This design comes from an exercise in tuning for small area and a short achievable clock period on the open sky130 flow, not from production work.
RTL that was checked went through simulation tests only; none was proved equivalent to the original.
The series may have gaps, and a smaller design here may also do less where the tests do not look.
The RTL of runs 8 to 11 was laid out without a check of its function.

**Run 1: supply network**

Pins as bars on the die edge. Tap cells in gray.
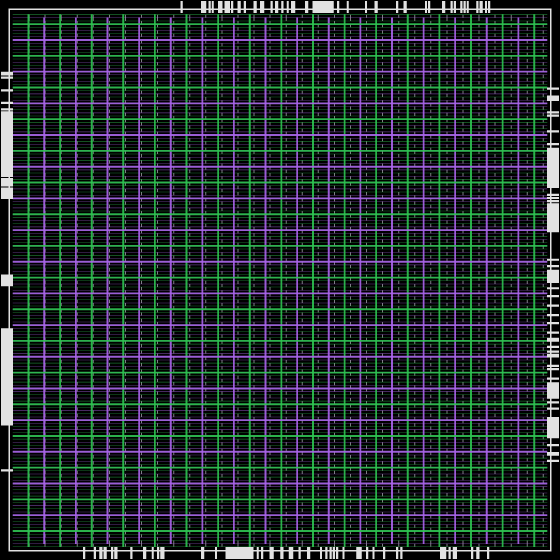
**Run 1: placement by cell class**

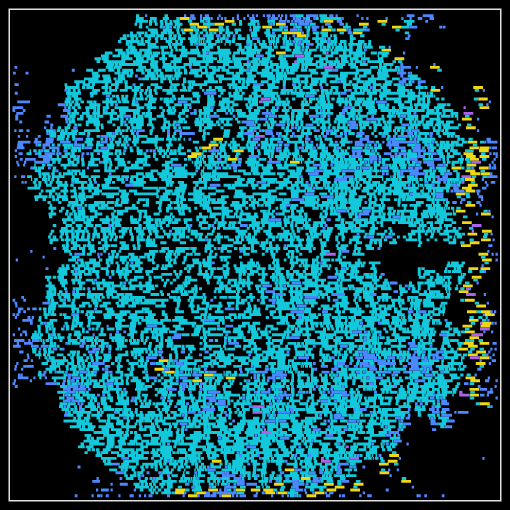
**Run 1: clock wires, drivers and flops**

The bar under the picture is 100 um long.
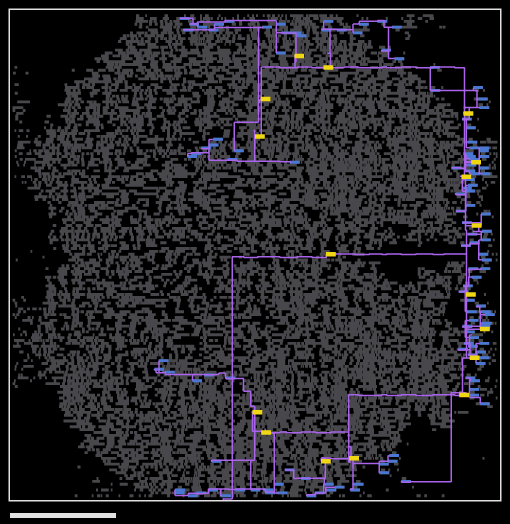
**Run 1: wiring by layer**

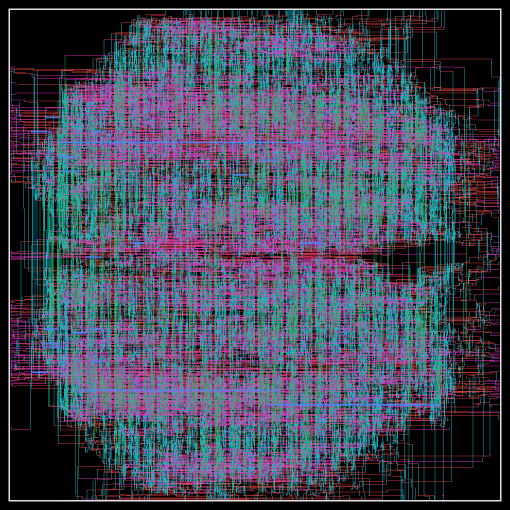
==> flow/design.v, too long to show whole: its modules and the start of the top module <==
// module matrix_multiplication: 11891 lines
// module mm_fa: 4 lines
// module mm_bpp: 3 lines
// module mm_sel3: 3 lines
// module mm_and2: 3 lines
// module mm_or2: 3 lines
// module mm_inv: 3 lines
// module mm_nand2: 3 lines
// module mm_nor2: 3 lines
// module mm_xor2: 3 lines
// module mm_xnor2: 3 lines
// module mm_aoi21: 3 lines
// module mm_oai21: 3 lines
module matrix_multiplication (
    input clk,
    input reset,
    input start,
    input [127:0] A,
    input [127:0] B,
    output reg [127:0] C,
    output reg done
);
  // ...
==> flow/flow/run.sh <==
#!/bin/bash
# Standard synthesis, then a drive-strength pass on the netlist, then the
# standard layout steps; flow/extra.args holds the make settings for them.
set -euo pipefail
HERE=$(pwd)
R=$HERE/orfs/results/sky130hd/matrix_multiplication/base
EXTRA=()
if [[ -f flow/extra.args ]]; then
  while read -r line; do [[ -n "$line" ]] && EXTRA+=("$line"); done < flow/extra.args
fi
bash standard.sh synth > "$HERE/log_1_synth.txt" 2>&1
cp "$R/1_2_yosys.v" "$HERE/synth_standard.v"
python3 flow/resize.py "$R/1_2_yosys.v" > "$HERE/log_1_resize.txt" 2>&1
rm -f "$R/1_synth.odb" "$R/1_synth.sdc"
bash standard.sh "${EXTRA[@]}" finish > "$HERE/log_2_layout.txt" 2>&1
==> flow/flow/extra.args <==
BUFFER_PORTS_ARGS=-buffer_cell sky130_fd_sc_hd__buf_2
SETUP_SLACK_MARGIN=3
==> flow/flow/resize.py <==
#!/usr/bin/env python3
"""Drive-strength pass on the synthesized netlist: cells that synthesis
picked at a larger drive than their loads need are set to the _1 size.
Only the cell's size changes; its function and pins stay the same."""
import re
import sys

SWAP = {
    'sky130_fd_sc_hd__a22oi_2': 'sky130_fd_sc_hd__a22oi_1',
    'sky130_fd_sc_hd__mux2_2': 'sky130_fd_sc_hd__mux2_1',
    'sky130_fd_sc_hd__a21oi_2': 'sky130_fd_sc_hd__a21oi_1',
}
path = sys.argv[1]
text = open(path).read()
counts = {}


def sub(m):
    counts[m.group(1)] = counts.get(m.group(1), 0) + 1
    return SWAP[m.group(1)] + m.group(2)


pat = re.compile(r'\b(' + '|'.join(re.escape(k) for k in SWAP) + r')(\s+[^\s(]+\s*\()')
text = pat.sub(sub, text)
open(path, 'w').write(text)
for k, v in sorted(counts.items()):
    print(f'{k} -> {SWAP[k]}: {v}')
==> flow/standard.sh <==
#!/bin/bash
# synth_recipe.tcl (not shown) runs the flow's synth.tcl, then flattens the netlist and writes it again
# the make line also repeats each setting of config.mk as NAME=value (left out here)
make -C /OpenROAD-flow-scripts/flow DESIGN_CONFIG=/design/flow/config.mk WORK_HOME=/design/flow/orfs CLKGATE_MAP_FILE= SYNTH_SCRIPT=/design/flow/synth_recipe.tcl "${@:-finish}"
==> flow/config.mk <==
export PLATFORM = sky130hd
export DESIGN_NAME = matrix_multiplication
export DESIGN_NICKNAME = matrix_multiplication
export VERILOG_FILES = /design/flow/design.v
export SDC_FILE = /design/flow/constraint.sdc
export NUM_CORES = 4
export LEC_CHECK = 0
export CAP_MARGIN = 20
export CORE_MARGIN = 2
export CORE_UTILIZATION = 40
export SLEW_MARGIN = 20
export SYNTH_HIERARCHICAL = 1
==> flow/constraint.sdc <==
create_clock -name core_clock -period 11.0 [get_ports {clk}]
set_input_delay 2.2000 -clock core_clock [delete_from_list [all_inputs] [get_ports {clk}]]
set_output_delay 2.2000 -clock core_clock [all_outputs]
set_load 0.01 [all_outputs]
==> results.py, run 1 <==
metrics = {
    "sta": {
        "final-hold-violation-count": 0,
        "max_clock_freq_mhz": 123,
        "final.period_utilization_pct": 73.8,
        "rsz0062_at_grt": "true",
        "final.min_clock_period_ns": 8.12,
        "worst-slew-pin-transition_ns": 1.13,
        "final_setup_violations": 0,
        "worst_slew_margin_rel_pct": 24.7,
        "slew_violations": 0,
        "clock-skew-final_ns": 0,
        "finalSetupTns_ns": 0,
    },
    "layout": {
        "largest_register_ffs": 128,
        "sequential_cell_area_sq_um": 3230,
        "final_cell_mix": "2,085 x sky130_fd_sc_hd__xnor2_1, 2,022 x sky130_fd_sc_hd__a22oi_1, 1,571 x sky130_fd_sc_hd__fa_1, 485 x sky130_fd_sc_hd__buf_4, 389 x sky130_fd_sc_hd__xor2_1",
        "layout_commonest_cell": "sky130_fd_sc_hd__xnor2_1",
        "instances_no_fill": 11700,
        "final_nets": 11000,
        "final_layout_size_suffix_gt1_share_pct": 20.4,
        "fillers": 19000,
        "multiInputGateArea_sq_um": 84300,
        "syn2layout_area_growth_pct": 24.4,
    },
    "floorplan": {
        "rows": 168,
        "die_height_um": 464,
        "core-area_sq_um": 210000,
        "start_util_pct": 40.3,
        "die_width_um": 464,
        "die_area_sq_um": 215000,
        "design.portCount": 388,
    },
    "hold_path": {
        "number_of_stages_on_the_worst_hold_path": 1,
        "hold_path.class": "flip-flop to flip-flop",
    },
    "drt": {
        "drt_pass1_iterations": 15,
        "detail_route.wl_per_cell_um": 40.6,
        "vias_per_cell": 7.17,
        "drcViolationCount": 0,
        "postRouteAntennaNets": 0,
        "detailedRoute.firstIterationViolations": 15900,
        "routed_wl_um": 474000,
        "detailroute.via_count": 83800,
    },
    "setup_path": {
        "setup.worst_path.start_class": "input pin",
        "timing.critical_path.fanout_max": 29,
        "critical_path_required_ns": 11.44,
        "crit_type": "input pin to flip-flop",
        "timing.reg2reg.setup_slack_ns": 9.97,
        "crit_path_dat_ns": 8.56,
        "r2r_cells": 1,
        "critical_path.endpoint_type": "flip-flop",
    },
    "yosys": {
        "number_of_cells_produced_by_synthesis": 7657,
        "synth.avg_cell_area_sq_um": 11.0,
        "ys.warnings.count": 7,
        "mappedNetlistArea_sq_um": 84500,
    },
    "clock_tree": {
        "cts.hold.buffers_added": 0,
        "cts_root_buffer": "sky130_fd_sc_hd__clkbuf_16",
        "cts-buffers-inserted": 17,
        "clk_path_buf_depth": 2,
        "htreeDepth": 4,
        "cts.sink_count": 129,
        "clk_pin_slew_worst_paths_ns": 0.08,
        "clk_latency_ns": 0.53,
        "tritoncts": "yes",
    },
    "flow_run": {
        "drv.max_cap_violation_count": 0,
    },
    "global_routing": {
        "maximum_number_of_pins_on_one_net_before_global_route_repair": 80,
        "grt_remaining_overflow": 0,
        "grt_util_all_layers_pct": 41.5,
        "grt_antenna_before_repair": 40,
        "grt_first_pass_wirelength_um": 638000,
        "first_global_vias": 85300,
    },
    "placement": {
        "buffer_ports.inserted": 387,
        "placedCellCount": 11100,
        "dpl.hpwl_um": 295000,
        "finalWeightedCongestion": 1.03,
    },
    "run_status": {
        "status": "timing/DRC/antenna clean",
    },
}
Back to the opening pictures, 'supply network':
[VDD] purple
[VSS] green
met1 rails: 169
tap cells: 2,805
met4 straps: 33
rows: 168
met5 straps: 33

Back to the opening pictures, 'placement by cell class':
[other buffers and delay cells] blue | cells: 1,192
[flops] yellow | cells: 129
[combinational and other logic] cyan | cells: 7,512
[clock drivers and dummy loads] purple | cells: 32

Back to the opening pictures, 'clock wires, drivers and flops':
[clock wires] purple | length: 3,710 um
[flip-flops] blue | count: 129
[clock drivers] yellow | count: 17
routed clock nets: 18

Back to the opening pictures, 'wiring by layer':
[metal 4] green | wire length: 39.3 mm
[metal 5] blue | wire length: 807 um
[metal 1] red | wire length: 164 mm
[metal 2] cyan | wire length: 181 mm
[metal 3] magenta | wire length: 88.9 mm

## run 1: layout make-up
class                           instances  share of cell area [%]
Inverter                              109                   0.394
Sequential cell                       129                    3.07
Timing Repair Buffer                 1192                    12.4
Clock inverter                         14                   0.134
Tap cell                             2805                    3.34
Multi-Input combinational cell       7403                    80.2
Antenna cell                           16                  0.0381
Clock buffer                           18                   0.408
## run 1: critical path, stage by stage
cell and delay [ns]:
sky130_fd_sc_hd__buf_16 0.15, sky130_fd_sc_hd__xor2_4 0.20, sky130_fd_sc_hd__buf_4 0.45, sky130_fd_sc_hd__a22oi_1 0.20, sky130_fd_sc_hd__xnor2_1 0.30, sky130_fd_sc_hd__fa_1 0.50
sky130_fd_sc_hd__fa_1 0.56, sky130_fd_sc_hd__fa_1 0.54, sky130_fd_sc_hd__fa_1 0.58, sky130_fd_sc_hd__fa_1 0.47, sky130_fd_sc_hd__fa_1 0.51, sky130_fd_sc_hd__fa_2 0.37
sky130_fd_sc_hd__fa_2 0.42, sky130_fd_sc_hd__nor2_1 0.11, sky130_fd_sc_hd__inv_1 0.07, sky130_fd_sc_hd__nand2_1 0.07, sky130_fd_sc_hd__inv_1 0.07, sky130_fd_sc_hd__a21oi_1 0.19
sky130_fd_sc_hd__o21ai_2 0.08, sky130_fd_sc_hd__xor2_1 0.16, sky130_fd_sc_hd__mux2_4 0.27
## run 1: per-stage QoR
stage,hold slack [ns],worst slack (ns),utilization (%),cell area [sq um]
final,0.463,2.88,50.1,105000
after global routing,0.490,2.81,50.1,105000
after CTS,0.470,2.98,47.8,100000
after detailed placement,0.453,1.07,44.9,94100
after global placement,0.452,1.17,44.9,94100
after floorplan,0.509,2.69,-,85600
## run 1: routing by layer
metal  track usage (%)  part of all wire (%)
met1              52.7                    35
met2              55.7                    38
met3              21.0                    19
met4              24.8                   8.3
met5              1.07                  0.17
## run 1: timing repair
action                                  in CTS  in global routing
resized for setup                          534                552
cloned                                      53                 31
endpoints found under the setup margin      64                 46
pin swaps                                  152                407
setup buffers                              200                220
==> inputs of run 2 (changes only) <==
--- a/flow/flow/run.sh
+++ b/flow/flow/run.sh
@@ -1,6 +1,6 @@
 #!/bin/bash
 # Standard synthesis, then a drive-strength pass on the netlist, then the
-# standard layout steps; flow/extra.args holds the make settings for them.
+# standard layout steps with small port buffers.
 set -euo pipefail
 HERE=$(pwd)
 R=$HERE/orfs/results/sky130hd/matrix_multiplication/base
**Run 2: critical path on the layout**

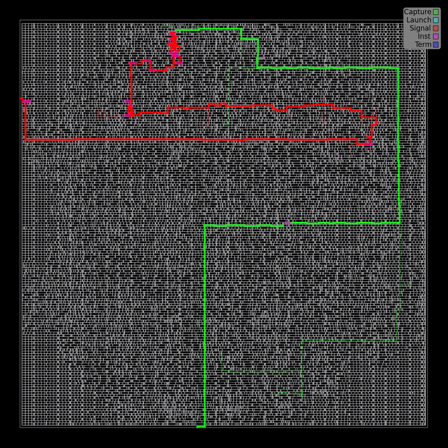
worst path setup slack after routing: 2.88 ns
number of non-filler instances in the completed layout: 11,700
fin crit period: 8.12 ns
aggregate negative setup slack: 0 ns
utilization of the core after routing: 50.1%

==> run 2 against run 1 <==
Against the previous run: still clean on timing, DRC and antenna; sequential share of layout area stayed put; non-clock buffer count stayed put; worst hold slack stayed put; final cell count stayed put; cell area stayed put; synthesized area stayed put; flip-flop and latch count stayed put; global-route usage stayed put; synthesized cell count stayed put; register-to-register slack hardly changed; via count stayed put; highest routed layer unchanged.
==> results.py, run 2 <==
metrics = {
    "global_routing": {
        "first_global_vias": 85300,
        "grt_remaining_overflow": 0,
        "grt_util_all_layers_pct": 41.5,
        "grt_first_pass_wirelength_um": 638000,
        "maximum_number_of_pins_on_one_net_before_global_route_repair": 80,
        "grt_antenna_before_repair": 40,
    },
    "setup_path": {
        "crit_path_dat_ns": 8.56,
        "critical_path.endpoint_type": "flip-flop",
        "setup.worst_path.start_class": "input pin",
        "crit_type": "input pin to flip-flop",
        "worst_path_most_repeated_cell": "sky130_fd_sc_hd__fa_1",
        "r2r_cells": 1,
        "timing.reg2reg.setup_slack_ns": 9.97,
        "worstPathCellList": "buf_16 -> xor2_4 -> buf_4 -> a22oi_1 -> xnor2_1 -> fa_1 -> fa_1 -> fa_1 -> fa_1 -> fa_1 -> fa_1 -> fa_2 -> fa_2 -> nor2_1 -> inv_1 -> nand2_1 -> inv_1 -> a21oi_1 -> o21ai_2 -> xor2_1 -> mux2_4",
        "critical-path-slowest-cell": "sky130_fd_sc_hd__fa_1",
        "max_stage_delay_ns": 0.58,
        "critical_path_required_ns": 11.44,
        "timing.critical_path.fanout_max": 29,
    },
    "layout": {
        "final_cell_mix": "2,085 x sky130_fd_sc_hd__xnor2_1, 2,022 x sky130_fd_sc_hd__a22oi_1, 1,571 x sky130_fd_sc_hd__fa_1, 485 x sky130_fd_sc_hd__buf_4, 389 x sky130_fd_sc_hd__xor2_1",
        "final_layout_size_suffix_gt1_share_pct": 20.4,
        "layout_commonest_cell": "sky130_fd_sc_hd__xnor2_1",
        "largest_register_ffs": 128,
        "syn2layout_area_growth_pct": 24.4,
        "final_nets": 11000,
    },
    "drt": {
        "drt_pass1_iterations": 15,
        "vias_per_cell": 7.17,
        "detailroute.via_count": 83800,
        "detailedRoute.firstIterationViolations": 15900,
        "routed_wl_um": 474000,
        "detail_route.wl_per_cell_um": 40.6,
        "postRouteAntennaNets": 0,
        "drcViolationCount": 0,
    },
    "yosys": {
        "synth.avg_cell_area_sq_um": 11.0,
        "number_of_cells_produced_by_synthesis": 7657,
        "mappedNetlistArea_sq_um": 84500,
        "ys.warnings.count": 7,
    },
    "floorplan": {
        "start_util_pct": 40.3,
        "core-area_sq_um": 210000,
        "die_area_sq_um": 215000,
        "die_height_um": 464,
        "rows": 168,
        "design.portCount": 388,
        "die_width_um": 464,
    },
    "hold_path": {
        "number_of_stages_on_the_worst_hold_path": 1,
        "hold_path.class": "flip-flop to flip-flop",
    },
    "placement": {
        "placedCellCount": 11100,
        "finalWeightedCongestion": 1.03,
        "buffer_ports.inserted": 387,
        "dpl.hpwl_um": 295000,
        "place_worst_setup_slack_ns": 1.07,
    },
    "clock_tree": {
        "cts.sink_count": 129,
        "cts-buffers-inserted": 17,
        "clk_path_buf_depth": 2,
        "clk_pin_slew_worst_paths_ns": 0.08,
        "cts_root_buffer": "sky130_fd_sc_hd__clkbuf_16",
        "tritoncts": "yes",
        "cts.hold.buffers_added": 0,
        "htreeDepth": 4,
        "clk_latency_ns": 0.53,
    },
    "sta": {
        "final.period_utilization_pct": 73.8,
        "clock-skew-final_ns": 0,
        "worst_slew_margin_rel_pct": 24.7,
        "fin_hold_ws_ns": 0.463,
        "final-hold-violation-count": 0,
        "worst-slew-pin-transition_ns": 1.13,
        "final_setup_violations": 0,
        "max_clock_freq_mhz": 123,
        "rsz0062_at_grt": "true",
        "slew_violations": 0,
    },
    "run_status": {
        "status": "timing/DRC/antenna clean",
    },
    "flow_run": {
        "drv.max_cap_violation_count": 0,
    },
}
-- run 2: cell type report --
type	instances	area, sq um
clock buffer	18	429
inverter	109	414
antenna	16	40.0
sequential	129	3230
tap	2805	3510
clock inverter	14	141
timing repair buffer	1192	13100
multi-input combinational	7403	84300
fill	19000	105000
-- run 2: timing repair --
action | in CTS | in global routing
gates resized for setup | 534 | 552
setup buffers | 200 | 220
setup endpoints to repair | 64 | 46
gates cloned | 53 | 31
pin swaps | 152 | 407
-- run 2: layer usage --
layer	vias to the layer above	part of all wire, %	track usage [%]
met5	-	0.17	1.07
met4	40	8.3	24.8
met3	2411	19	21.0
met2	9239	38	55.7
met1	42100	35	52.7
li1	30000	-	-
-- run 2: critical path, delay by kind of cell --
family,cells,cell delay (ns)
AO/OA/AOI/OAI,3,0.47
buffers and inverters,4,0.74
AND/OR/NAND/NOR,2,0.18
adder cells (fa/ha/maj),8,3.95
XOR/XNOR,3,0.66
multiplexers,1,0.27
-- run 2: per-stage QoR --
step / instance area (sq um)
floorplan: 85600
global placement: 94100
detailed placement: 94100
CTS: 100000
global route: 105000
finish: 105000
==> inputs of run 3 (changes only) <==
--- a/flow/flow/run.sh
+++ b/flow/flow/run.sh
@@ -1,6 +1,6 @@
 #!/bin/bash
 # Standard synthesis, then a drive-strength pass on the netlist, then the
-# standard layout steps with small port buffers.
+# standard layout steps; flow/extra.args holds the make settings for them.
 set -euo pipefail
 HERE=$(pwd)
 R=$HERE/orfs/results/sky130hd/matrix_multiplication/base
==> flow/flow/extra.args (replaced) <==
DONT_BUFFER_PORTS=1
PRE_GLOBAL_PLACE_TCL=@HERE@/flow/pre_gpl.tcl
POST_GLOBAL_PLACE_TCL=@HERE@/flow/post_gpl.tcl
REMOVE_ABC_BUFFERS=1
SETUP_SLACK_MARGIN=3
==> flow/flow/post_gpl.tcl (new file) <==
# Let the later steps size the port buffers like any other cell.
foreach inst $::my_port_bufs { unset_dont_touch $inst }
==> flow/flow/pre_gpl.tcl (new file) <==
# Port buffers: a strong one on each input (the inputs fan out widely) and
# a small one on each output. Synthesis buffers are removed first, as the
# standard step does before it buffers the ports; the port buffers are then
# kept through that step's remove_buffers and freed for sizing afterwards.
remove_buffers
buffer_ports -inputs -buffer_cell sky130_fd_sc_hd__buf_4
buffer_ports -outputs -buffer_cell sky130_fd_sc_hd__buf_1
set ::my_port_bufs {}
foreach inst [get_cells -quiet {input* output*}] {
  lappend ::my_port_bufs $inst
  set_dont_touch $inst
}
puts "port buffers kept: [llength $::my_port_bufs]"
--- a/flow/config.mk
+++ b/flow/config.mk
@@ -5,8 +5,8 @@
 export SDC_FILE = /design/flow/constraint.sdc
 export NUM_CORES = 4
 export LEC_CHECK = 0
-export CAP_MARGIN = 20
+export CAP_MARGIN = 0
 export CORE_MARGIN = 2
 export CORE_UTILIZATION = 40
-export SLEW_MARGIN = 20
+export SLEW_MARGIN = 0
 export SYNTH_HIERARCHICAL = 1
==> run 3 against run 2 <==
Against the previous run: the flow now stops in 3_3_place_gp; synthesized area stayed put; synthesized cell count stayed put.
==> results.py, run 3 <==
metrics = {
    "floorplan": {
        "die_width_um": 464,
        "die_height_um": 464,
        "rows": 168,
        "start_util_pct": 40.3,
        "design.portCount": 388,
    },
    "yosys": {
        "number_of_cells_produced_by_synthesis": 7657,
        "ys.warnings.count": 7,
        "synth.avg_cell_area_sq_um": 11.0,
        "mappedNetlistArea_sq_um": 84500,
    },
    "placement": {
        "buffer_ports.inserted": 0,
    },
    "run_status": {
        "haltStage": "3_3_place_gp",
        "status": "did not finish",
        "run.stop_error": "Error: global_place.tcl, 5 couldn't read file \"@HERE@/flow/pre_gpl.tcl\": no such file or directory",
    },
}
==> inputs of run 4 (changes only) <==
==> flow/flow/run.sh (replaced) <==
#!/bin/bash
# Standard synthesis, then a drive-strength pass on the netlist, then the
# standard layout steps; flow/extra.args holds the make settings for them
# (@HERE@ stands for this work folder).
set -euo pipefail
HERE=$(pwd)
R=$HERE/orfs/results/sky130hd/matrix_multiplication/base
EXTRA=()
if [[ -f flow/extra.args ]]; then
  while read -r line; do [[ -n "$line" ]] && EXTRA+=("${line//@HERE@/$HERE}"); done < flow/extra.args
fi
bash standard.sh synth > "$HERE/log_1_synth.txt" 2>&1
cp "$R/1_2_yosys.v" "$HERE/synth_standard.v"
python3 flow/resize.py "$R/1_2_yosys.v" > "$HERE/log_1_resize.txt" 2>&1
rm -f "$R/1_synth.odb" "$R/1_synth.sdc"
bash standard.sh "${EXTRA[@]}" finish > "$HERE/log_2_layout.txt" 2>&1
**Run 4: clock wires, drivers and flops**

The bar under the picture is 100 um long.
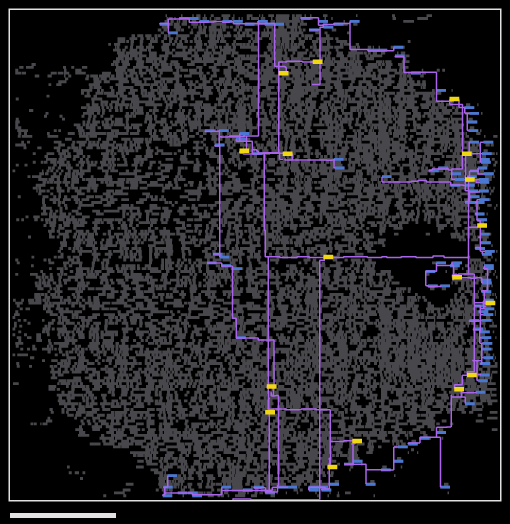
[flip-flops] blue | count: 129
[clock wires] purple | length: 4,030 um
[clock drivers] yellow | count: 17
routed clock nets: 18

**Run 4: supply network**

Pins as bars on the die edge. Tap cells in gray.
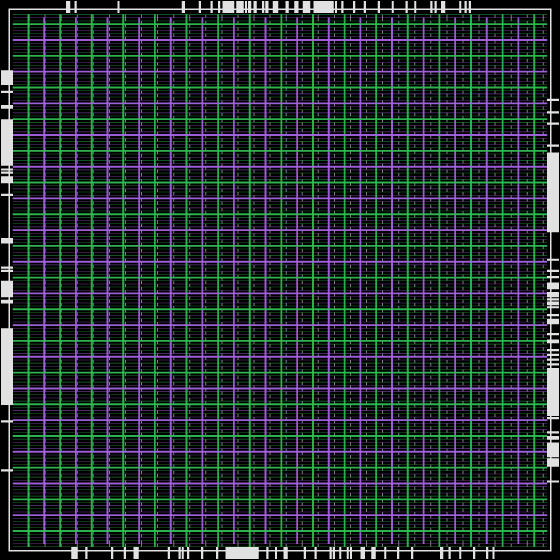
[VDD] purple
[VSS] green
signal pins: 388
met4 straps: 33
met1 rails: 169
rows: 168
met5 straps: 33

==> run 4 against run 3 <==
Against the previous run: synthesized area is the same; the run now finishes clean; synthesized cell count is the same.
==> results.py, run 4 <==
metrics = {
    "run_status": {
        "status": "timing/DRC/antenna clean",
    },
    "sta": {
        "worst_slew_margin_rel_pct": 28.1,
        "max_clock_freq_mhz": 123,
        "slew_violations": 0,
        "final-hold-violation-count": 0,
        "rsz0062_at_grt": "true",
        "final.min_clock_period_ns": 8.12,
        "finalSetupTns_ns": 0,
        "final_setup_violations": 0,
        "final.period_utilization_pct": 73.8,
        "clock-skew-final_ns": 0,
        "setup_slack_ns": 2.88,
        "worst-slew-pin-transition_ns": 1.08,
    },
    "setup_path": {
        "crit_path_dat_ns": 8.59,
        "worstPathCellList": "buf_8 -> buf_6 -> a22oi_1 -> xnor2_1 -> fa_1 -> fa_1 -> fa_1 -> fa_1 -> fa_2 -> fa_1 -> fa_2 -> fa_2 -> nand2_4 -> o21ai_4 -> a21oi_1 -> o21ai_1 -> xor2_1 -> mux2_1",
        "critPathTopFamily": "adder cells",
        "timing.critical_path.fanout_max": 42,
        "timing.reg2reg.setup_slack_ns": 9.89,
        "r2r_cells": 1,
        "critical-path-slowest-cell": "sky130_fd_sc_hd__fa_2",
        "max_stage_delay_ns": 0.65,
        "crit_type": "input pin to flip-flop",
        "cp_num_buf_inv": 2,
        "wp_depth": 18,
        "setup.worst_path.start_class": "input pin",
        "worst_path_most_repeated_cell": "sky130_fd_sc_hd__fa_1",
        "critical_path_required_ns": 11.47,
        "critical_path.endpoint_type": "flip-flop",
    },
    "placement": {
        "buffer_ports.inserted": 387,
        "place_worst_setup_slack_ns": 1.05,
        "dpl.hpwl_um": 294000,
    },
    "yosys": {
        "number_of_cells_produced_by_synthesis": 7657,
        "mappedNetlistArea_sq_um": 84500,
        "synth.avg_cell_area_sq_um": 11.0,
        "ys.warnings.count": 7,
    },
    "floorplan": {
        "rows": 168,
        "die_width_um": 464,
        "die_area_sq_um": 215000,
        "design.portCount": 388,
        "core-area_sq_um": 210000,
        "die_height_um": 464,
        "start_util_pct": 40.3,
    },
    "drt": {
        "detailedRoute.firstIterationViolations": 17100,
        "drt_pass1_iterations": 17,
        "detailroute.via_count": 84200,
        "routed_wl_um": 474000,
        "detail_route.wl_per_cell_um": 40.7,
        "postRouteAntennaNets": 0,
        "drcViolationCount": 0,
        "vias_per_cell": 7.22,
    },
    "hold_path": {
        "hold_path.class": "flip-flop to flip-flop",
        "number_of_stages_on_the_worst_hold_path": 1,
    },
    "global_routing": {
        "grt_util_all_layers_pct": 41.1,
        "grt_remaining_overflow": 0,
        "first_global_vias": 85500,
        "maximum_number_of_pins_on_one_net_before_global_route_repair": 67,
        "grt_first_pass_wirelength_um": 632000,
        "grt_antenna_before_repair": 40,
    },
    "clock_tree": {
        "cts_root_buffer": "sky130_fd_sc_hd__clkbuf_16",
        "htreeDepth": 4,
        "tritoncts": "yes",
        "cts-buffers-inserted": 17,
        "cts.sink_count": 129,
        "clk_pin_slew_worst_paths_ns": 0.10,
        "clk_latency_ns": 0.56,
        "clk_path_buf_depth": 2,
    },
    "layout": {
        "final_layout_size_suffix_gt1_share_pct": 17.4,
        "layout_commonest_cell": "sky130_fd_sc_hd__xnor2_1",
        "final_nets": 10900,
        "largest_register_ffs": 128,
        "syn2layout_area_growth_pct": 23.9,
        "final_cell_mix": "2,090 x sky130_fd_sc_hd__xnor2_1, 2,031 x sky130_fd_sc_hd__a22oi_1, 1,647 x sky130_fd_sc_hd__fa_1, 606 x sky130_fd_sc_hd__buf_4, 388 x sky130_fd_sc_hd__xor2_1",
    },
    "flow_run": {
        "drv.max_cap_violation_count": 0,
    },
}
-- run 4: timing repair --
item	4_1_cts	5_1_grt
endpoints found under the setup margin	61	44
setup buffers	184	200
gates cloned	46	43
hold buffers	0	0
resized for setup	460	548
pin swaps	104	299
-- run 4: area by class of cell --
type / instances / area (sq um)
Clock inverter: 14 / 225
Timing Repair Buffer: 1154 / 12900
Clock buffer: 18 / 439
Sequential cell: 129 / 3230
Multi-Input combinational cell: 7404 / 84000
Tap cell: 2805 / 3510
Fill cell: 18900 / 105000
Antenna cell: 20 / 50.0
Inverter: 109 / 414
-- run 4: stage by stage --
step	hold WS, ns	utilization, %	instances	area (sq um)
2_1_floorplan	0.509	-	7619	84300
3_3_place_gp	0.448	44.8	11100	94000
3_5_place_dp	0.449	44.8	11100	94000
4_1_cts	0.468	47.5	11400	99700
5_1_grt	0.499	49.9	11600	105000
6_report	0.463	49.9	11700	105000
-- run 4: layer usage --
metal / GRT usage [%] / routed length [um]
met3: 20.5 / 87600
met4: 25.7 / 40700
met5: 1.63 / 1360
met1: 51.4 / 162000
met2: 55.8 / 183000
==> inputs of run 5 (changes only) <==
==> flow/flow/extra.args (replaced) <==
DONT_BUFFER_PORTS=1
PRE_GLOBAL_PLACE_TCL=@HERE@/flow/pre_gpl.tcl
POST_GLOBAL_PLACE_TCL=@HERE@/flow/post_gpl.tcl
REMOVE_ABC_BUFFERS=1
SETUP_SLACK_MARGIN=2.5
**Run 5: placement by cell class**

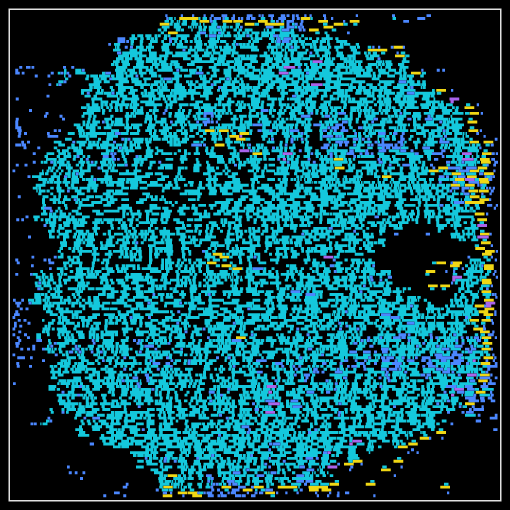
[other buffers and delay cells] blue | cells: 876
[flops] yellow | cells: 129
[clock drivers and dummy loads] purple | cells: 32
[combinational and other logic] cyan | cells: 7,513

**Run 5: critical path on the layout**

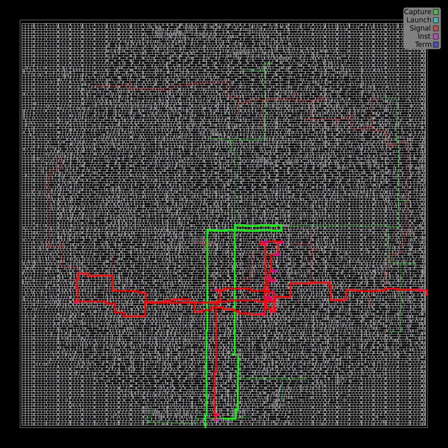
worst path setup slack after routing: 2.49 ns
number of non-filler instances in the completed layout: 11,400
utilization of the core after routing: 47.0%
fin crit period: 8.51 ns

==> run 5 against run 4 <==
Against the previous run: cell area down 5.8%; largest cell class unchanged; sequential share of layout area is 0.19 points higher; flip-flop and latch count unchanged; highest routed layer unchanged; still clean; die area is the same; non-clock buffer count shrank 278; critical endpoint is now C[57]$_DFFE_PP0P_; wire length fell by 5.8%; utilization down 2.9 points.
==> results.py, run 5 <==
metrics = {
    "setup_path": {
        "timing.critical_path.fanout_max": 65,
        "timing.reg2reg.setup_slack_ns": 9.97,
        "cp_num_buf_inv": 3,
        "worst_path_most_repeated_cell": "sky130_fd_sc_hd__fa_1",
        "setup.worst_path.start_class": "input pin",
        "r2r_cells": 1,
        "wp_depth": 19,
        "max_stage_delay_ns": 0.55,
        "worstPathCellList": "buf_8 -> buf_6 -> a22oi_1 -> xnor2_1 -> fa_1 -> fa_1 -> fa_1 -> fa_1 -> fa_1 -> fa_1 -> fa_1 -> fa_1 -> nor2_1 -> nor2_1 -> a21oi_1 -> o21ai_1 -> buf_4 -> xor2_1 -> mux2_1",
        "crit_type": "input pin to flip-flop",
        "crit_path_dat_ns": 9.03,
        "critPathTopFamily": "adder cells",
        "critical_path_required_ns": 11.51,
        "critical-path-slowest-cell": "sky130_fd_sc_hd__fa_1",
        "critical_path.endpoint_type": "flip-flop",
    },
    "placement": {
        "dpl.hpwl_um": 294000,
        "buffer_ports.inserted": 387,
        "placedCellCount": 11100,
    },
    "layout": {
        "final_layout_size_suffix_gt1_share_pct": 11.0,
        "final_cell_mix": "2,104 x sky130_fd_sc_hd__xnor2_1, 2,048 x sky130_fd_sc_hd__a22oi_1, 1,856 x sky130_fd_sc_hd__fa_1, 534 x sky130_fd_sc_hd__buf_4, 392 x sky130_fd_sc_hd__xor2_1",
        "syn2layout_area_growth_pct": 16.7,
        "final_nets": 10700,
        "layout_commonest_cell": "sky130_fd_sc_hd__xnor2_1",
        "largest_register_ffs": 128,
    },
    "yosys": {
        "synth.avg_cell_area_sq_um": 11.0,
        "ys.warnings.count": 7,
        "number_of_cells_produced_by_synthesis": 7657,
        "mappedNetlistArea_sq_um": 84500,
    },
    "sta": {
        "worst-slew-pin-transition_ns": 1.23,
        "final_setup_violations": 0,
        "final.period_utilization_pct": 77.4,
        "finalSetupTns_ns": 0,
        "worst_slew_margin_rel_pct": 18.2,
        "slew_violations": 0,
        "rsz0062_at_grt": "false",
        "clock-skew-final_ns": 0,
        "max_clock_freq_mhz": 117,
        "final-hold-violation-count": 0,
    },
    "global_routing": {
        "maximum_number_of_pins_on_one_net_before_global_route_repair": 67,
        "grt_antenna_before_repair": 36,
        "grt_first_pass_wirelength_um": 616000,
        "grt_remaining_overflow": 0,
        "grt_util_all_layers_pct": 39.9,
        "first_global_vias": 84000,
    },
    "drt": {
        "drcViolationCount": 0,
        "detailedRoute.firstIterationViolations": 15500,
        "detail_route.wl_per_cell_um": 39.3,
        "detailroute.via_count": 80700,
        "postRouteAntennaNets": 0,
        "vias_per_cell": 7.10,
        "routed_wl_um": 446000,
        "drt_pass1_iterations": 14,
    },
    "clock_tree": {
        "tritoncts": "yes",
        "clk_path_buf_depth": 2,
        "cts.sink_count": 129,
        "cts_root_buffer": "sky130_fd_sc_hd__clkbuf_16",
        "cts.hold.buffers_added": 0,
        "clk_pin_slew_worst_paths_ns": 0.08,
        "clk_latency_ns": 0.56,
        "htreeDepth": 4,
        "cts-buffers-inserted": 17,
    },
    "floorplan": {
        "start_util_pct": 40.3,
        "die_height_um": 464,
        "rows": 168,
        "die_area_sq_um": 215000,
        "core-area_sq_um": 210000,
        "die_width_um": 464,
        "design.portCount": 388,
    },
    "run_status": {
        "status": "timing/DRC/antenna clean",
    },
    "hold_path": {
        "number_of_stages_on_the_worst_hold_path": 1,
        "hold_path.class": "flip-flop to flip-flop",
    },
    "flow_run": {
        "drv.max_cap_violation_count": 0,
    },
}
==> run 5: cell count changes in the layout (fill, tap and decap cells not counted), moves of 17 or more <==
cell / delta
sky130_fd_sc_hd__o21ai_1: +17
sky130_fd_sc_hd__a22oi_1: +17
sky130_fd_sc_hd__buf_4: -72
sky130_fd_sc_hd__fa_2: -209
sky130_fd_sc_hd__clkbuf_16: -29
sky130_fd_sc_hd__a22oi_2: -17
sky130_fd_sc_hd__nor2_1: +20
sky130_fd_sc_hd__fa_1: +209
sky130_fd_sc_hd__buf_12: -69
sky130_fd_sc_hd__buf_6: -42
sky130_fd_sc_hd__buf_16: -34
==> run 5: cell type report <==
type,instances,area (sq um)
antenna,13,32.5
clock buffer,18,439
clock inverter,14,225
fill,19600,111000
inverter,109,414
multi-input combinational,7404,82700
sequential,129,3230
tap,2805,3510
timing repair buffer,876,8100
==> run 5: metal layers <==
metal	part of all wire (%)	vias to the layer above	GRT usage, %	wire (um)
met3	17	2091	18.0	76500
met4	7.9	42	24.9	35500
met2	40	8360	54.6	177000
met5	0.13	-	2.07	582
li1	-	29300	-	-
met1	35	40900	50.7	157000
==> run 5: per-stage QoR <==
stage | setup WS (ns) | hold WS, ns | util, % | area, sq um
final | 2.49 | 0.462 | 47.0 | 98700
after global routing | 2.47 | 0.499 | 47.0 | 98600
after CTS | 2.46 | 0.468 | 45.9 | 96300
after detailed placement | 1.05 | 0.449 | 44.8 | 94000
after global placement | 1.03 | 0.448 | 44.8 | 94000
after floorplan | 1.10 | 0.509 | - | 84300
==> run 5: what timing repair did <==
| item | 4_1_cts | 5_1_grt |
|---|---|---|
| pin swaps | 40 | 45 |
| resized for setup | 82 | 261 |
| endpoints found under the setup margin | 46 | 40 |
| buffers inserted | 79 | 79 |
| gates cloned | 24 | 13 |
==> inputs of run 6 (changes only) <==
==> flow/flow/extra.args (replaced) <==
DONT_BUFFER_PORTS=1
PRE_GLOBAL_PLACE_TCL=@HERE@/flow/pre_gpl.tcl
POST_GLOBAL_PLACE_TCL=@HERE@/flow/post_gpl.tcl
REMOVE_ABC_BUFFERS=1
SETUP_SLACK_MARGIN=3
SKIP_INCREMENTAL_REPAIR=1
**Run 6: critical path on the layout**

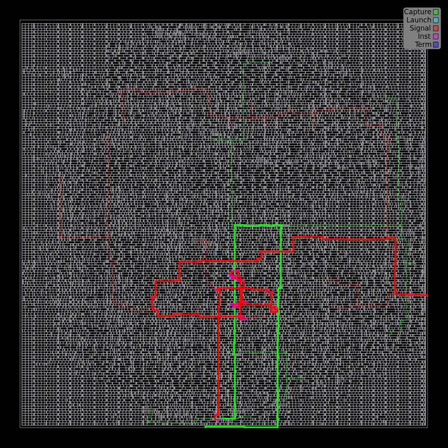
utilization of the core after routing: 47.5%
worst path setup slack after routing: 2.70 ns

**Run 6: clock wires, drivers and flops**

The bar under the picture is 100 um long.
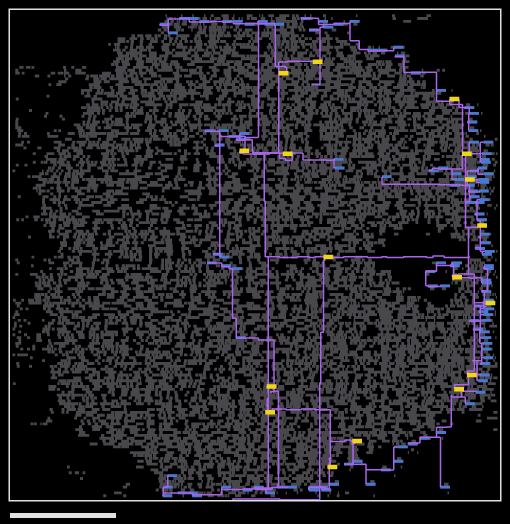
[clock drivers] yellow | count: 17
[clock wires] purple | length: 4,030 um
[flip-flops] blue | count: 129
routed clock nets: 18

==> run 6 against run 5 <==
Against the previous run: still clean on timing, DRC and antenna; worst hold slack improved by 0.0035 ns; clock skew unchanged; setup slack improved by 0.21 ns; clock-buffer cell count unchanged; maximum frequency increased by 2.6%; synthesized area unchanged; register-to-register slack got worse by 0.09 ns; utilization increased by 0.52 points; critical path depth unchanged; via count increased by 0.51%.
==> results.py, run 6 <==
metrics = {
    "run_status": {
        "status": "timing/DRC/antenna clean",
    },
    "clock_tree": {
        "cts-buffers-inserted": 17,
        "cts.sink_count": 129,
        "post_cts_buffers": 184,
        "clk_pin_slew_worst_paths_ns": 0.09,
        "cts_root_buffer": "sky130_fd_sc_hd__clkbuf_16",
        "clk_latency_ns": 0.56,
        "count_of_instances_resized_after_the_clock_tree_is_built": 460,
        "cts.hold.buffers_added": 0,
        "htreeDepth": 4,
        "tritoncts": "yes",
        "clk_path_buf_depth": 2,
    },
    "layout": {
        "syn2layout_area_growth_pct": 18.0,
        "final_nets": 10700,
        "final_layout_size_suffix_gt1_share_pct": 11.9,
        "largest_register_ffs": 128,
        "instances_no_fill": 11400,
        "final_cell_mix": "2,105 x sky130_fd_sc_hd__xnor2_1, 2,047 x sky130_fd_sc_hd__a22oi_1, 1,832 x sky130_fd_sc_hd__fa_1, 530 x sky130_fd_sc_hd__buf_4, 392 x sky130_fd_sc_hd__xor2_1",
        "layout_commonest_cell": "sky130_fd_sc_hd__xnor2_1",
    },
    "setup_path": {
        "timing.critical_path.fanout_max": 43,
        "critical_path_required_ns": 11.51,
        "crit_path_dat_ns": 8.81,
        "crit_type": "input pin to flip-flop",
        "r2r_cells": 1,
        "setup.worst_path.start_class": "input pin",
        "timing.reg2reg.setup_slack_ns": 9.88,
        "critical_path.endpoint_type": "flip-flop",
    },
    "drt": {
        "routed_wl_um": 452000,
        "detailroute.via_count": 81100,
        "detail_route.wl_per_cell_um": 39.6,
        "vias_per_cell": 7.11,
        "postRouteAntennaNets": 0,
        "drt_pass1_iterations": 13,
        "detailedRoute.firstIterationViolations": 15400,
        "drcViolationCount": 0,
    },
    "floorplan": {
        "die_area_sq_um": 215000,
        "core-area_sq_um": 210000,
        "die_width_um": 464,
        "rows": 168,
        "design.portCount": 388,
        "die_height_um": 464,
        "start_util_pct": 40.3,
    },
    "sta": {
        "slew_violations": 0,
        "max_clock_freq_mhz": 121,
        "final_setup_violations": 0,
        "final-hold-violation-count": 0,
        "final.period_utilization_pct": 75.4,
        "worst-slew-pin-transition_ns": 1.18,
        "fin_hold_ws_ns": 0.466,
        "worst_slew_margin_rel_pct": 21.3,
        "finalSetupTns_ns": 0,
        "final.min_clock_period_ns": 8.30,
        "clock-skew-final_ns": 0,
    },
    "global_routing": {
        "maximum_number_of_pins_on_one_net_before_global_route_repair": 67,
        "grt_remaining_overflow": 0,
        "grt_antenna_before_repair": 46,
        "grt_first_pass_wirelength_um": 632000,
        "first_global_vias": 85500,
        "grt_util_all_layers_pct": 41.1,
    },
    "hold_path": {
        "hold_path.class": "flip-flop to flip-flop",
        "number_of_stages_on_the_worst_hold_path": 1,
    },
    "yosys": {
        "ys.warnings.count": 7,
        "mappedNetlistArea_sq_um": 84500,
        "synth.avg_cell_area_sq_um": 11.0,
        "number_of_cells_produced_by_synthesis": 7657,
    },
    "flow_run": {
        "drv.max_cap_violation_count": 0,
    },
    "placement": {
        "dpl.hpwl_um": 294000,
        "place_worst_setup_slack_ns": 1.05,
        "buffer_ports.inserted": 387,
        "placedCellCount": 11100,
    },
}
[run 6: layout make-up]
cell class | count | area [sq um]
diodes | 14 | 35.0
inverters | 109 | 414
fillers | 19500 | 110000
clock inverters | 14 | 225
multi-input cells | 7404 | 82900
flip-flops and latches | 129 | 3230
well taps | 2805 | 3510
clock buffers | 18 | 439
repair buffers | 911 | 9000
[run 6: per-layer routing]
layer,vias to the layer above,global-route usage (%),wire [um]
li1,29400,-,-
met1,41000,51.4,158000
met2,8505,55.8,178000
met5,-,1.63,765
met3,2091,20.5,79800
met4,64,25.7,35600
[run 6: critical path: stages]
cell	delay [ns]
sky130_fd_sc_hd__buf_6	0.50
sky130_fd_sc_hd__buf_4	0.51
sky130_fd_sc_hd__a22oi_1	0.15
sky130_fd_sc_hd__xnor2_1	0.19
sky130_fd_sc_hd__fa_1	0.50
sky130_fd_sc_hd__fa_1	0.47
sky130_fd_sc_hd__fa_1	0.47
sky130_fd_sc_hd__fa_1	0.58
sky130_fd_sc_hd__fa_2	0.47
sky130_fd_sc_hd__fa_2	0.36
sky130_fd_sc_hd__fa_2	0.38
sky130_fd_sc_hd__fa_2	0.62
sky130_fd_sc_hd__inv_1	0.07
sky130_fd_sc_hd__nor2_2	0.10
sky130_fd_sc_hd__nand2_1	0.08
sky130_fd_sc_hd__o21ai_1	0.14
sky130_fd_sc_hd__buf_4	0.20
sky130_fd_sc_hd__xor2_1	0.52
sky130_fd_sc_hd__mux2_1	0.23
[run 6: through the flow]
step	instance area, sq um
after CTS	99700
after detailed placement	94000
final	99700
after global routing	99700
after floorplan	84300
after global placement	94000
==> inputs of run 7 (changes only) <==
--- a/flow/config.mk
+++ b/flow/config.mk
@@ -7,6 +7,6 @@
 export LEC_CHECK = 0
 export CAP_MARGIN = 0
 export CORE_MARGIN = 2
-export CORE_UTILIZATION = 40
+export CORE_UTILIZATION = 50
 export SLEW_MARGIN = 0
 export SYNTH_HIERARCHICAL = 1
**Run 7: supply network**

Pins as bars on the die edge. Tap cells in gray.
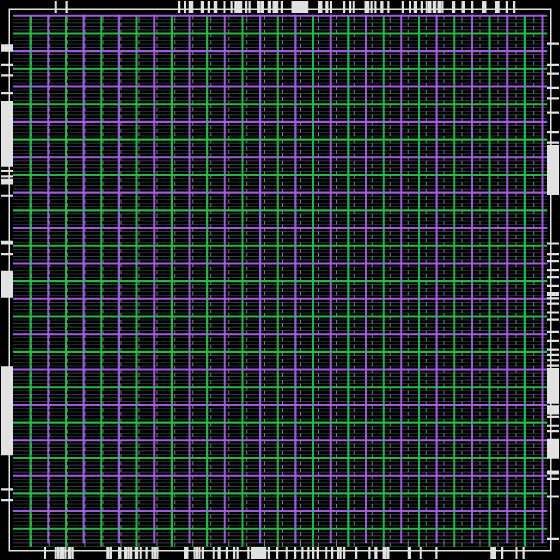
[VSS] green
[VDD] purple
tap cells: 2,204
met1 rails: 151
met4 straps: 30

**Run 7: wiring by layer**

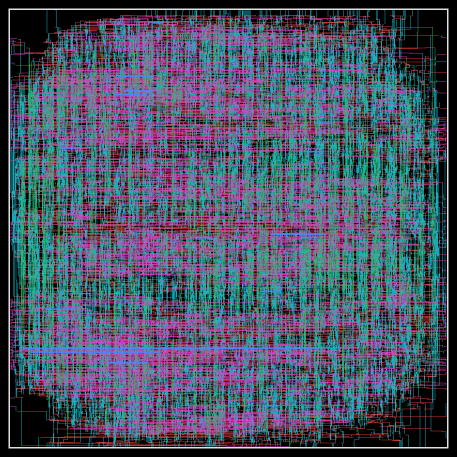
[metal 1] red | wire length: 147 mm
[metal 4] green | wire length: 36.5 mm
[metal 3] magenta | wire length: 77.6 mm
[metal 5] blue | wire length: 731 um
[metal 2] cyan | wire length: 169 mm

==> run 7 against run 6 <==
Against the previous run: register-to-register slack better by 0.20 ns; synthesized area unchanged; critical path depth grew 1; first-iteration DRC count down 5.4%; clock-buffer cell count increased by 2; via count down 1.3%; non-clock buffer count down 52; maximum frequency rose by 0.41%.
==> results.py, run 7 <==
metrics = {
    "run_status": {
        "status": "timing/DRC/antenna clean",
    },
    "clock_tree": {
        "htreeDepth": 4,
        "cts.hold.buffers_added": 0,
        "tritoncts": "yes",
        "clk_pin_slew_worst_paths_ns": 0.07,
        "clk_latency_ns": 0.54,
        "clk_path_buf_depth": 2,
        "cts.sink_count": 129,
        "cts_root_buffer": "sky130_fd_sc_hd__clkbuf_16",
        "post_cts_buffers": 162,
        "count_of_instances_resized_after_the_clock_tree_is_built": 349,
        "cts-buffers-inserted": 17,
    },
    "global_routing": {
        "first_global_vias": 84400,
        "maximum_number_of_pins_on_one_net_before_global_route_repair": 76,
        "grt_antenna_before_repair": 20,
        "grt_first_pass_wirelength_um": 609000,
        "grt_remaining_overflow": 0,
        "grt_util_all_layers_pct": 49.4,
    },
    "drt": {
        "route.top_layer_used": "met5",
        "routed_wl_um": 431000,
        "detailedRoute.firstIterationViolations": 14600,
        "detailroute.via_count": 80100,
        "vias_per_cell": 7.46,
        "drcViolationCount": 0,
        "detail_route.wl_per_cell_um": 40.2,
        "dr_wl_met2_um": 169000,
        "wirelength_met1_um": 147000,
        "postRouteAntennaNets": 0,
        "drt_pass1_iterations": 13,
        "detailroute.wirelength.met3_um": 77600,
    },
    "setup_path": {
        "critical_path_required_ns": 11.45,
        "critical_path.endpoint_type": "flip-flop",
        "setup.worst_path.start_class": "input pin",
        "timing.reg2reg.setup_slack_ns": 10.08,
        "crit_type": "input pin to flip-flop",
        "r2r_cells": 1,
        "timing.critical_path.fanout_max": 54,
        "crit_path_dat_ns": 8.71,
    },
    "layout": {
        "layout_commonest_cell": "sky130_fd_sc_hd__xnor2_1",
        "final_nets": 10600,
        "final_layout_size_suffix_gt1_share_pct": 10.7,
        "fillers": 14300,
        "largest_register_ffs": 128,
        "instances_no_fill": 10700,
        "syn2layout_area_growth_pct": 15.7,
        "final_cell_mix": "2,111 x sky130_fd_sc_hd__xnor2_1, 2,048 x sky130_fd_sc_hd__a22oi_1, 1,849 x sky130_fd_sc_hd__fa_1, 514 x sky130_fd_sc_hd__buf_4, 391 x sky130_fd_sc_hd__xor2_1",
    },
    "sta": {
        "clock-skew-final_ns": 0,
        "setup_slack_ns": 2.74,
        "final-hold-violation-count": 0,
        "final.period_utilization_pct": 75.1,
        "finalSetupTns_ns": 0,
        "max_clock_freq_mhz": 121,
        "worst-slew-pin-transition_ns": 1.20,
        "worst_slew_margin_rel_pct": 20.0,
        "fin_hold_ws_ns": 0.468,
        "final_setup_violations": 0,
        "final.min_clock_period_ns": 8.26,
        "slew_violations": 0,
    },
    "floorplan": {
        "rows": 150,
        "design.portCount": 388,
        "die_area_sq_um": 172000,
        "die_height_um": 415,
        "core-area_sq_um": 168000,
        "start_util_pct": 50.4,
        "die_width_um": 415,
    },
    "hold_path": {
        "number_of_stages_on_the_worst_hold_path": 1,
        "hold_path.class": "flip-flop to flip-flop",
    },
    "yosys": {
        "synth.avg_cell_area_sq_um": 11.0,
        "number_of_cells_produced_by_synthesis": 7657,
        "ys.warnings.count": 7,
        "mappedNetlistArea_sq_um": 84500,
    },
    "flow_run": {
        "drv.max_cap_violation_count": 0,
    },
    "placement": {
        "dpl.hpwl_um": 282000,
        "buffer_ports.inserted": 387,
        "placedCellCount": 10500,
        "place_worst_setup_slack_ns": 1.03,
    },
}
[run 7: critical path: stages]
cell and delay [ns]:
sky130_fd_sc_hd__buf_4 0.77, sky130_fd_sc_hd__a22oi_1 0.25, sky130_fd_sc_hd__xnor2_1 0.22, sky130_fd_sc_hd__fa_1 0.49
sky130_fd_sc_hd__fa_1 0.47, sky130_fd_sc_hd__fa_1 0.49, sky130_fd_sc_hd__fa_1 0.41, sky130_fd_sc_hd__fa_1 0.41
sky130_fd_sc_hd__fa_1 0.46, sky130_fd_sc_hd__fa_1 0.41, sky130_fd_sc_hd__fa_1 0.40, sky130_fd_sc_hd__fa_1 0.45
sky130_fd_sc_hd__nor2_2 0.18, sky130_fd_sc_hd__inv_1 0.06, sky130_fd_sc_hd__nand2_1 0.10, sky130_fd_sc_hd__o21ai_2 0.08
sky130_fd_sc_hd__a21oi_1 0.16, sky130_fd_sc_hd__o21ai_1 0.11, sky130_fd_sc_hd__xor2_1 0.17, sky130_fd_sc_hd__mux2_1 0.30
[run 7: metal layers]
metal,up-vias,global-route usage (%)
met3,1925,24.4
met2,8511,65.8
met4,39,33.7
met1,40400,62.2
li1,29200,-
met5,-,1.94
[run 7: area by class of cell]
cell class | count | area [sq um] | area share [%]
clock inverter | 12 | 156 | 0.160
clock buffer | 20 | 457 | 0.467
multi-input combinational | 7394 | 82500 | 84.4
tap | 2204 | 2760 | 2.82
inverter | 109 | 414 | 0.424
timing repair buffer | 859 | 8230 | 8.42
sequential | 129 | 3230 | 3.30
antenna | 6 | 15.0 | 0.0154
[run 7: per-stage QoR]
| stage | util, % | area [sq um] |
|---|---|---|
| 6_report | 58.3 | 97800 |
| 5_1_grt | 58.3 | 97700 |
| 4_1_cts | 58.3 | 97700 |
| 3_5_place_dp | 55.5 | 93000 |
| 3_3_place_gp | 55.5 | 93000 |
| 2_1_floorplan | - | 84300 |
--- run 8 (changed files replaced; the others as in run 7) ---
removed: flow/flow/run.sh
removed: flow/flow/extra.args
removed: flow/flow/post_gpl.tcl
removed: flow/flow/pre_gpl.tcl
removed: flow/flow/resize.py
removed: flow/standard.sh
==> flow/design.v <==
module matrix_multiplication #(
    parameter M = 2,  
    parameter N = 2,  
    parameter P = 2   
)(
    input clk,                    
    input reset,                  
    input start,                  
    input [M*N*32-1:0] A,         
    input [N*P*32-1:0] B,         
    output reg [M*P*32-1:0] C,    
    output reg done               
);
    reg [31:0] sum;
    integer i, j, k;
    always @(posedge clk or posedge reset) begin
        if (reset) begin
            done <= 0;
            for (i = 0; i < M; i = i + 1) begin
                for (j = 0; j < P; j = j + 1) begin
                    C[(i*P+j)*32 +: 32] <= 32'b0;
                end
            end
        end else if (start) begin
            done <= 0;   
            for (i = 0; i < M; i = i + 1) begin
                for (j = 0; j < P; j = j + 1) begin
                    sum = 32'b0;  
                    for (k = 0; k < N; k = k + 1) begin
                        sum = sum + A[(i*N+k)*32 +: 32] * B[(k*P+j)*32 +: 32];
                    end
                    C[(i*P+j)*32 +: 32] <= sum;   
                end
            end
            done <= 1;   
        end
    end
endmodule
==> flow/run.sh <==
#!/bin/bash
# synth_recipe.tcl (not shown) runs the flow's synth.tcl, then flattens the netlist and writes it again
# the make line also repeats each setting of config.mk as NAME=value (left out here)
make -C /OpenROAD-flow-scripts/flow DESIGN_CONFIG=/design/flow/config.mk WORK_HOME=/design/flow/orfs CLKGATE_MAP_FILE= SYNTH_SCRIPT=/design/flow/synth_recipe.tcl finish
==> flow/config.mk <==
export PLATFORM = sky130hd
export DESIGN_NAME = matrix_multiplication
export DESIGN_NICKNAME = matrix_multiplication
export VERILOG_FILES = /design/flow/design.v
export SDC_FILE = /design/flow/constraint.sdc
export NUM_CORES = 4
export LEC_CHECK = 0
export CAP_MARGIN = 20
export CORE_MARGIN = 2
export CORE_UTILIZATION = 40
export SLEW_MARGIN = 20
**Run 8: supply network**

Pins as bars on the die edge. Tap cells in gray.
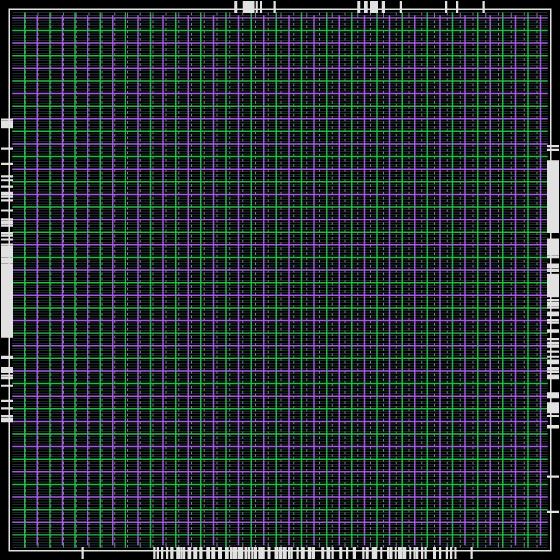
[VDD] purple
[VSS] green
tap cells: 4,387
met5 straps: 42
met1 rails: 213
rows: 212

**Run 8: critical path on the layout**

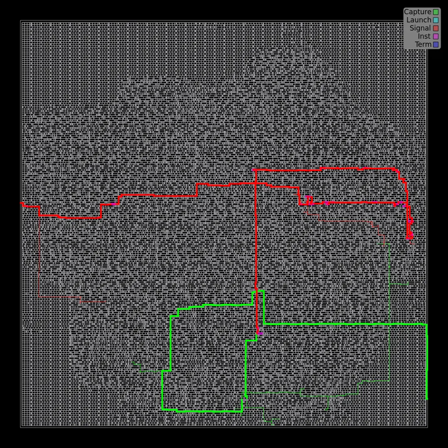
fin crit period: 10.71 ns
worst path setup slack after routing: 0.289 ns
utilization of the core after routing: 44.3%
number of non-filler instances in the completed layout: 19,500

==> run 8 against run 7 <==
Against the previous run: register-to-register slack got worse by 0.14 ns; critical path depth increased by 13; highest routed layer unchanged.
==> results.py, run 8 <==
metrics = {
    "clock_tree": {
        "cts.hold.buffers_added": 0,
        "clk_latency_ns": 0.54,
        "count_of_instances_resized_after_the_clock_tree_is_built": 0,
        "post_cts_buffers": 0,
        "htreeDepth": 4,
        "cts.sink_count": 129,
        "cts_root_buffer": "sky130_fd_sc_hd__clkbuf_16",
        "tritoncts": "yes",
        "clk_pin_slew_worst_paths_ns": 0.08,
        "clk_path_buf_depth": 2,
        "cts-buffers-inserted": 17,
    },
    "floorplan": {
        "die_height_um": 582,
        "core-area_sq_um": 333000,
        "start_util_pct": 40.2,
        "design.portCount": 388,
        "die_area_sq_um": 339000,
        "die_width_um": 582,
        "rows": 212,
    },
    "layout": {
        "final_cell_mix": "3,787 x sky130_fd_sc_hd__inv_1, 3,480 x sky130_fd_sc_hd__fa_1, 2,162 x sky130_fd_sc_hd__nand2_1, 2,117 x sky130_fd_sc_hd__and2_1, 1,020 x sky130_fd_sc_hd__ha_1",
        "final_nets": 19800,
        "syn2layout_area_growth_pct": 10.3,
        "largest_register_ffs": 128,
        "layout_commonest_cell": "sky130_fd_sc_hd__inv_1",
        "final_layout_size_suffix_gt1_share_pct": 6.73,
    },
    "drt": {
        "drt_pass1_iterations": 9,
        "drcViolationCount": 0,
        "detail_route.wl_per_cell_um": 24.8,
        "detailedRoute.firstIterationViolations": 8201,
        "vias_per_cell": 5.11,
        "routed_wl_um": 482000,
        "detailroute.via_count": 99400,
        "postRouteAntennaNets": 0,
    },
    "yosys": {
        "synth.distinct_cells": 75,
        "yosys-top-cells-count": "3,789 x sky130_fd_sc_hd__inv_1, 3,480 x sky130_fd_sc_hd__fa_1, 2,162 x sky130_fd_sc_hd__nand2_1",
        "synth_most_common_cell": "sky130_fd_sc_hd__inv_1",
        "post-synth-top-area-fraction_pct": 52.1,
        "synth_largest_area_cell": "sky130_fd_sc_hd__fa_1",
        "synth_enable_flop_cells": 0,
        "synth.avg_cell_area_sq_um": 9.07,
        "mappedNetlistArea_sq_um": 134000,
        "number_of_cells_produced_by_synthesis": 14700,
        "synth-main-ff-cell": "sky130_fd_sc_hd__dfrtp_1",
        "ys.warnings.count": 1,
        "synth_sequential_area_ratio_pct": 2.41,
        "ys_async_sr_fraction_pct": 100,
        "postSynthRegisterBits": 129,
        "netlist_top_cells_area": "sky130_fd_sc_hd__fa_1 52%, sky130_fd_sc_hd__inv_1 11%, sky130_fd_sc_hd__and2_1 9.9%",
    },
    "global_routing": {
        "maximum_number_of_pins_on_one_net_before_global_route_repair": 52,
        "grt_util_all_layers_pct": 29.1,
        "grt_remaining_overflow": 0,
        "grt_antenna_before_repair": 78,
        "grt_first_pass_wirelength_um": 719000,
        "first_global_vias": 107000,
    },
    "setup_path": {
        "timing.critical_path.fanout_max": 12,
        "crit_type": "input pin to flip-flop",
        "crit_path_dat_ns": 11.13,
        "critical_path_required_ns": 11.41,
        "r2r_cells": 3,
        "timing.reg2reg.setup_slack_ns": 9.94,
        "worst_path_most_repeated_cell": "sky130_fd_sc_hd__fa_1",
        "critical-path-slowest-cell": "sky130_fd_sc_hd__fa_1",
        "max_stage_delay_ns": 0.57,
        "critical_path.endpoint_type": "flip-flop",
        "setup.worst_path.start_class": "input pin",
    },
    "sta": {
        "worst_slew_margin_rel_pct": 23.0,
        "clock-skew-final_ns": 0,
        "finalSetupTns_ns": 0,
        "final_setup_violations": 0,
        "rsz0062_at_grt": "false",
        "slew_violations": 0,
        "worst-slew-pin-transition_ns": 1.15,
        "fin_hold_ws_ns": 0.473,
        "max_clock_freq_mhz": 93.4,
        "final.period_utilization_pct": 97.4,
        "final-hold-violation-count": 0,
    },
    "flow_run": {
        "drv.max_cap_violation_count": 0,
    },
    "hold_path": {
        "number_of_stages_on_the_worst_hold_path": 1,
        "hold_path.class": "flip-flop to flip-flop",
    },
    "placement": {
        "dpl.hpwl_um": 416000,
        "placedCellCount": 19400,
        "finalWeightedCongestion": 0.987,
        "buffer_ports.inserted": 387,
    },
    "run_status": {
        "status": "timing/DRC/antenna clean",
    },
}
==> run 8: worst max-delay path, delay by kind of cell <==
kind | cells | cell delay, ns
xor gates and xnor gates | 1 | 0.49
adders and majority gates | 11 | 5.03
AOI/OAI and AO/OA | 7 | 1.07
buffers and inverters | 11 | 1.66
and+or+nand+nor | 3 | 0.61
==> run 8: metal layers <==
metal	track usage [%]	share of wire, %	up-vias
li1	-	-	42000
met1	40.1	41	52200
met2	43.8	43	4425
met3	8.91	12	747
met4	9.33	3.9	56
met5	0	0.075	-
==> run 8: cell type report <==
type                       count  area [sq um]
tap                         4387          5490
fill                       32800        186000
antenna                       17          42.5
clock inverter                15           254
timing repair buffer        1138         10800
clock buffer                  17           425
inverter                    3789         14200
multi-input combinational   9962        113000
sequential                   129          3230
==> run 8: metrics by stage <==
stage | area [sq um] | setup WS, ns
2_1_floorplan | 134000 | 0.538
3_3_place_gp | 147000 | -0.394
3_5_place_dp | 147000 | -0.412
4_1_cts | 148000 | 0.192
5_1_grt | 148000 | 0.0871
6_report | 148000 | 0.289
==> run 8: cell families (layout without fill, tap and decap cells) <==
kind of cell | Yosys count | in the layout | synth area share [%]
buffers and inverters | 4657 | 4959 | 13.1
muxes | 94 | 94 | 0.792
DFF | 129 | 129 | 2.41
adders and majority gates | 4500 | 4500 | 61.6
other | 0 | 17 | 0
xor gates and xnor gates | 596 | 596 | 3.90
AOI/OAI and AO/OA | 335 | 335 | 1.66
and+or+nand+nor | 4437 | 4437 | 16.6
==> run 9: too many edits to list; what changed since run 8 <==
flow/design.v: 38 -> 8485 lines; modules unchanged: 0
  matrix_multiplication: edited, 38 -> 8475 lines
  mm_fa: new, 4 lines
  mm_bpp: new, 3 lines
  mm_add32: new, 3 lines
==> module mm_bpp as of run 9 <==
module mm_bpp (input one, input two, input neg, input a1, input a0, output pp);
    assign pp = ((one & a1) | (two & a0)) ^ neg;
endmodule
==> module mm_add32 as of run 9 <==
module mm_add32 (input [31:0] x, input [31:0] y, output [31:0] s);
    assign s = x + y;
endmodule
==> module mm_fa as of run 9 <==
module mm_fa (input a, input b, input c, output s, output co);
    assign s = a ^ b ^ c;
    assign co = (a & b) | (a & c) | (b & c);
endmodule
--- a/flow/config.mk
+++ b/flow/config.mk
@@ -10,2 +10,3 @@
 export CORE_UTILIZATION = 40
 export SLEW_MARGIN = 20
+export SYNTH_HIERARCHICAL = 1
**Run 9: supply network**

Pins as bars on the die edge. Tap cells in gray.
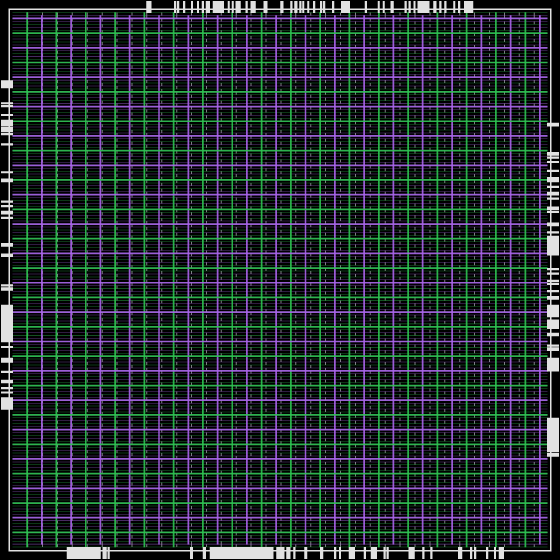
[VSS] green
[VDD] purple
met1 rails: 183
met5 straps: 36
met4 straps: 36

**Run 9: critical path on the layout**

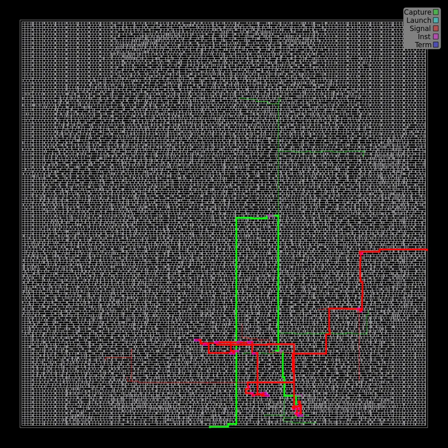
fin crit period: 10.24 ns
utilization of the core after routing: 46.6%
worst path setup slack after routing: 0.764 ns
number of non-filler instances in the completed layout: 12,300

==> run 9 against run 8 <==
Against the previous run: setup slack improved by 0.47 ns; flip-flop and latch count unchanged; first-iteration DRC count increased by 15%; synthesized cell count decreased by 47%; wire length increased by 1.5%; maximum frequency increased by 4.6%.
==> results.py, run 9 <==
metrics = {
    "layout": {
        "final_cell_mix": "2,108 x sky130_fd_sc_hd__xnor2_1, 2,048 x sky130_fd_sc_hd__a22oi_2, 1,988 x sky130_fd_sc_hd__fa_1, 732 x sky130_fd_sc_hd__buf_4, 248 x sky130_fd_sc_hd__clkdlybuf4s50_1",
        "layout_commonest_cell": "sky130_fd_sc_hd__xnor2_1",
        "syn2layout_area_growth_pct": 16.1,
        "final_nets": 11400,
        "largest_register_ffs": 128,
        "fillers": 22300,
        "final_layout_size_suffix_gt1_share_pct": 35.9,
    },
    "setup_path": {
        "r2r_cells": 1,
        "worstPathCellList": "clkdlybuf4s50_1 -> nand2b_1 -> o22ai_4 -> buf_4 -> a22oi_2 -> xnor2_1 -> fa_1 -> fa_1 -> fa_1 -> fa_1 -> fa_1 -> fa_1 -> fa_1 -> fa_1 -> fa_1 -> fa_1 -> ha_1 -> a21oi_1 -> inv_1 -> o31ai_1 -> o311ai_0 -> mux2_2",
        "timing.critical_path.fanout_max": 10,
        "timing.reg2reg.setup_slack_ns": 10.16,
        "critical_path_required_ns": 11.46,
        "setup.worst_path.start_class": "input pin",
        "max_stage_delay_ns": 0.91,
        "crit_type": "input pin to flip-flop",
        "critical-path-slowest-cell": "sky130_fd_sc_hd__o22ai_4",
        "crit_path_dat_ns": 10.69,
        "critical_path.endpoint_type": "flip-flop",
        "worst_path_most_repeated_cell": "sky130_fd_sc_hd__fa_1",
    },
    "clock_tree": {
        "count_of_instances_resized_after_the_clock_tree_is_built": 0,
        "htreeDepth": 4,
        "cts.hold.buffers_added": 0,
        "clk_pin_slew_worst_paths_ns": 0.06,
        "cts-buffers-inserted": 25,
        "post_cts_buffers": 0,
        "clk_path_buf_depth": 3,
        "clk_latency_ns": 0.56,
        "cts.sink_count": 129,
        "tritoncts": "yes",
        "cts_root_buffer": "sky130_fd_sc_hd__clkbuf_16",
    },
    "sta": {
        "clock-skew-final_ns": 0,
        "final_setup_violations": 0,
        "final-hold-violation-count": 0,
        "max_clock_freq_mhz": 97.7,
        "worst_slew_margin_rel_pct": 19.9,
        "rsz0062_at_grt": "false",
        "fin_hold_ws_ns": 0.465,
        "slew_violations": 0,
        "worst-slew-pin-transition_ns": 1.20,
        "final.period_utilization_pct": 93.1,
        "finalSetupTns_ns": 0,
    },
    "drt": {
        "wirelength_met1_um": 189000,
        "detailroute.wirelength.met3_um": 51600,
        "detailedRoute.firstIterationViolations": 9452,
        "routed_wl_um": 489000,
        "postRouteAntennaNets": 0,
        "vias_per_cell": 6.63,
        "detailroute.via_count": 81300,
        "drt_pass1_iterations": 6,
        "detail_route.wl_per_cell_um": 39.9,
        "drcViolationCount": 0,
        "dr_wl_met2_um": 207000,
        "route.top_layer_used": "met5",
    },
    "yosys": {
        "synth_enable_flop_cells": 0,
        "synth_most_common_cell": "sky130_fd_sc_hd__xnor2_1",
        "yosys-top-cells-count": "2,108 x sky130_fd_sc_hd__xnor2_1, 2,048 x sky130_fd_sc_hd__a22oi_2, 1,988 x sky130_fd_sc_hd__fa_1",
        "ys_async_sr_fraction_pct": 100,
        "synth.distinct_cells": 57,
        "number_of_cells_produced_by_synthesis": 7850,
        "mappedNetlistArea_sq_um": 98500,
        "postSynthRegisterBits": 129,
        "post-synth-top-area-fraction_pct": 40.4,
        "ys.warnings.count": 7,
        "synth-main-ff-cell": "sky130_fd_sc_hd__dfrtp_1",
        "netlist_top_cells_area": "sky130_fd_sc_hd__fa_1 40%, sky130_fd_sc_hd__a22oi_2 26%, sky130_fd_sc_hd__xnor2_1 19%",
        "synth.avg_cell_area_sq_um": 12.5,
        "synth_sequential_area_ratio_pct": 3.28,
        "synth_largest_area_cell": "sky130_fd_sc_hd__fa_1",
    },
    "placement": {
        "finalWeightedCongestion": 1.05,
        "dpl.hpwl_um": 391000,
        "buffer_ports.inserted": 387,
    },
    "run_status": {
        "status": "timing/DRC/antenna clean",
    },
    "flow_run": {
        "drv.max_cap_violation_count": 0,
    },
    "floorplan": {
        "die_width_um": 500,
        "die_height_um": 500,
        "rows": 182,
        "core-area_sq_um": 245000,
        "design.portCount": 388,
        "start_util_pct": 40.1,
        "die_area_sq_um": 250000,
    },
    "global_routing": {
        "grt_remaining_overflow": 0,
        "maximum_number_of_pins_on_one_net_before_global_route_repair": 57,
        "first_global_vias": 85500,
        "grt_first_pass_wirelength_um": 682000,
        "grt_util_all_layers_pct": 38.7,
        "grt_antenna_before_repair": 39,
    },
    "hold_path": {
        "hold_path.class": "flip-flop to flip-flop",
        "number_of_stages_on_the_worst_hold_path": 1,
    },
}
==> run 9: layout make-up <==
class	instances	area [sq um]	area share (%)
antenna	21	52.6	0.0460
inverter	21	83.8	0.0733
clock inverter	3	15.0	0.0131
tap	3220	4030	3.52
timing repair buffer	1131	9840	8.60
sequential	129	3230	2.82
multi-input combinational	7697	96400	84.3
clock buffer	30	674	0.590
==> run 9: logic make-up (layout without fill, tap and decap cells) <==
group	Yosys count	count (layout)	share of synthesized area (%)
xor+xnor	2220	2220	19.7
buf+inv	83	1185	0.468
flops	129	129	3.28
simple gates	545	545	2.88
compound gates	2632	2632	30.2
fa+ha+maj	2112	2112	42.0
mux	128	128	1.46
other cells	1	81	0.00381
==> run 9: worst max-delay path: cells and delay by family <==
kind / cells / cell delay [ns]
and+or+nand+nor: 1 / 0.27
xor gates and xnor gates: 1 / 0.17
buffers and inverters: 3 / 0.97
AOI/OAI and AO/OA: 5 / 1.62
adders and majority gates: 11 / 5.14
muxes: 1 / 0.29
==> run 9: metrics by stage <==
stage / instances / setup slack [ns] / cell area, sq um / util, %
floorplan: 7909 / 0.0355 / 99000 / -
global placement: 12200 / 0.311 / 114000 / 46.3
detailed placement: 12200 / 0.371 / 114000 / 46.3
CTS: 12200 / 0.969 / 114000 / 46.6
global route: 12200 / 0.604 / 114000 / 46.6
finish: 12300 / 0.764 / 114000 / 46.6
==> run 9: per-layer routing <==
layer / vias up / track usage [%]
li1: 31000 / -
met1: 43400 / 50.5
met2: 5625 / 56.0
met5: - / 0
met4: 12 / 26.8
met3: 1291 / 9.78
--- run 10: outline of the changes from run 9 ---
flow/design.v: 8485 -> 8485 lines; modules unchanged: 3
  matrix_multiplication: edited, 8475 -> 8475 lines
==> flow/flow/run.sh (new file) <==
#!/bin/bash
# Standard synthesis, then a drive-strength pass on the netlist, then the
# standard layout steps with small port buffers.
set -euo pipefail
HERE=$(pwd)
R=$HERE/orfs/results/sky130hd/matrix_multiplication/base
EXTRA=()
if [[ -f flow/extra.args ]]; then
  while read -r line; do [[ -n "$line" ]] && EXTRA+=("$line"); done < flow/extra.args
fi
bash standard.sh synth > "$HERE/log_1_synth.txt" 2>&1
cp "$R/1_2_yosys.v" "$HERE/synth_standard.v"
python3 flow/resize.py "$R/1_2_yosys.v" > "$HERE/log_1_resize.txt" 2>&1
rm -f "$R/1_synth.odb" "$R/1_synth.sdc"
bash standard.sh "${EXTRA[@]}" finish > "$HERE/log_2_layout.txt" 2>&1
==> flow/flow/extra.args (new file) <==
BUFFER_PORTS_ARGS=-buffer_cell sky130_fd_sc_hd__buf_2
==> flow/flow/resize.py (new file) <==
#!/usr/bin/env python3
"""Drive-strength pass on the synthesized netlist: cells that synthesis
picked at a larger drive than their loads need are set to the _1 size.
Only the cell's size changes; its function and pins stay the same."""
import re
import sys

SWAP = {
    'sky130_fd_sc_hd__a22oi_2': 'sky130_fd_sc_hd__a22oi_1',
    'sky130_fd_sc_hd__mux2_2': 'sky130_fd_sc_hd__mux2_1',
}
path = sys.argv[1]
text = open(path).read()
counts = {}


def sub(m):
    counts[m.group(1)] = counts.get(m.group(1), 0) + 1
    return SWAP[m.group(1)] + m.group(2)


pat = re.compile(r'\b(' + '|'.join(re.escape(k) for k in SWAP) + r')(\s+[^\s(]+\s*\()')
text = pat.sub(sub, text)
open(path, 'w').write(text)
for k, v in sorted(counts.items()):
    print(f'{k} -> {SWAP[k]}: {v}')
==> flow/standard.sh (new file) <==
#!/bin/bash
# synth_recipe.tcl (not shown) runs the flow's synth.tcl, then flattens the netlist and writes it again
# the make line also repeats each setting of config.mk as NAME=value (left out here)
make -C /OpenROAD-flow-scripts/flow DESIGN_CONFIG=/design/flow/config.mk WORK_HOME=/design/flow/orfs CLKGATE_MAP_FILE= SYNTH_SCRIPT=/design/flow/synth_recipe.tcl "${@:-finish}"
removed: flow/run.sh
**Run 10: placement by cell class**

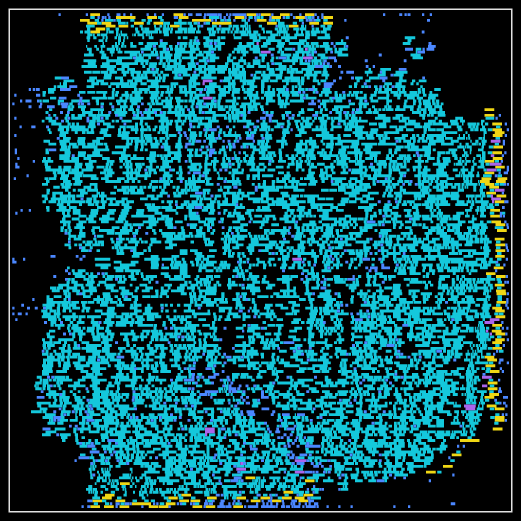
[flops] yellow | cells: 129
[other buffers and delay cells] blue | cells: 966
[clock drivers and dummy loads] purple | cells: 31
[combinational and other logic] cyan | cells: 7,718

**Run 10: wiring by layer**

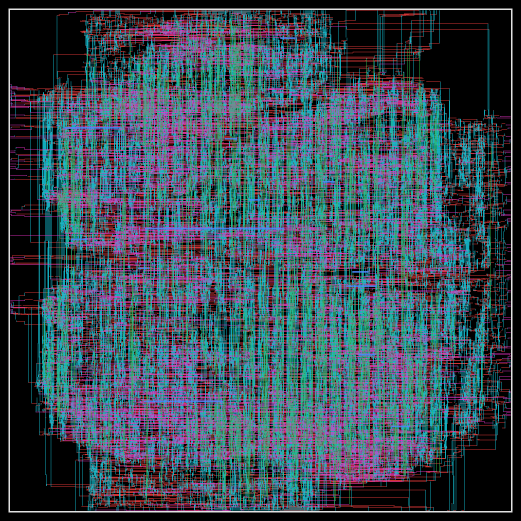
[metal 4] green | wire length: 40.8 mm
[metal 3] magenta | wire length: 64.6 mm
[metal 2] cyan | wire length: 193 mm
[metal 1] red | wire length: 165 mm
[metal 5] blue | wire length: 387 um

==> run 10 against run 9 <==
Against the previous run: still clean; clock-buffer cell count decreased by 10; non-clock buffer count fell by 165; flip-flop and latch count unchanged; first-iteration DRC count grew 37%; maximum frequency rose by 5.3%; wire length shrank 5.3%; worst hold slack gained 0.010 ns; clock skew stayed put; synthesized cell count unchanged; via count rose by 1.5%; register-to-register slack about the same; critical path type unchanged; largest cell class unchanged; highest routed layer unchanged.
==> results.py, run 10 <==
metrics = {
    "clock_tree": {
        "cts.hold.buffers_added": 0,
        "clk_latency_ns": 0.57,
        "post_cts_buffers": 0,
        "tritoncts": "yes",
        "count_of_instances_resized_after_the_clock_tree_is_built": 0,
        "cts-buffers-inserted": 17,
        "htreeDepth": 4,
        "cts_root_buffer": "sky130_fd_sc_hd__clkbuf_16",
        "cts.sink_count": 129,
        "clk_path_buf_depth": 2,
        "clk_pin_slew_worst_paths_ns": 0.06,
    },
    "placement": {
        "place_worst_setup_slack_ns": 0.810,
        "buffer_ports.inserted": 387,
        "finalWeightedCongestion": 1.05,
        "placedCellCount": 11700,
        "dpl.hpwl_um": 346000,
    },
    "sta": {
        "final_setup_violations": 0,
        "rsz0062_at_grt": "false",
        "finalSetupTns_ns": 0,
        "final-hold-violation-count": 0,
        "worst-slew-pin-transition_ns": 1.29,
        "slew_violations": 0,
        "worst_slew_margin_rel_pct": 13.7,
        "max_clock_freq_mhz": 103,
        "final.period_utilization_pct": 88.4,
        "clock-skew-final_ns": 0,
        "final.min_clock_period_ns": 9.72,
        "setup_slack_ns": 1.28,
    },
    "global_routing": {
        "grt_remaining_overflow": 0,
        "grt_util_all_layers_pct": 40.8,
        "maximum_number_of_pins_on_one_net_before_global_route_repair": 65,
        "first_global_vias": 85400,
        "grt_first_pass_wirelength_um": 651000,
        "grt_antenna_before_repair": 61,
    },
    "yosys": {
        "number_of_cells_produced_by_synthesis": 7850,
        "ys.warnings.count": 7,
        "synth.avg_cell_area_sq_um": 11.2,
        "mappedNetlistArea_sq_um": 88200,
    },
    "drt": {
        "detailroute.via_count": 82500,
        "detail_route.wl_per_cell_um": 39.4,
        "vias_per_cell": 7.01,
        "postRouteAntennaNets": 0,
        "drt_pass1_iterations": 12,
        "detailedRoute.firstIterationViolations": 12900,
        "drcViolationCount": 0,
        "routed_wl_um": 463000,
    },
    "floorplan": {
        "core-area_sq_um": 220000,
        "die_height_um": 474,
        "die_width_um": 474,
        "design.portCount": 388,
        "start_util_pct": 40.2,
        "rows": 172,
        "die_area_sq_um": 224000,
    },
    "run_status": {
        "status": "timing/DRC/antenna clean",
    },
    "setup_path": {
        "timing.reg2reg.setup_slack_ns": 10.16,
        "critical_path.endpoint_type": "flip-flop",
        "timing.critical_path.fanout_max": 17,
        "crit_type": "input pin to flip-flop",
        "setup.worst_path.start_class": "input pin",
        "crit_path_dat_ns": 10.16,
        "r2r_cells": 1,
        "critical_path_required_ns": 11.44,
    },
    "layout": {
        "instances_no_fill": 11800,
        "final_cell_mix": "2,108 x sky130_fd_sc_hd__xnor2_1, 2,048 x sky130_fd_sc_hd__a22oi_1, 1,988 x sky130_fd_sc_hd__fa_1, 545 x sky130_fd_sc_hd__buf_4, 358 x sky130_fd_sc_hd__buf_2",
        "final_nets": 11200,
        "largest_register_ffs": 128,
        "final_layout_size_suffix_gt1_share_pct": 12.8,
        "syn2layout_area_growth_pct": 14.1,
        "layout_commonest_cell": "sky130_fd_sc_hd__xnor2_1",
        "final_util_pct": 45.8,
    },
    "hold_path": {
        "number_of_stages_on_the_worst_hold_path": 1,
        "hold_path.class": "flip-flop to flip-flop",
    },
    "flow_run": {
        "drv.max_cap_violation_count": 0,
    },
}
-- run 10: worst max-delay path, cell delays in order --
cell	delay (ns)
sky130_fd_sc_hd__buf_2	0.65
sky130_fd_sc_hd__nand2_1	0.16
sky130_fd_sc_hd__o22ai_1	0.22
sky130_fd_sc_hd__buf_4	0.34
sky130_fd_sc_hd__a22oi_1	0.13
sky130_fd_sc_hd__xnor2_1	0.44
sky130_fd_sc_hd__fa_1	0.63
sky130_fd_sc_hd__fa_1	0.47
sky130_fd_sc_hd__fa_1	0.45
sky130_fd_sc_hd__fa_1	0.50
sky130_fd_sc_hd__fa_1	0.62
sky130_fd_sc_hd__fa_1	0.46
sky130_fd_sc_hd__fa_1	0.42
sky130_fd_sc_hd__fa_1	0.56
sky130_fd_sc_hd__ha_1	0.39
sky130_fd_sc_hd__a21o_1	0.19
sky130_fd_sc_hd__a21o_1	0.20
sky130_fd_sc_hd__a21oi_1	0.26
sky130_fd_sc_hd__inv_1	0.08
sky130_fd_sc_hd__o31ai_1	0.19
sky130_fd_sc_hd__o311ai_0	0.19
sky130_fd_sc_hd__mux2_1	0.33
-- run 10: through the flow --
| stage | hold WS (ns) | area [sq um] |
|---|---|---|
| after floorplan | 0.509 | 88400 |
| after global placement | 0.446 | 99900 |
| after detailed placement | 0.455 | 99900 |
| after CTS | 0.481 | 101000 |
| after global routing | 0.487 | 101000 |
| final | 0.476 | 101000 |
-- run 10: layout make-up --
| cell class | count | area, sq um |
|---|---|---|
| tap | 2871 | 3590 |
| timing repair buffer | 966 | 7140 |
| inverter | 21 | 83.8 |
| fill | 20600 | 119000 |
| multi-input combinational | 7697 | 85900 |
| sequential | 129 | 3230 |
| antenna | 45 | 113 |
| clock buffer | 20 | 447 |
| clock inverter | 11 | 139 |
-- run 10: per-layer routing --
metal / vias to the layer above / wire, um / GRT usage [%]
li1: 30700 / - / -
met1: 42100 / 165000 / 50.6
met2: 7655 / 193000 / 58.3
met3: 2029 / 64600 / 14.9
met4: 27 / 40800 / 29.5
met5: - / 387 / 0.844
==> inputs of run 11 (changes only) <==
==> flow/flow/extra.args (replaced) <==
BUFFER_PORTS_ARGS=-buffer_cell sky130_fd_sc_hd__buf_2
SETUP_SLACK_MARGIN=2
**Run 11: wiring by layer**

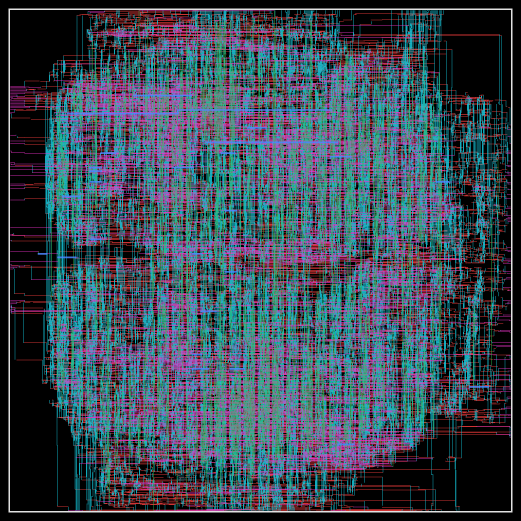
[metal 3] magenta | wire length: 68.3 mm
[metal 1] red | wire length: 163 mm
[metal 2] cyan | wire length: 191 mm
[metal 5] blue | wire length: 712 um
[metal 4] green | wire length: 40.7 mm

**Run 11: clock wires, drivers and flops**

The bar under the picture is 100 um long.
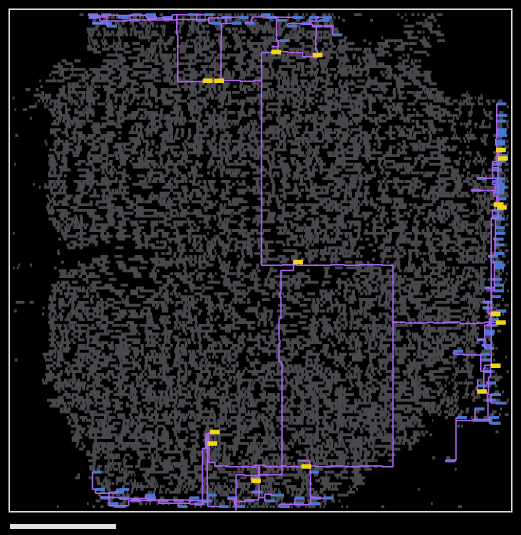
[flip-flops] blue | count: 129
[clock wires] purple | length: 3,590 um
[clock drivers] yellow | count: 17
routed clock nets: 18
flops lie: widely spread

==> run 11 against run 10 <==
Against the previous run: still clean on timing, DRC and antenna; via count grew 0.93%; final cell count rose by 0.75%; clock-buffer cell count did not move; first-iteration DRC count is 9.9% higher.
==> results.py, run 11 <==
metrics = {
    "yosys": {
        "number_of_cells_produced_by_synthesis": 7850,
        "synth.avg_cell_area_sq_um": 11.2,
        "ys.warnings.count": 7,
        "mappedNetlistArea_sq_um": 88200,
    },
    "layout": {
        "final_util_pct": 46.8,
        "layout_commonest_cell": "sky130_fd_sc_hd__xnor2_1",
        "largest_register_ffs": 128,
        "final_cell_mix": "2,103 x sky130_fd_sc_hd__xnor2_1, 2,047 x sky130_fd_sc_hd__a22oi_1, 1,982 x sky130_fd_sc_hd__fa_1, 537 x sky130_fd_sc_hd__buf_4, 307 x sky130_fd_sc_hd__buf_2",
        "final_layout_size_suffix_gt1_share_pct": 14.1,
        "final_nets": 11300,
        "syn2layout_area_growth_pct": 16.5,
    },
    "clock_tree": {
        "cts.sink_count": 129,
        "clk_path_buf_depth": 2,
        "cts_root_buffer": "sky130_fd_sc_hd__clkbuf_16",
        "tritoncts": "yes",
        "cts.hold.buffers_added": 0,
        "cts-buffers-inserted": 17,
        "htreeDepth": 4,
        "clk_pin_slew_worst_paths_ns": 0.06,
    },
    "global_routing": {
        "grt_first_pass_wirelength_um": 641000,
        "grt_util_all_layers_pct": 40.0,
        "grt_antenna_before_repair": 77,
        "first_global_vias": 85400,
    },
    "placement": {
        "place_worst_setup_slack_ns": 0.285,
        "buffer_ports.inserted": 387,
        "finalWeightedCongestion": 1.04,
        "dpl.hpwl_um": 332000,
    },
    "drt": {
        "drt_pass1_iterations": 9,
        "detailroute.wirelength.met3_um": 68300,
        "drcViolationCount": 0,
        "wirelength_met1_um": 163000,
        "detail_route.wl_per_cell_um": 39.2,
        "routed_wl_um": 464000,
        "vias_per_cell": 7.02,
        "detailroute.via_count": 83200,
        "postRouteAntennaNets": 0,
        "detailedRoute.firstIterationViolations": 14200,
        "route.top_layer_used": "met5",
        "dr_wl_met2_um": 191000,
    },
    "setup_path": {
        "cp_num_buf_inv": 3,
        "timing.critical_path.fanout_max": 21,
        "crit_type": "input pin to flip-flop",
        "worst_path_most_repeated_cell": "sky130_fd_sc_hd__fa_1",
        "r2r_cells": 1,
        "setup.worst_path.start_class": "input pin",
        "max_stage_delay_ns": 0.75,
        "critical_path.endpoint_type": "flip-flop",
        "wp_depth": 21,
        "critPathTopFamily": "adder cells",
        "worstPathCellList": "buf_2 -> buf_12 -> a22oi_1 -> xnor2_1 -> fa_1 -> fa_1 -> fa_1 -> fa_1 -> fa_1 -> fa_1 -> fa_1 -> fa_1 -> fa_1 -> ha_1 -> a21o_1 -> a21o_1 -> a21oi_2 -> inv_1 -> o31ai_1 -> o311ai_0 -> mux2_1",
        "timing.reg2reg.setup_slack_ns": 10.10,
    },
    "sta": {
        "final-hold-violation-count": 0,
        "final.period_utilization_pct": 81.6,
        "finalSetupTns_ns": 0,
        "clock-skew-final_ns": 0,
        "worst-slew-pin-transition_ns": 1.08,
        "final.min_clock_period_ns": 8.97,
        "rsz0062_at_grt": "true",
        "setup_slack_ns": 2.03,
        "final_setup_violations": 0,
        "max_clock_freq_mhz": 111,
        "fin_hold_ws_ns": 0.475,
        "slew_violations": 0,
        "worst_slew_margin_rel_pct": 28.1,
    },
    "flow_run": {
        "drv.max_cap_violation_count": 0,
    },
    "floorplan": {
        "core-area_sq_um": 220000,
        "rows": 172,
        "die_width_um": 474,
        "design.portCount": 388,
        "die_height_um": 474,
        "start_util_pct": 40.2,
        "die_area_sq_um": 224000,
    },
    "run_status": {
        "status": "timing/DRC/antenna clean",
    },
    "hold_path": {
        "hold_path.class": "flip-flop to flip-flop",
    },
}
## run 11: cell count changes in the layout (fill, tap and decap cells not counted), sizes merged
cell      before   now
buf          966  1008
bufbuf         0     1
clkbuf        20    62
clkinv         6     5
clkinvlp       2     3
diode         45    47
xor2         112   113
## run 11: cell type report
cell class,instances,area (sq um)
fillers,20400,117000
multi-input cells,7698,86200
repair buffers,1051,8950
well taps,2871,3590
flip-flops and latches,129,3230
clock buffers,20,457
clock inverters,11,138
diodes,47,118
inverters,21,83.8
## run 11: timing repair
action,CTS,global route
resized for setup,79,156
setup endpoints to repair,28,23
pin swaps,39,42
buffers inserted,83,49
cloned,4,13
## run 11: stage by stage
step           instances  instance area, sq um
2_1_floorplan       7909                 89400
3_3_place_gp       11600                 99400
3_5_place_dp       11600                 99400
4_1_cts            11700                101000
5_1_grt            11800                103000
6_report           11800                103000
## run 11: layer usage
layer | up-vias | global-route usage, %
li1 | 30800 | -
met1 | 42400 | 49.6
met2 | 7774 | 56.6
met3 | 2121 | 15.3
met4 | 50 | 29.0
met5 | - | 0.108

## port drivers added, routing unchanged
The results above use ideal ports. As a check the final layouts listed here were re-extracted and re-timed, cells and wires unchanged. Step 1: set_driving_cell puts a clkbuf_16 on clk and a buf_2 on each other input, an assumption about the parent block. Step 2, shift: input delay + t, output delay - t, t = (earliest + latest rising clock arrival at the registers) / 2. This alone moves slack from input paths to output paths. Slacks: no drivers / after step 1 / after step 2; pairs: no drivers / after step 1.
run	t, ns	slack for setup (ns)	latest minus earliest clock arrival (ns)	worst data-port slew with drivers (ns)	cell pins on the clock port's net
run 1	0.629	2.883 / 2.632 / 2.003	0.039 / 0.039	0.50	1
run 2	0.629	2.883 / 2.632 / 2.003	0.039 / 0.039	0.50	1
run 4	0.641	2.878 / 2.603 / 1.963	0.040 / 0.041	0.52	1
run 5	0.649	2.489 / 2.353 / 1.705	0.041 / 0.041	0.38	1
run 6	0.641	2.703 / 2.501 / 1.860	0.039 / 0.039	0.37	1
run 7	0.618	2.737 / 2.447 / 1.829	0.028 / 0.028	0.49	1
run 8	0.635	0.289 / 0.265 / -0.370	0.074 / 0.074	0.37	1
run 9	0.649	0.764 / 0.777 / 0.128	0.038 / 0.038	0.37	1
run 10	0.663	1.277 / 1.343 / 0.681	0.043 / 0.043	0.27	1
run 11	0.655	2.029 / 1.840 / 1.184	0.041 / 0.041	0.34	1
Met with ideal ports but missed after step 2: setup timing in run 8. For run 4, which loses most, drivers alone change the setup slack by -0.275 ns; drivers and shift together by -0.915 ns.
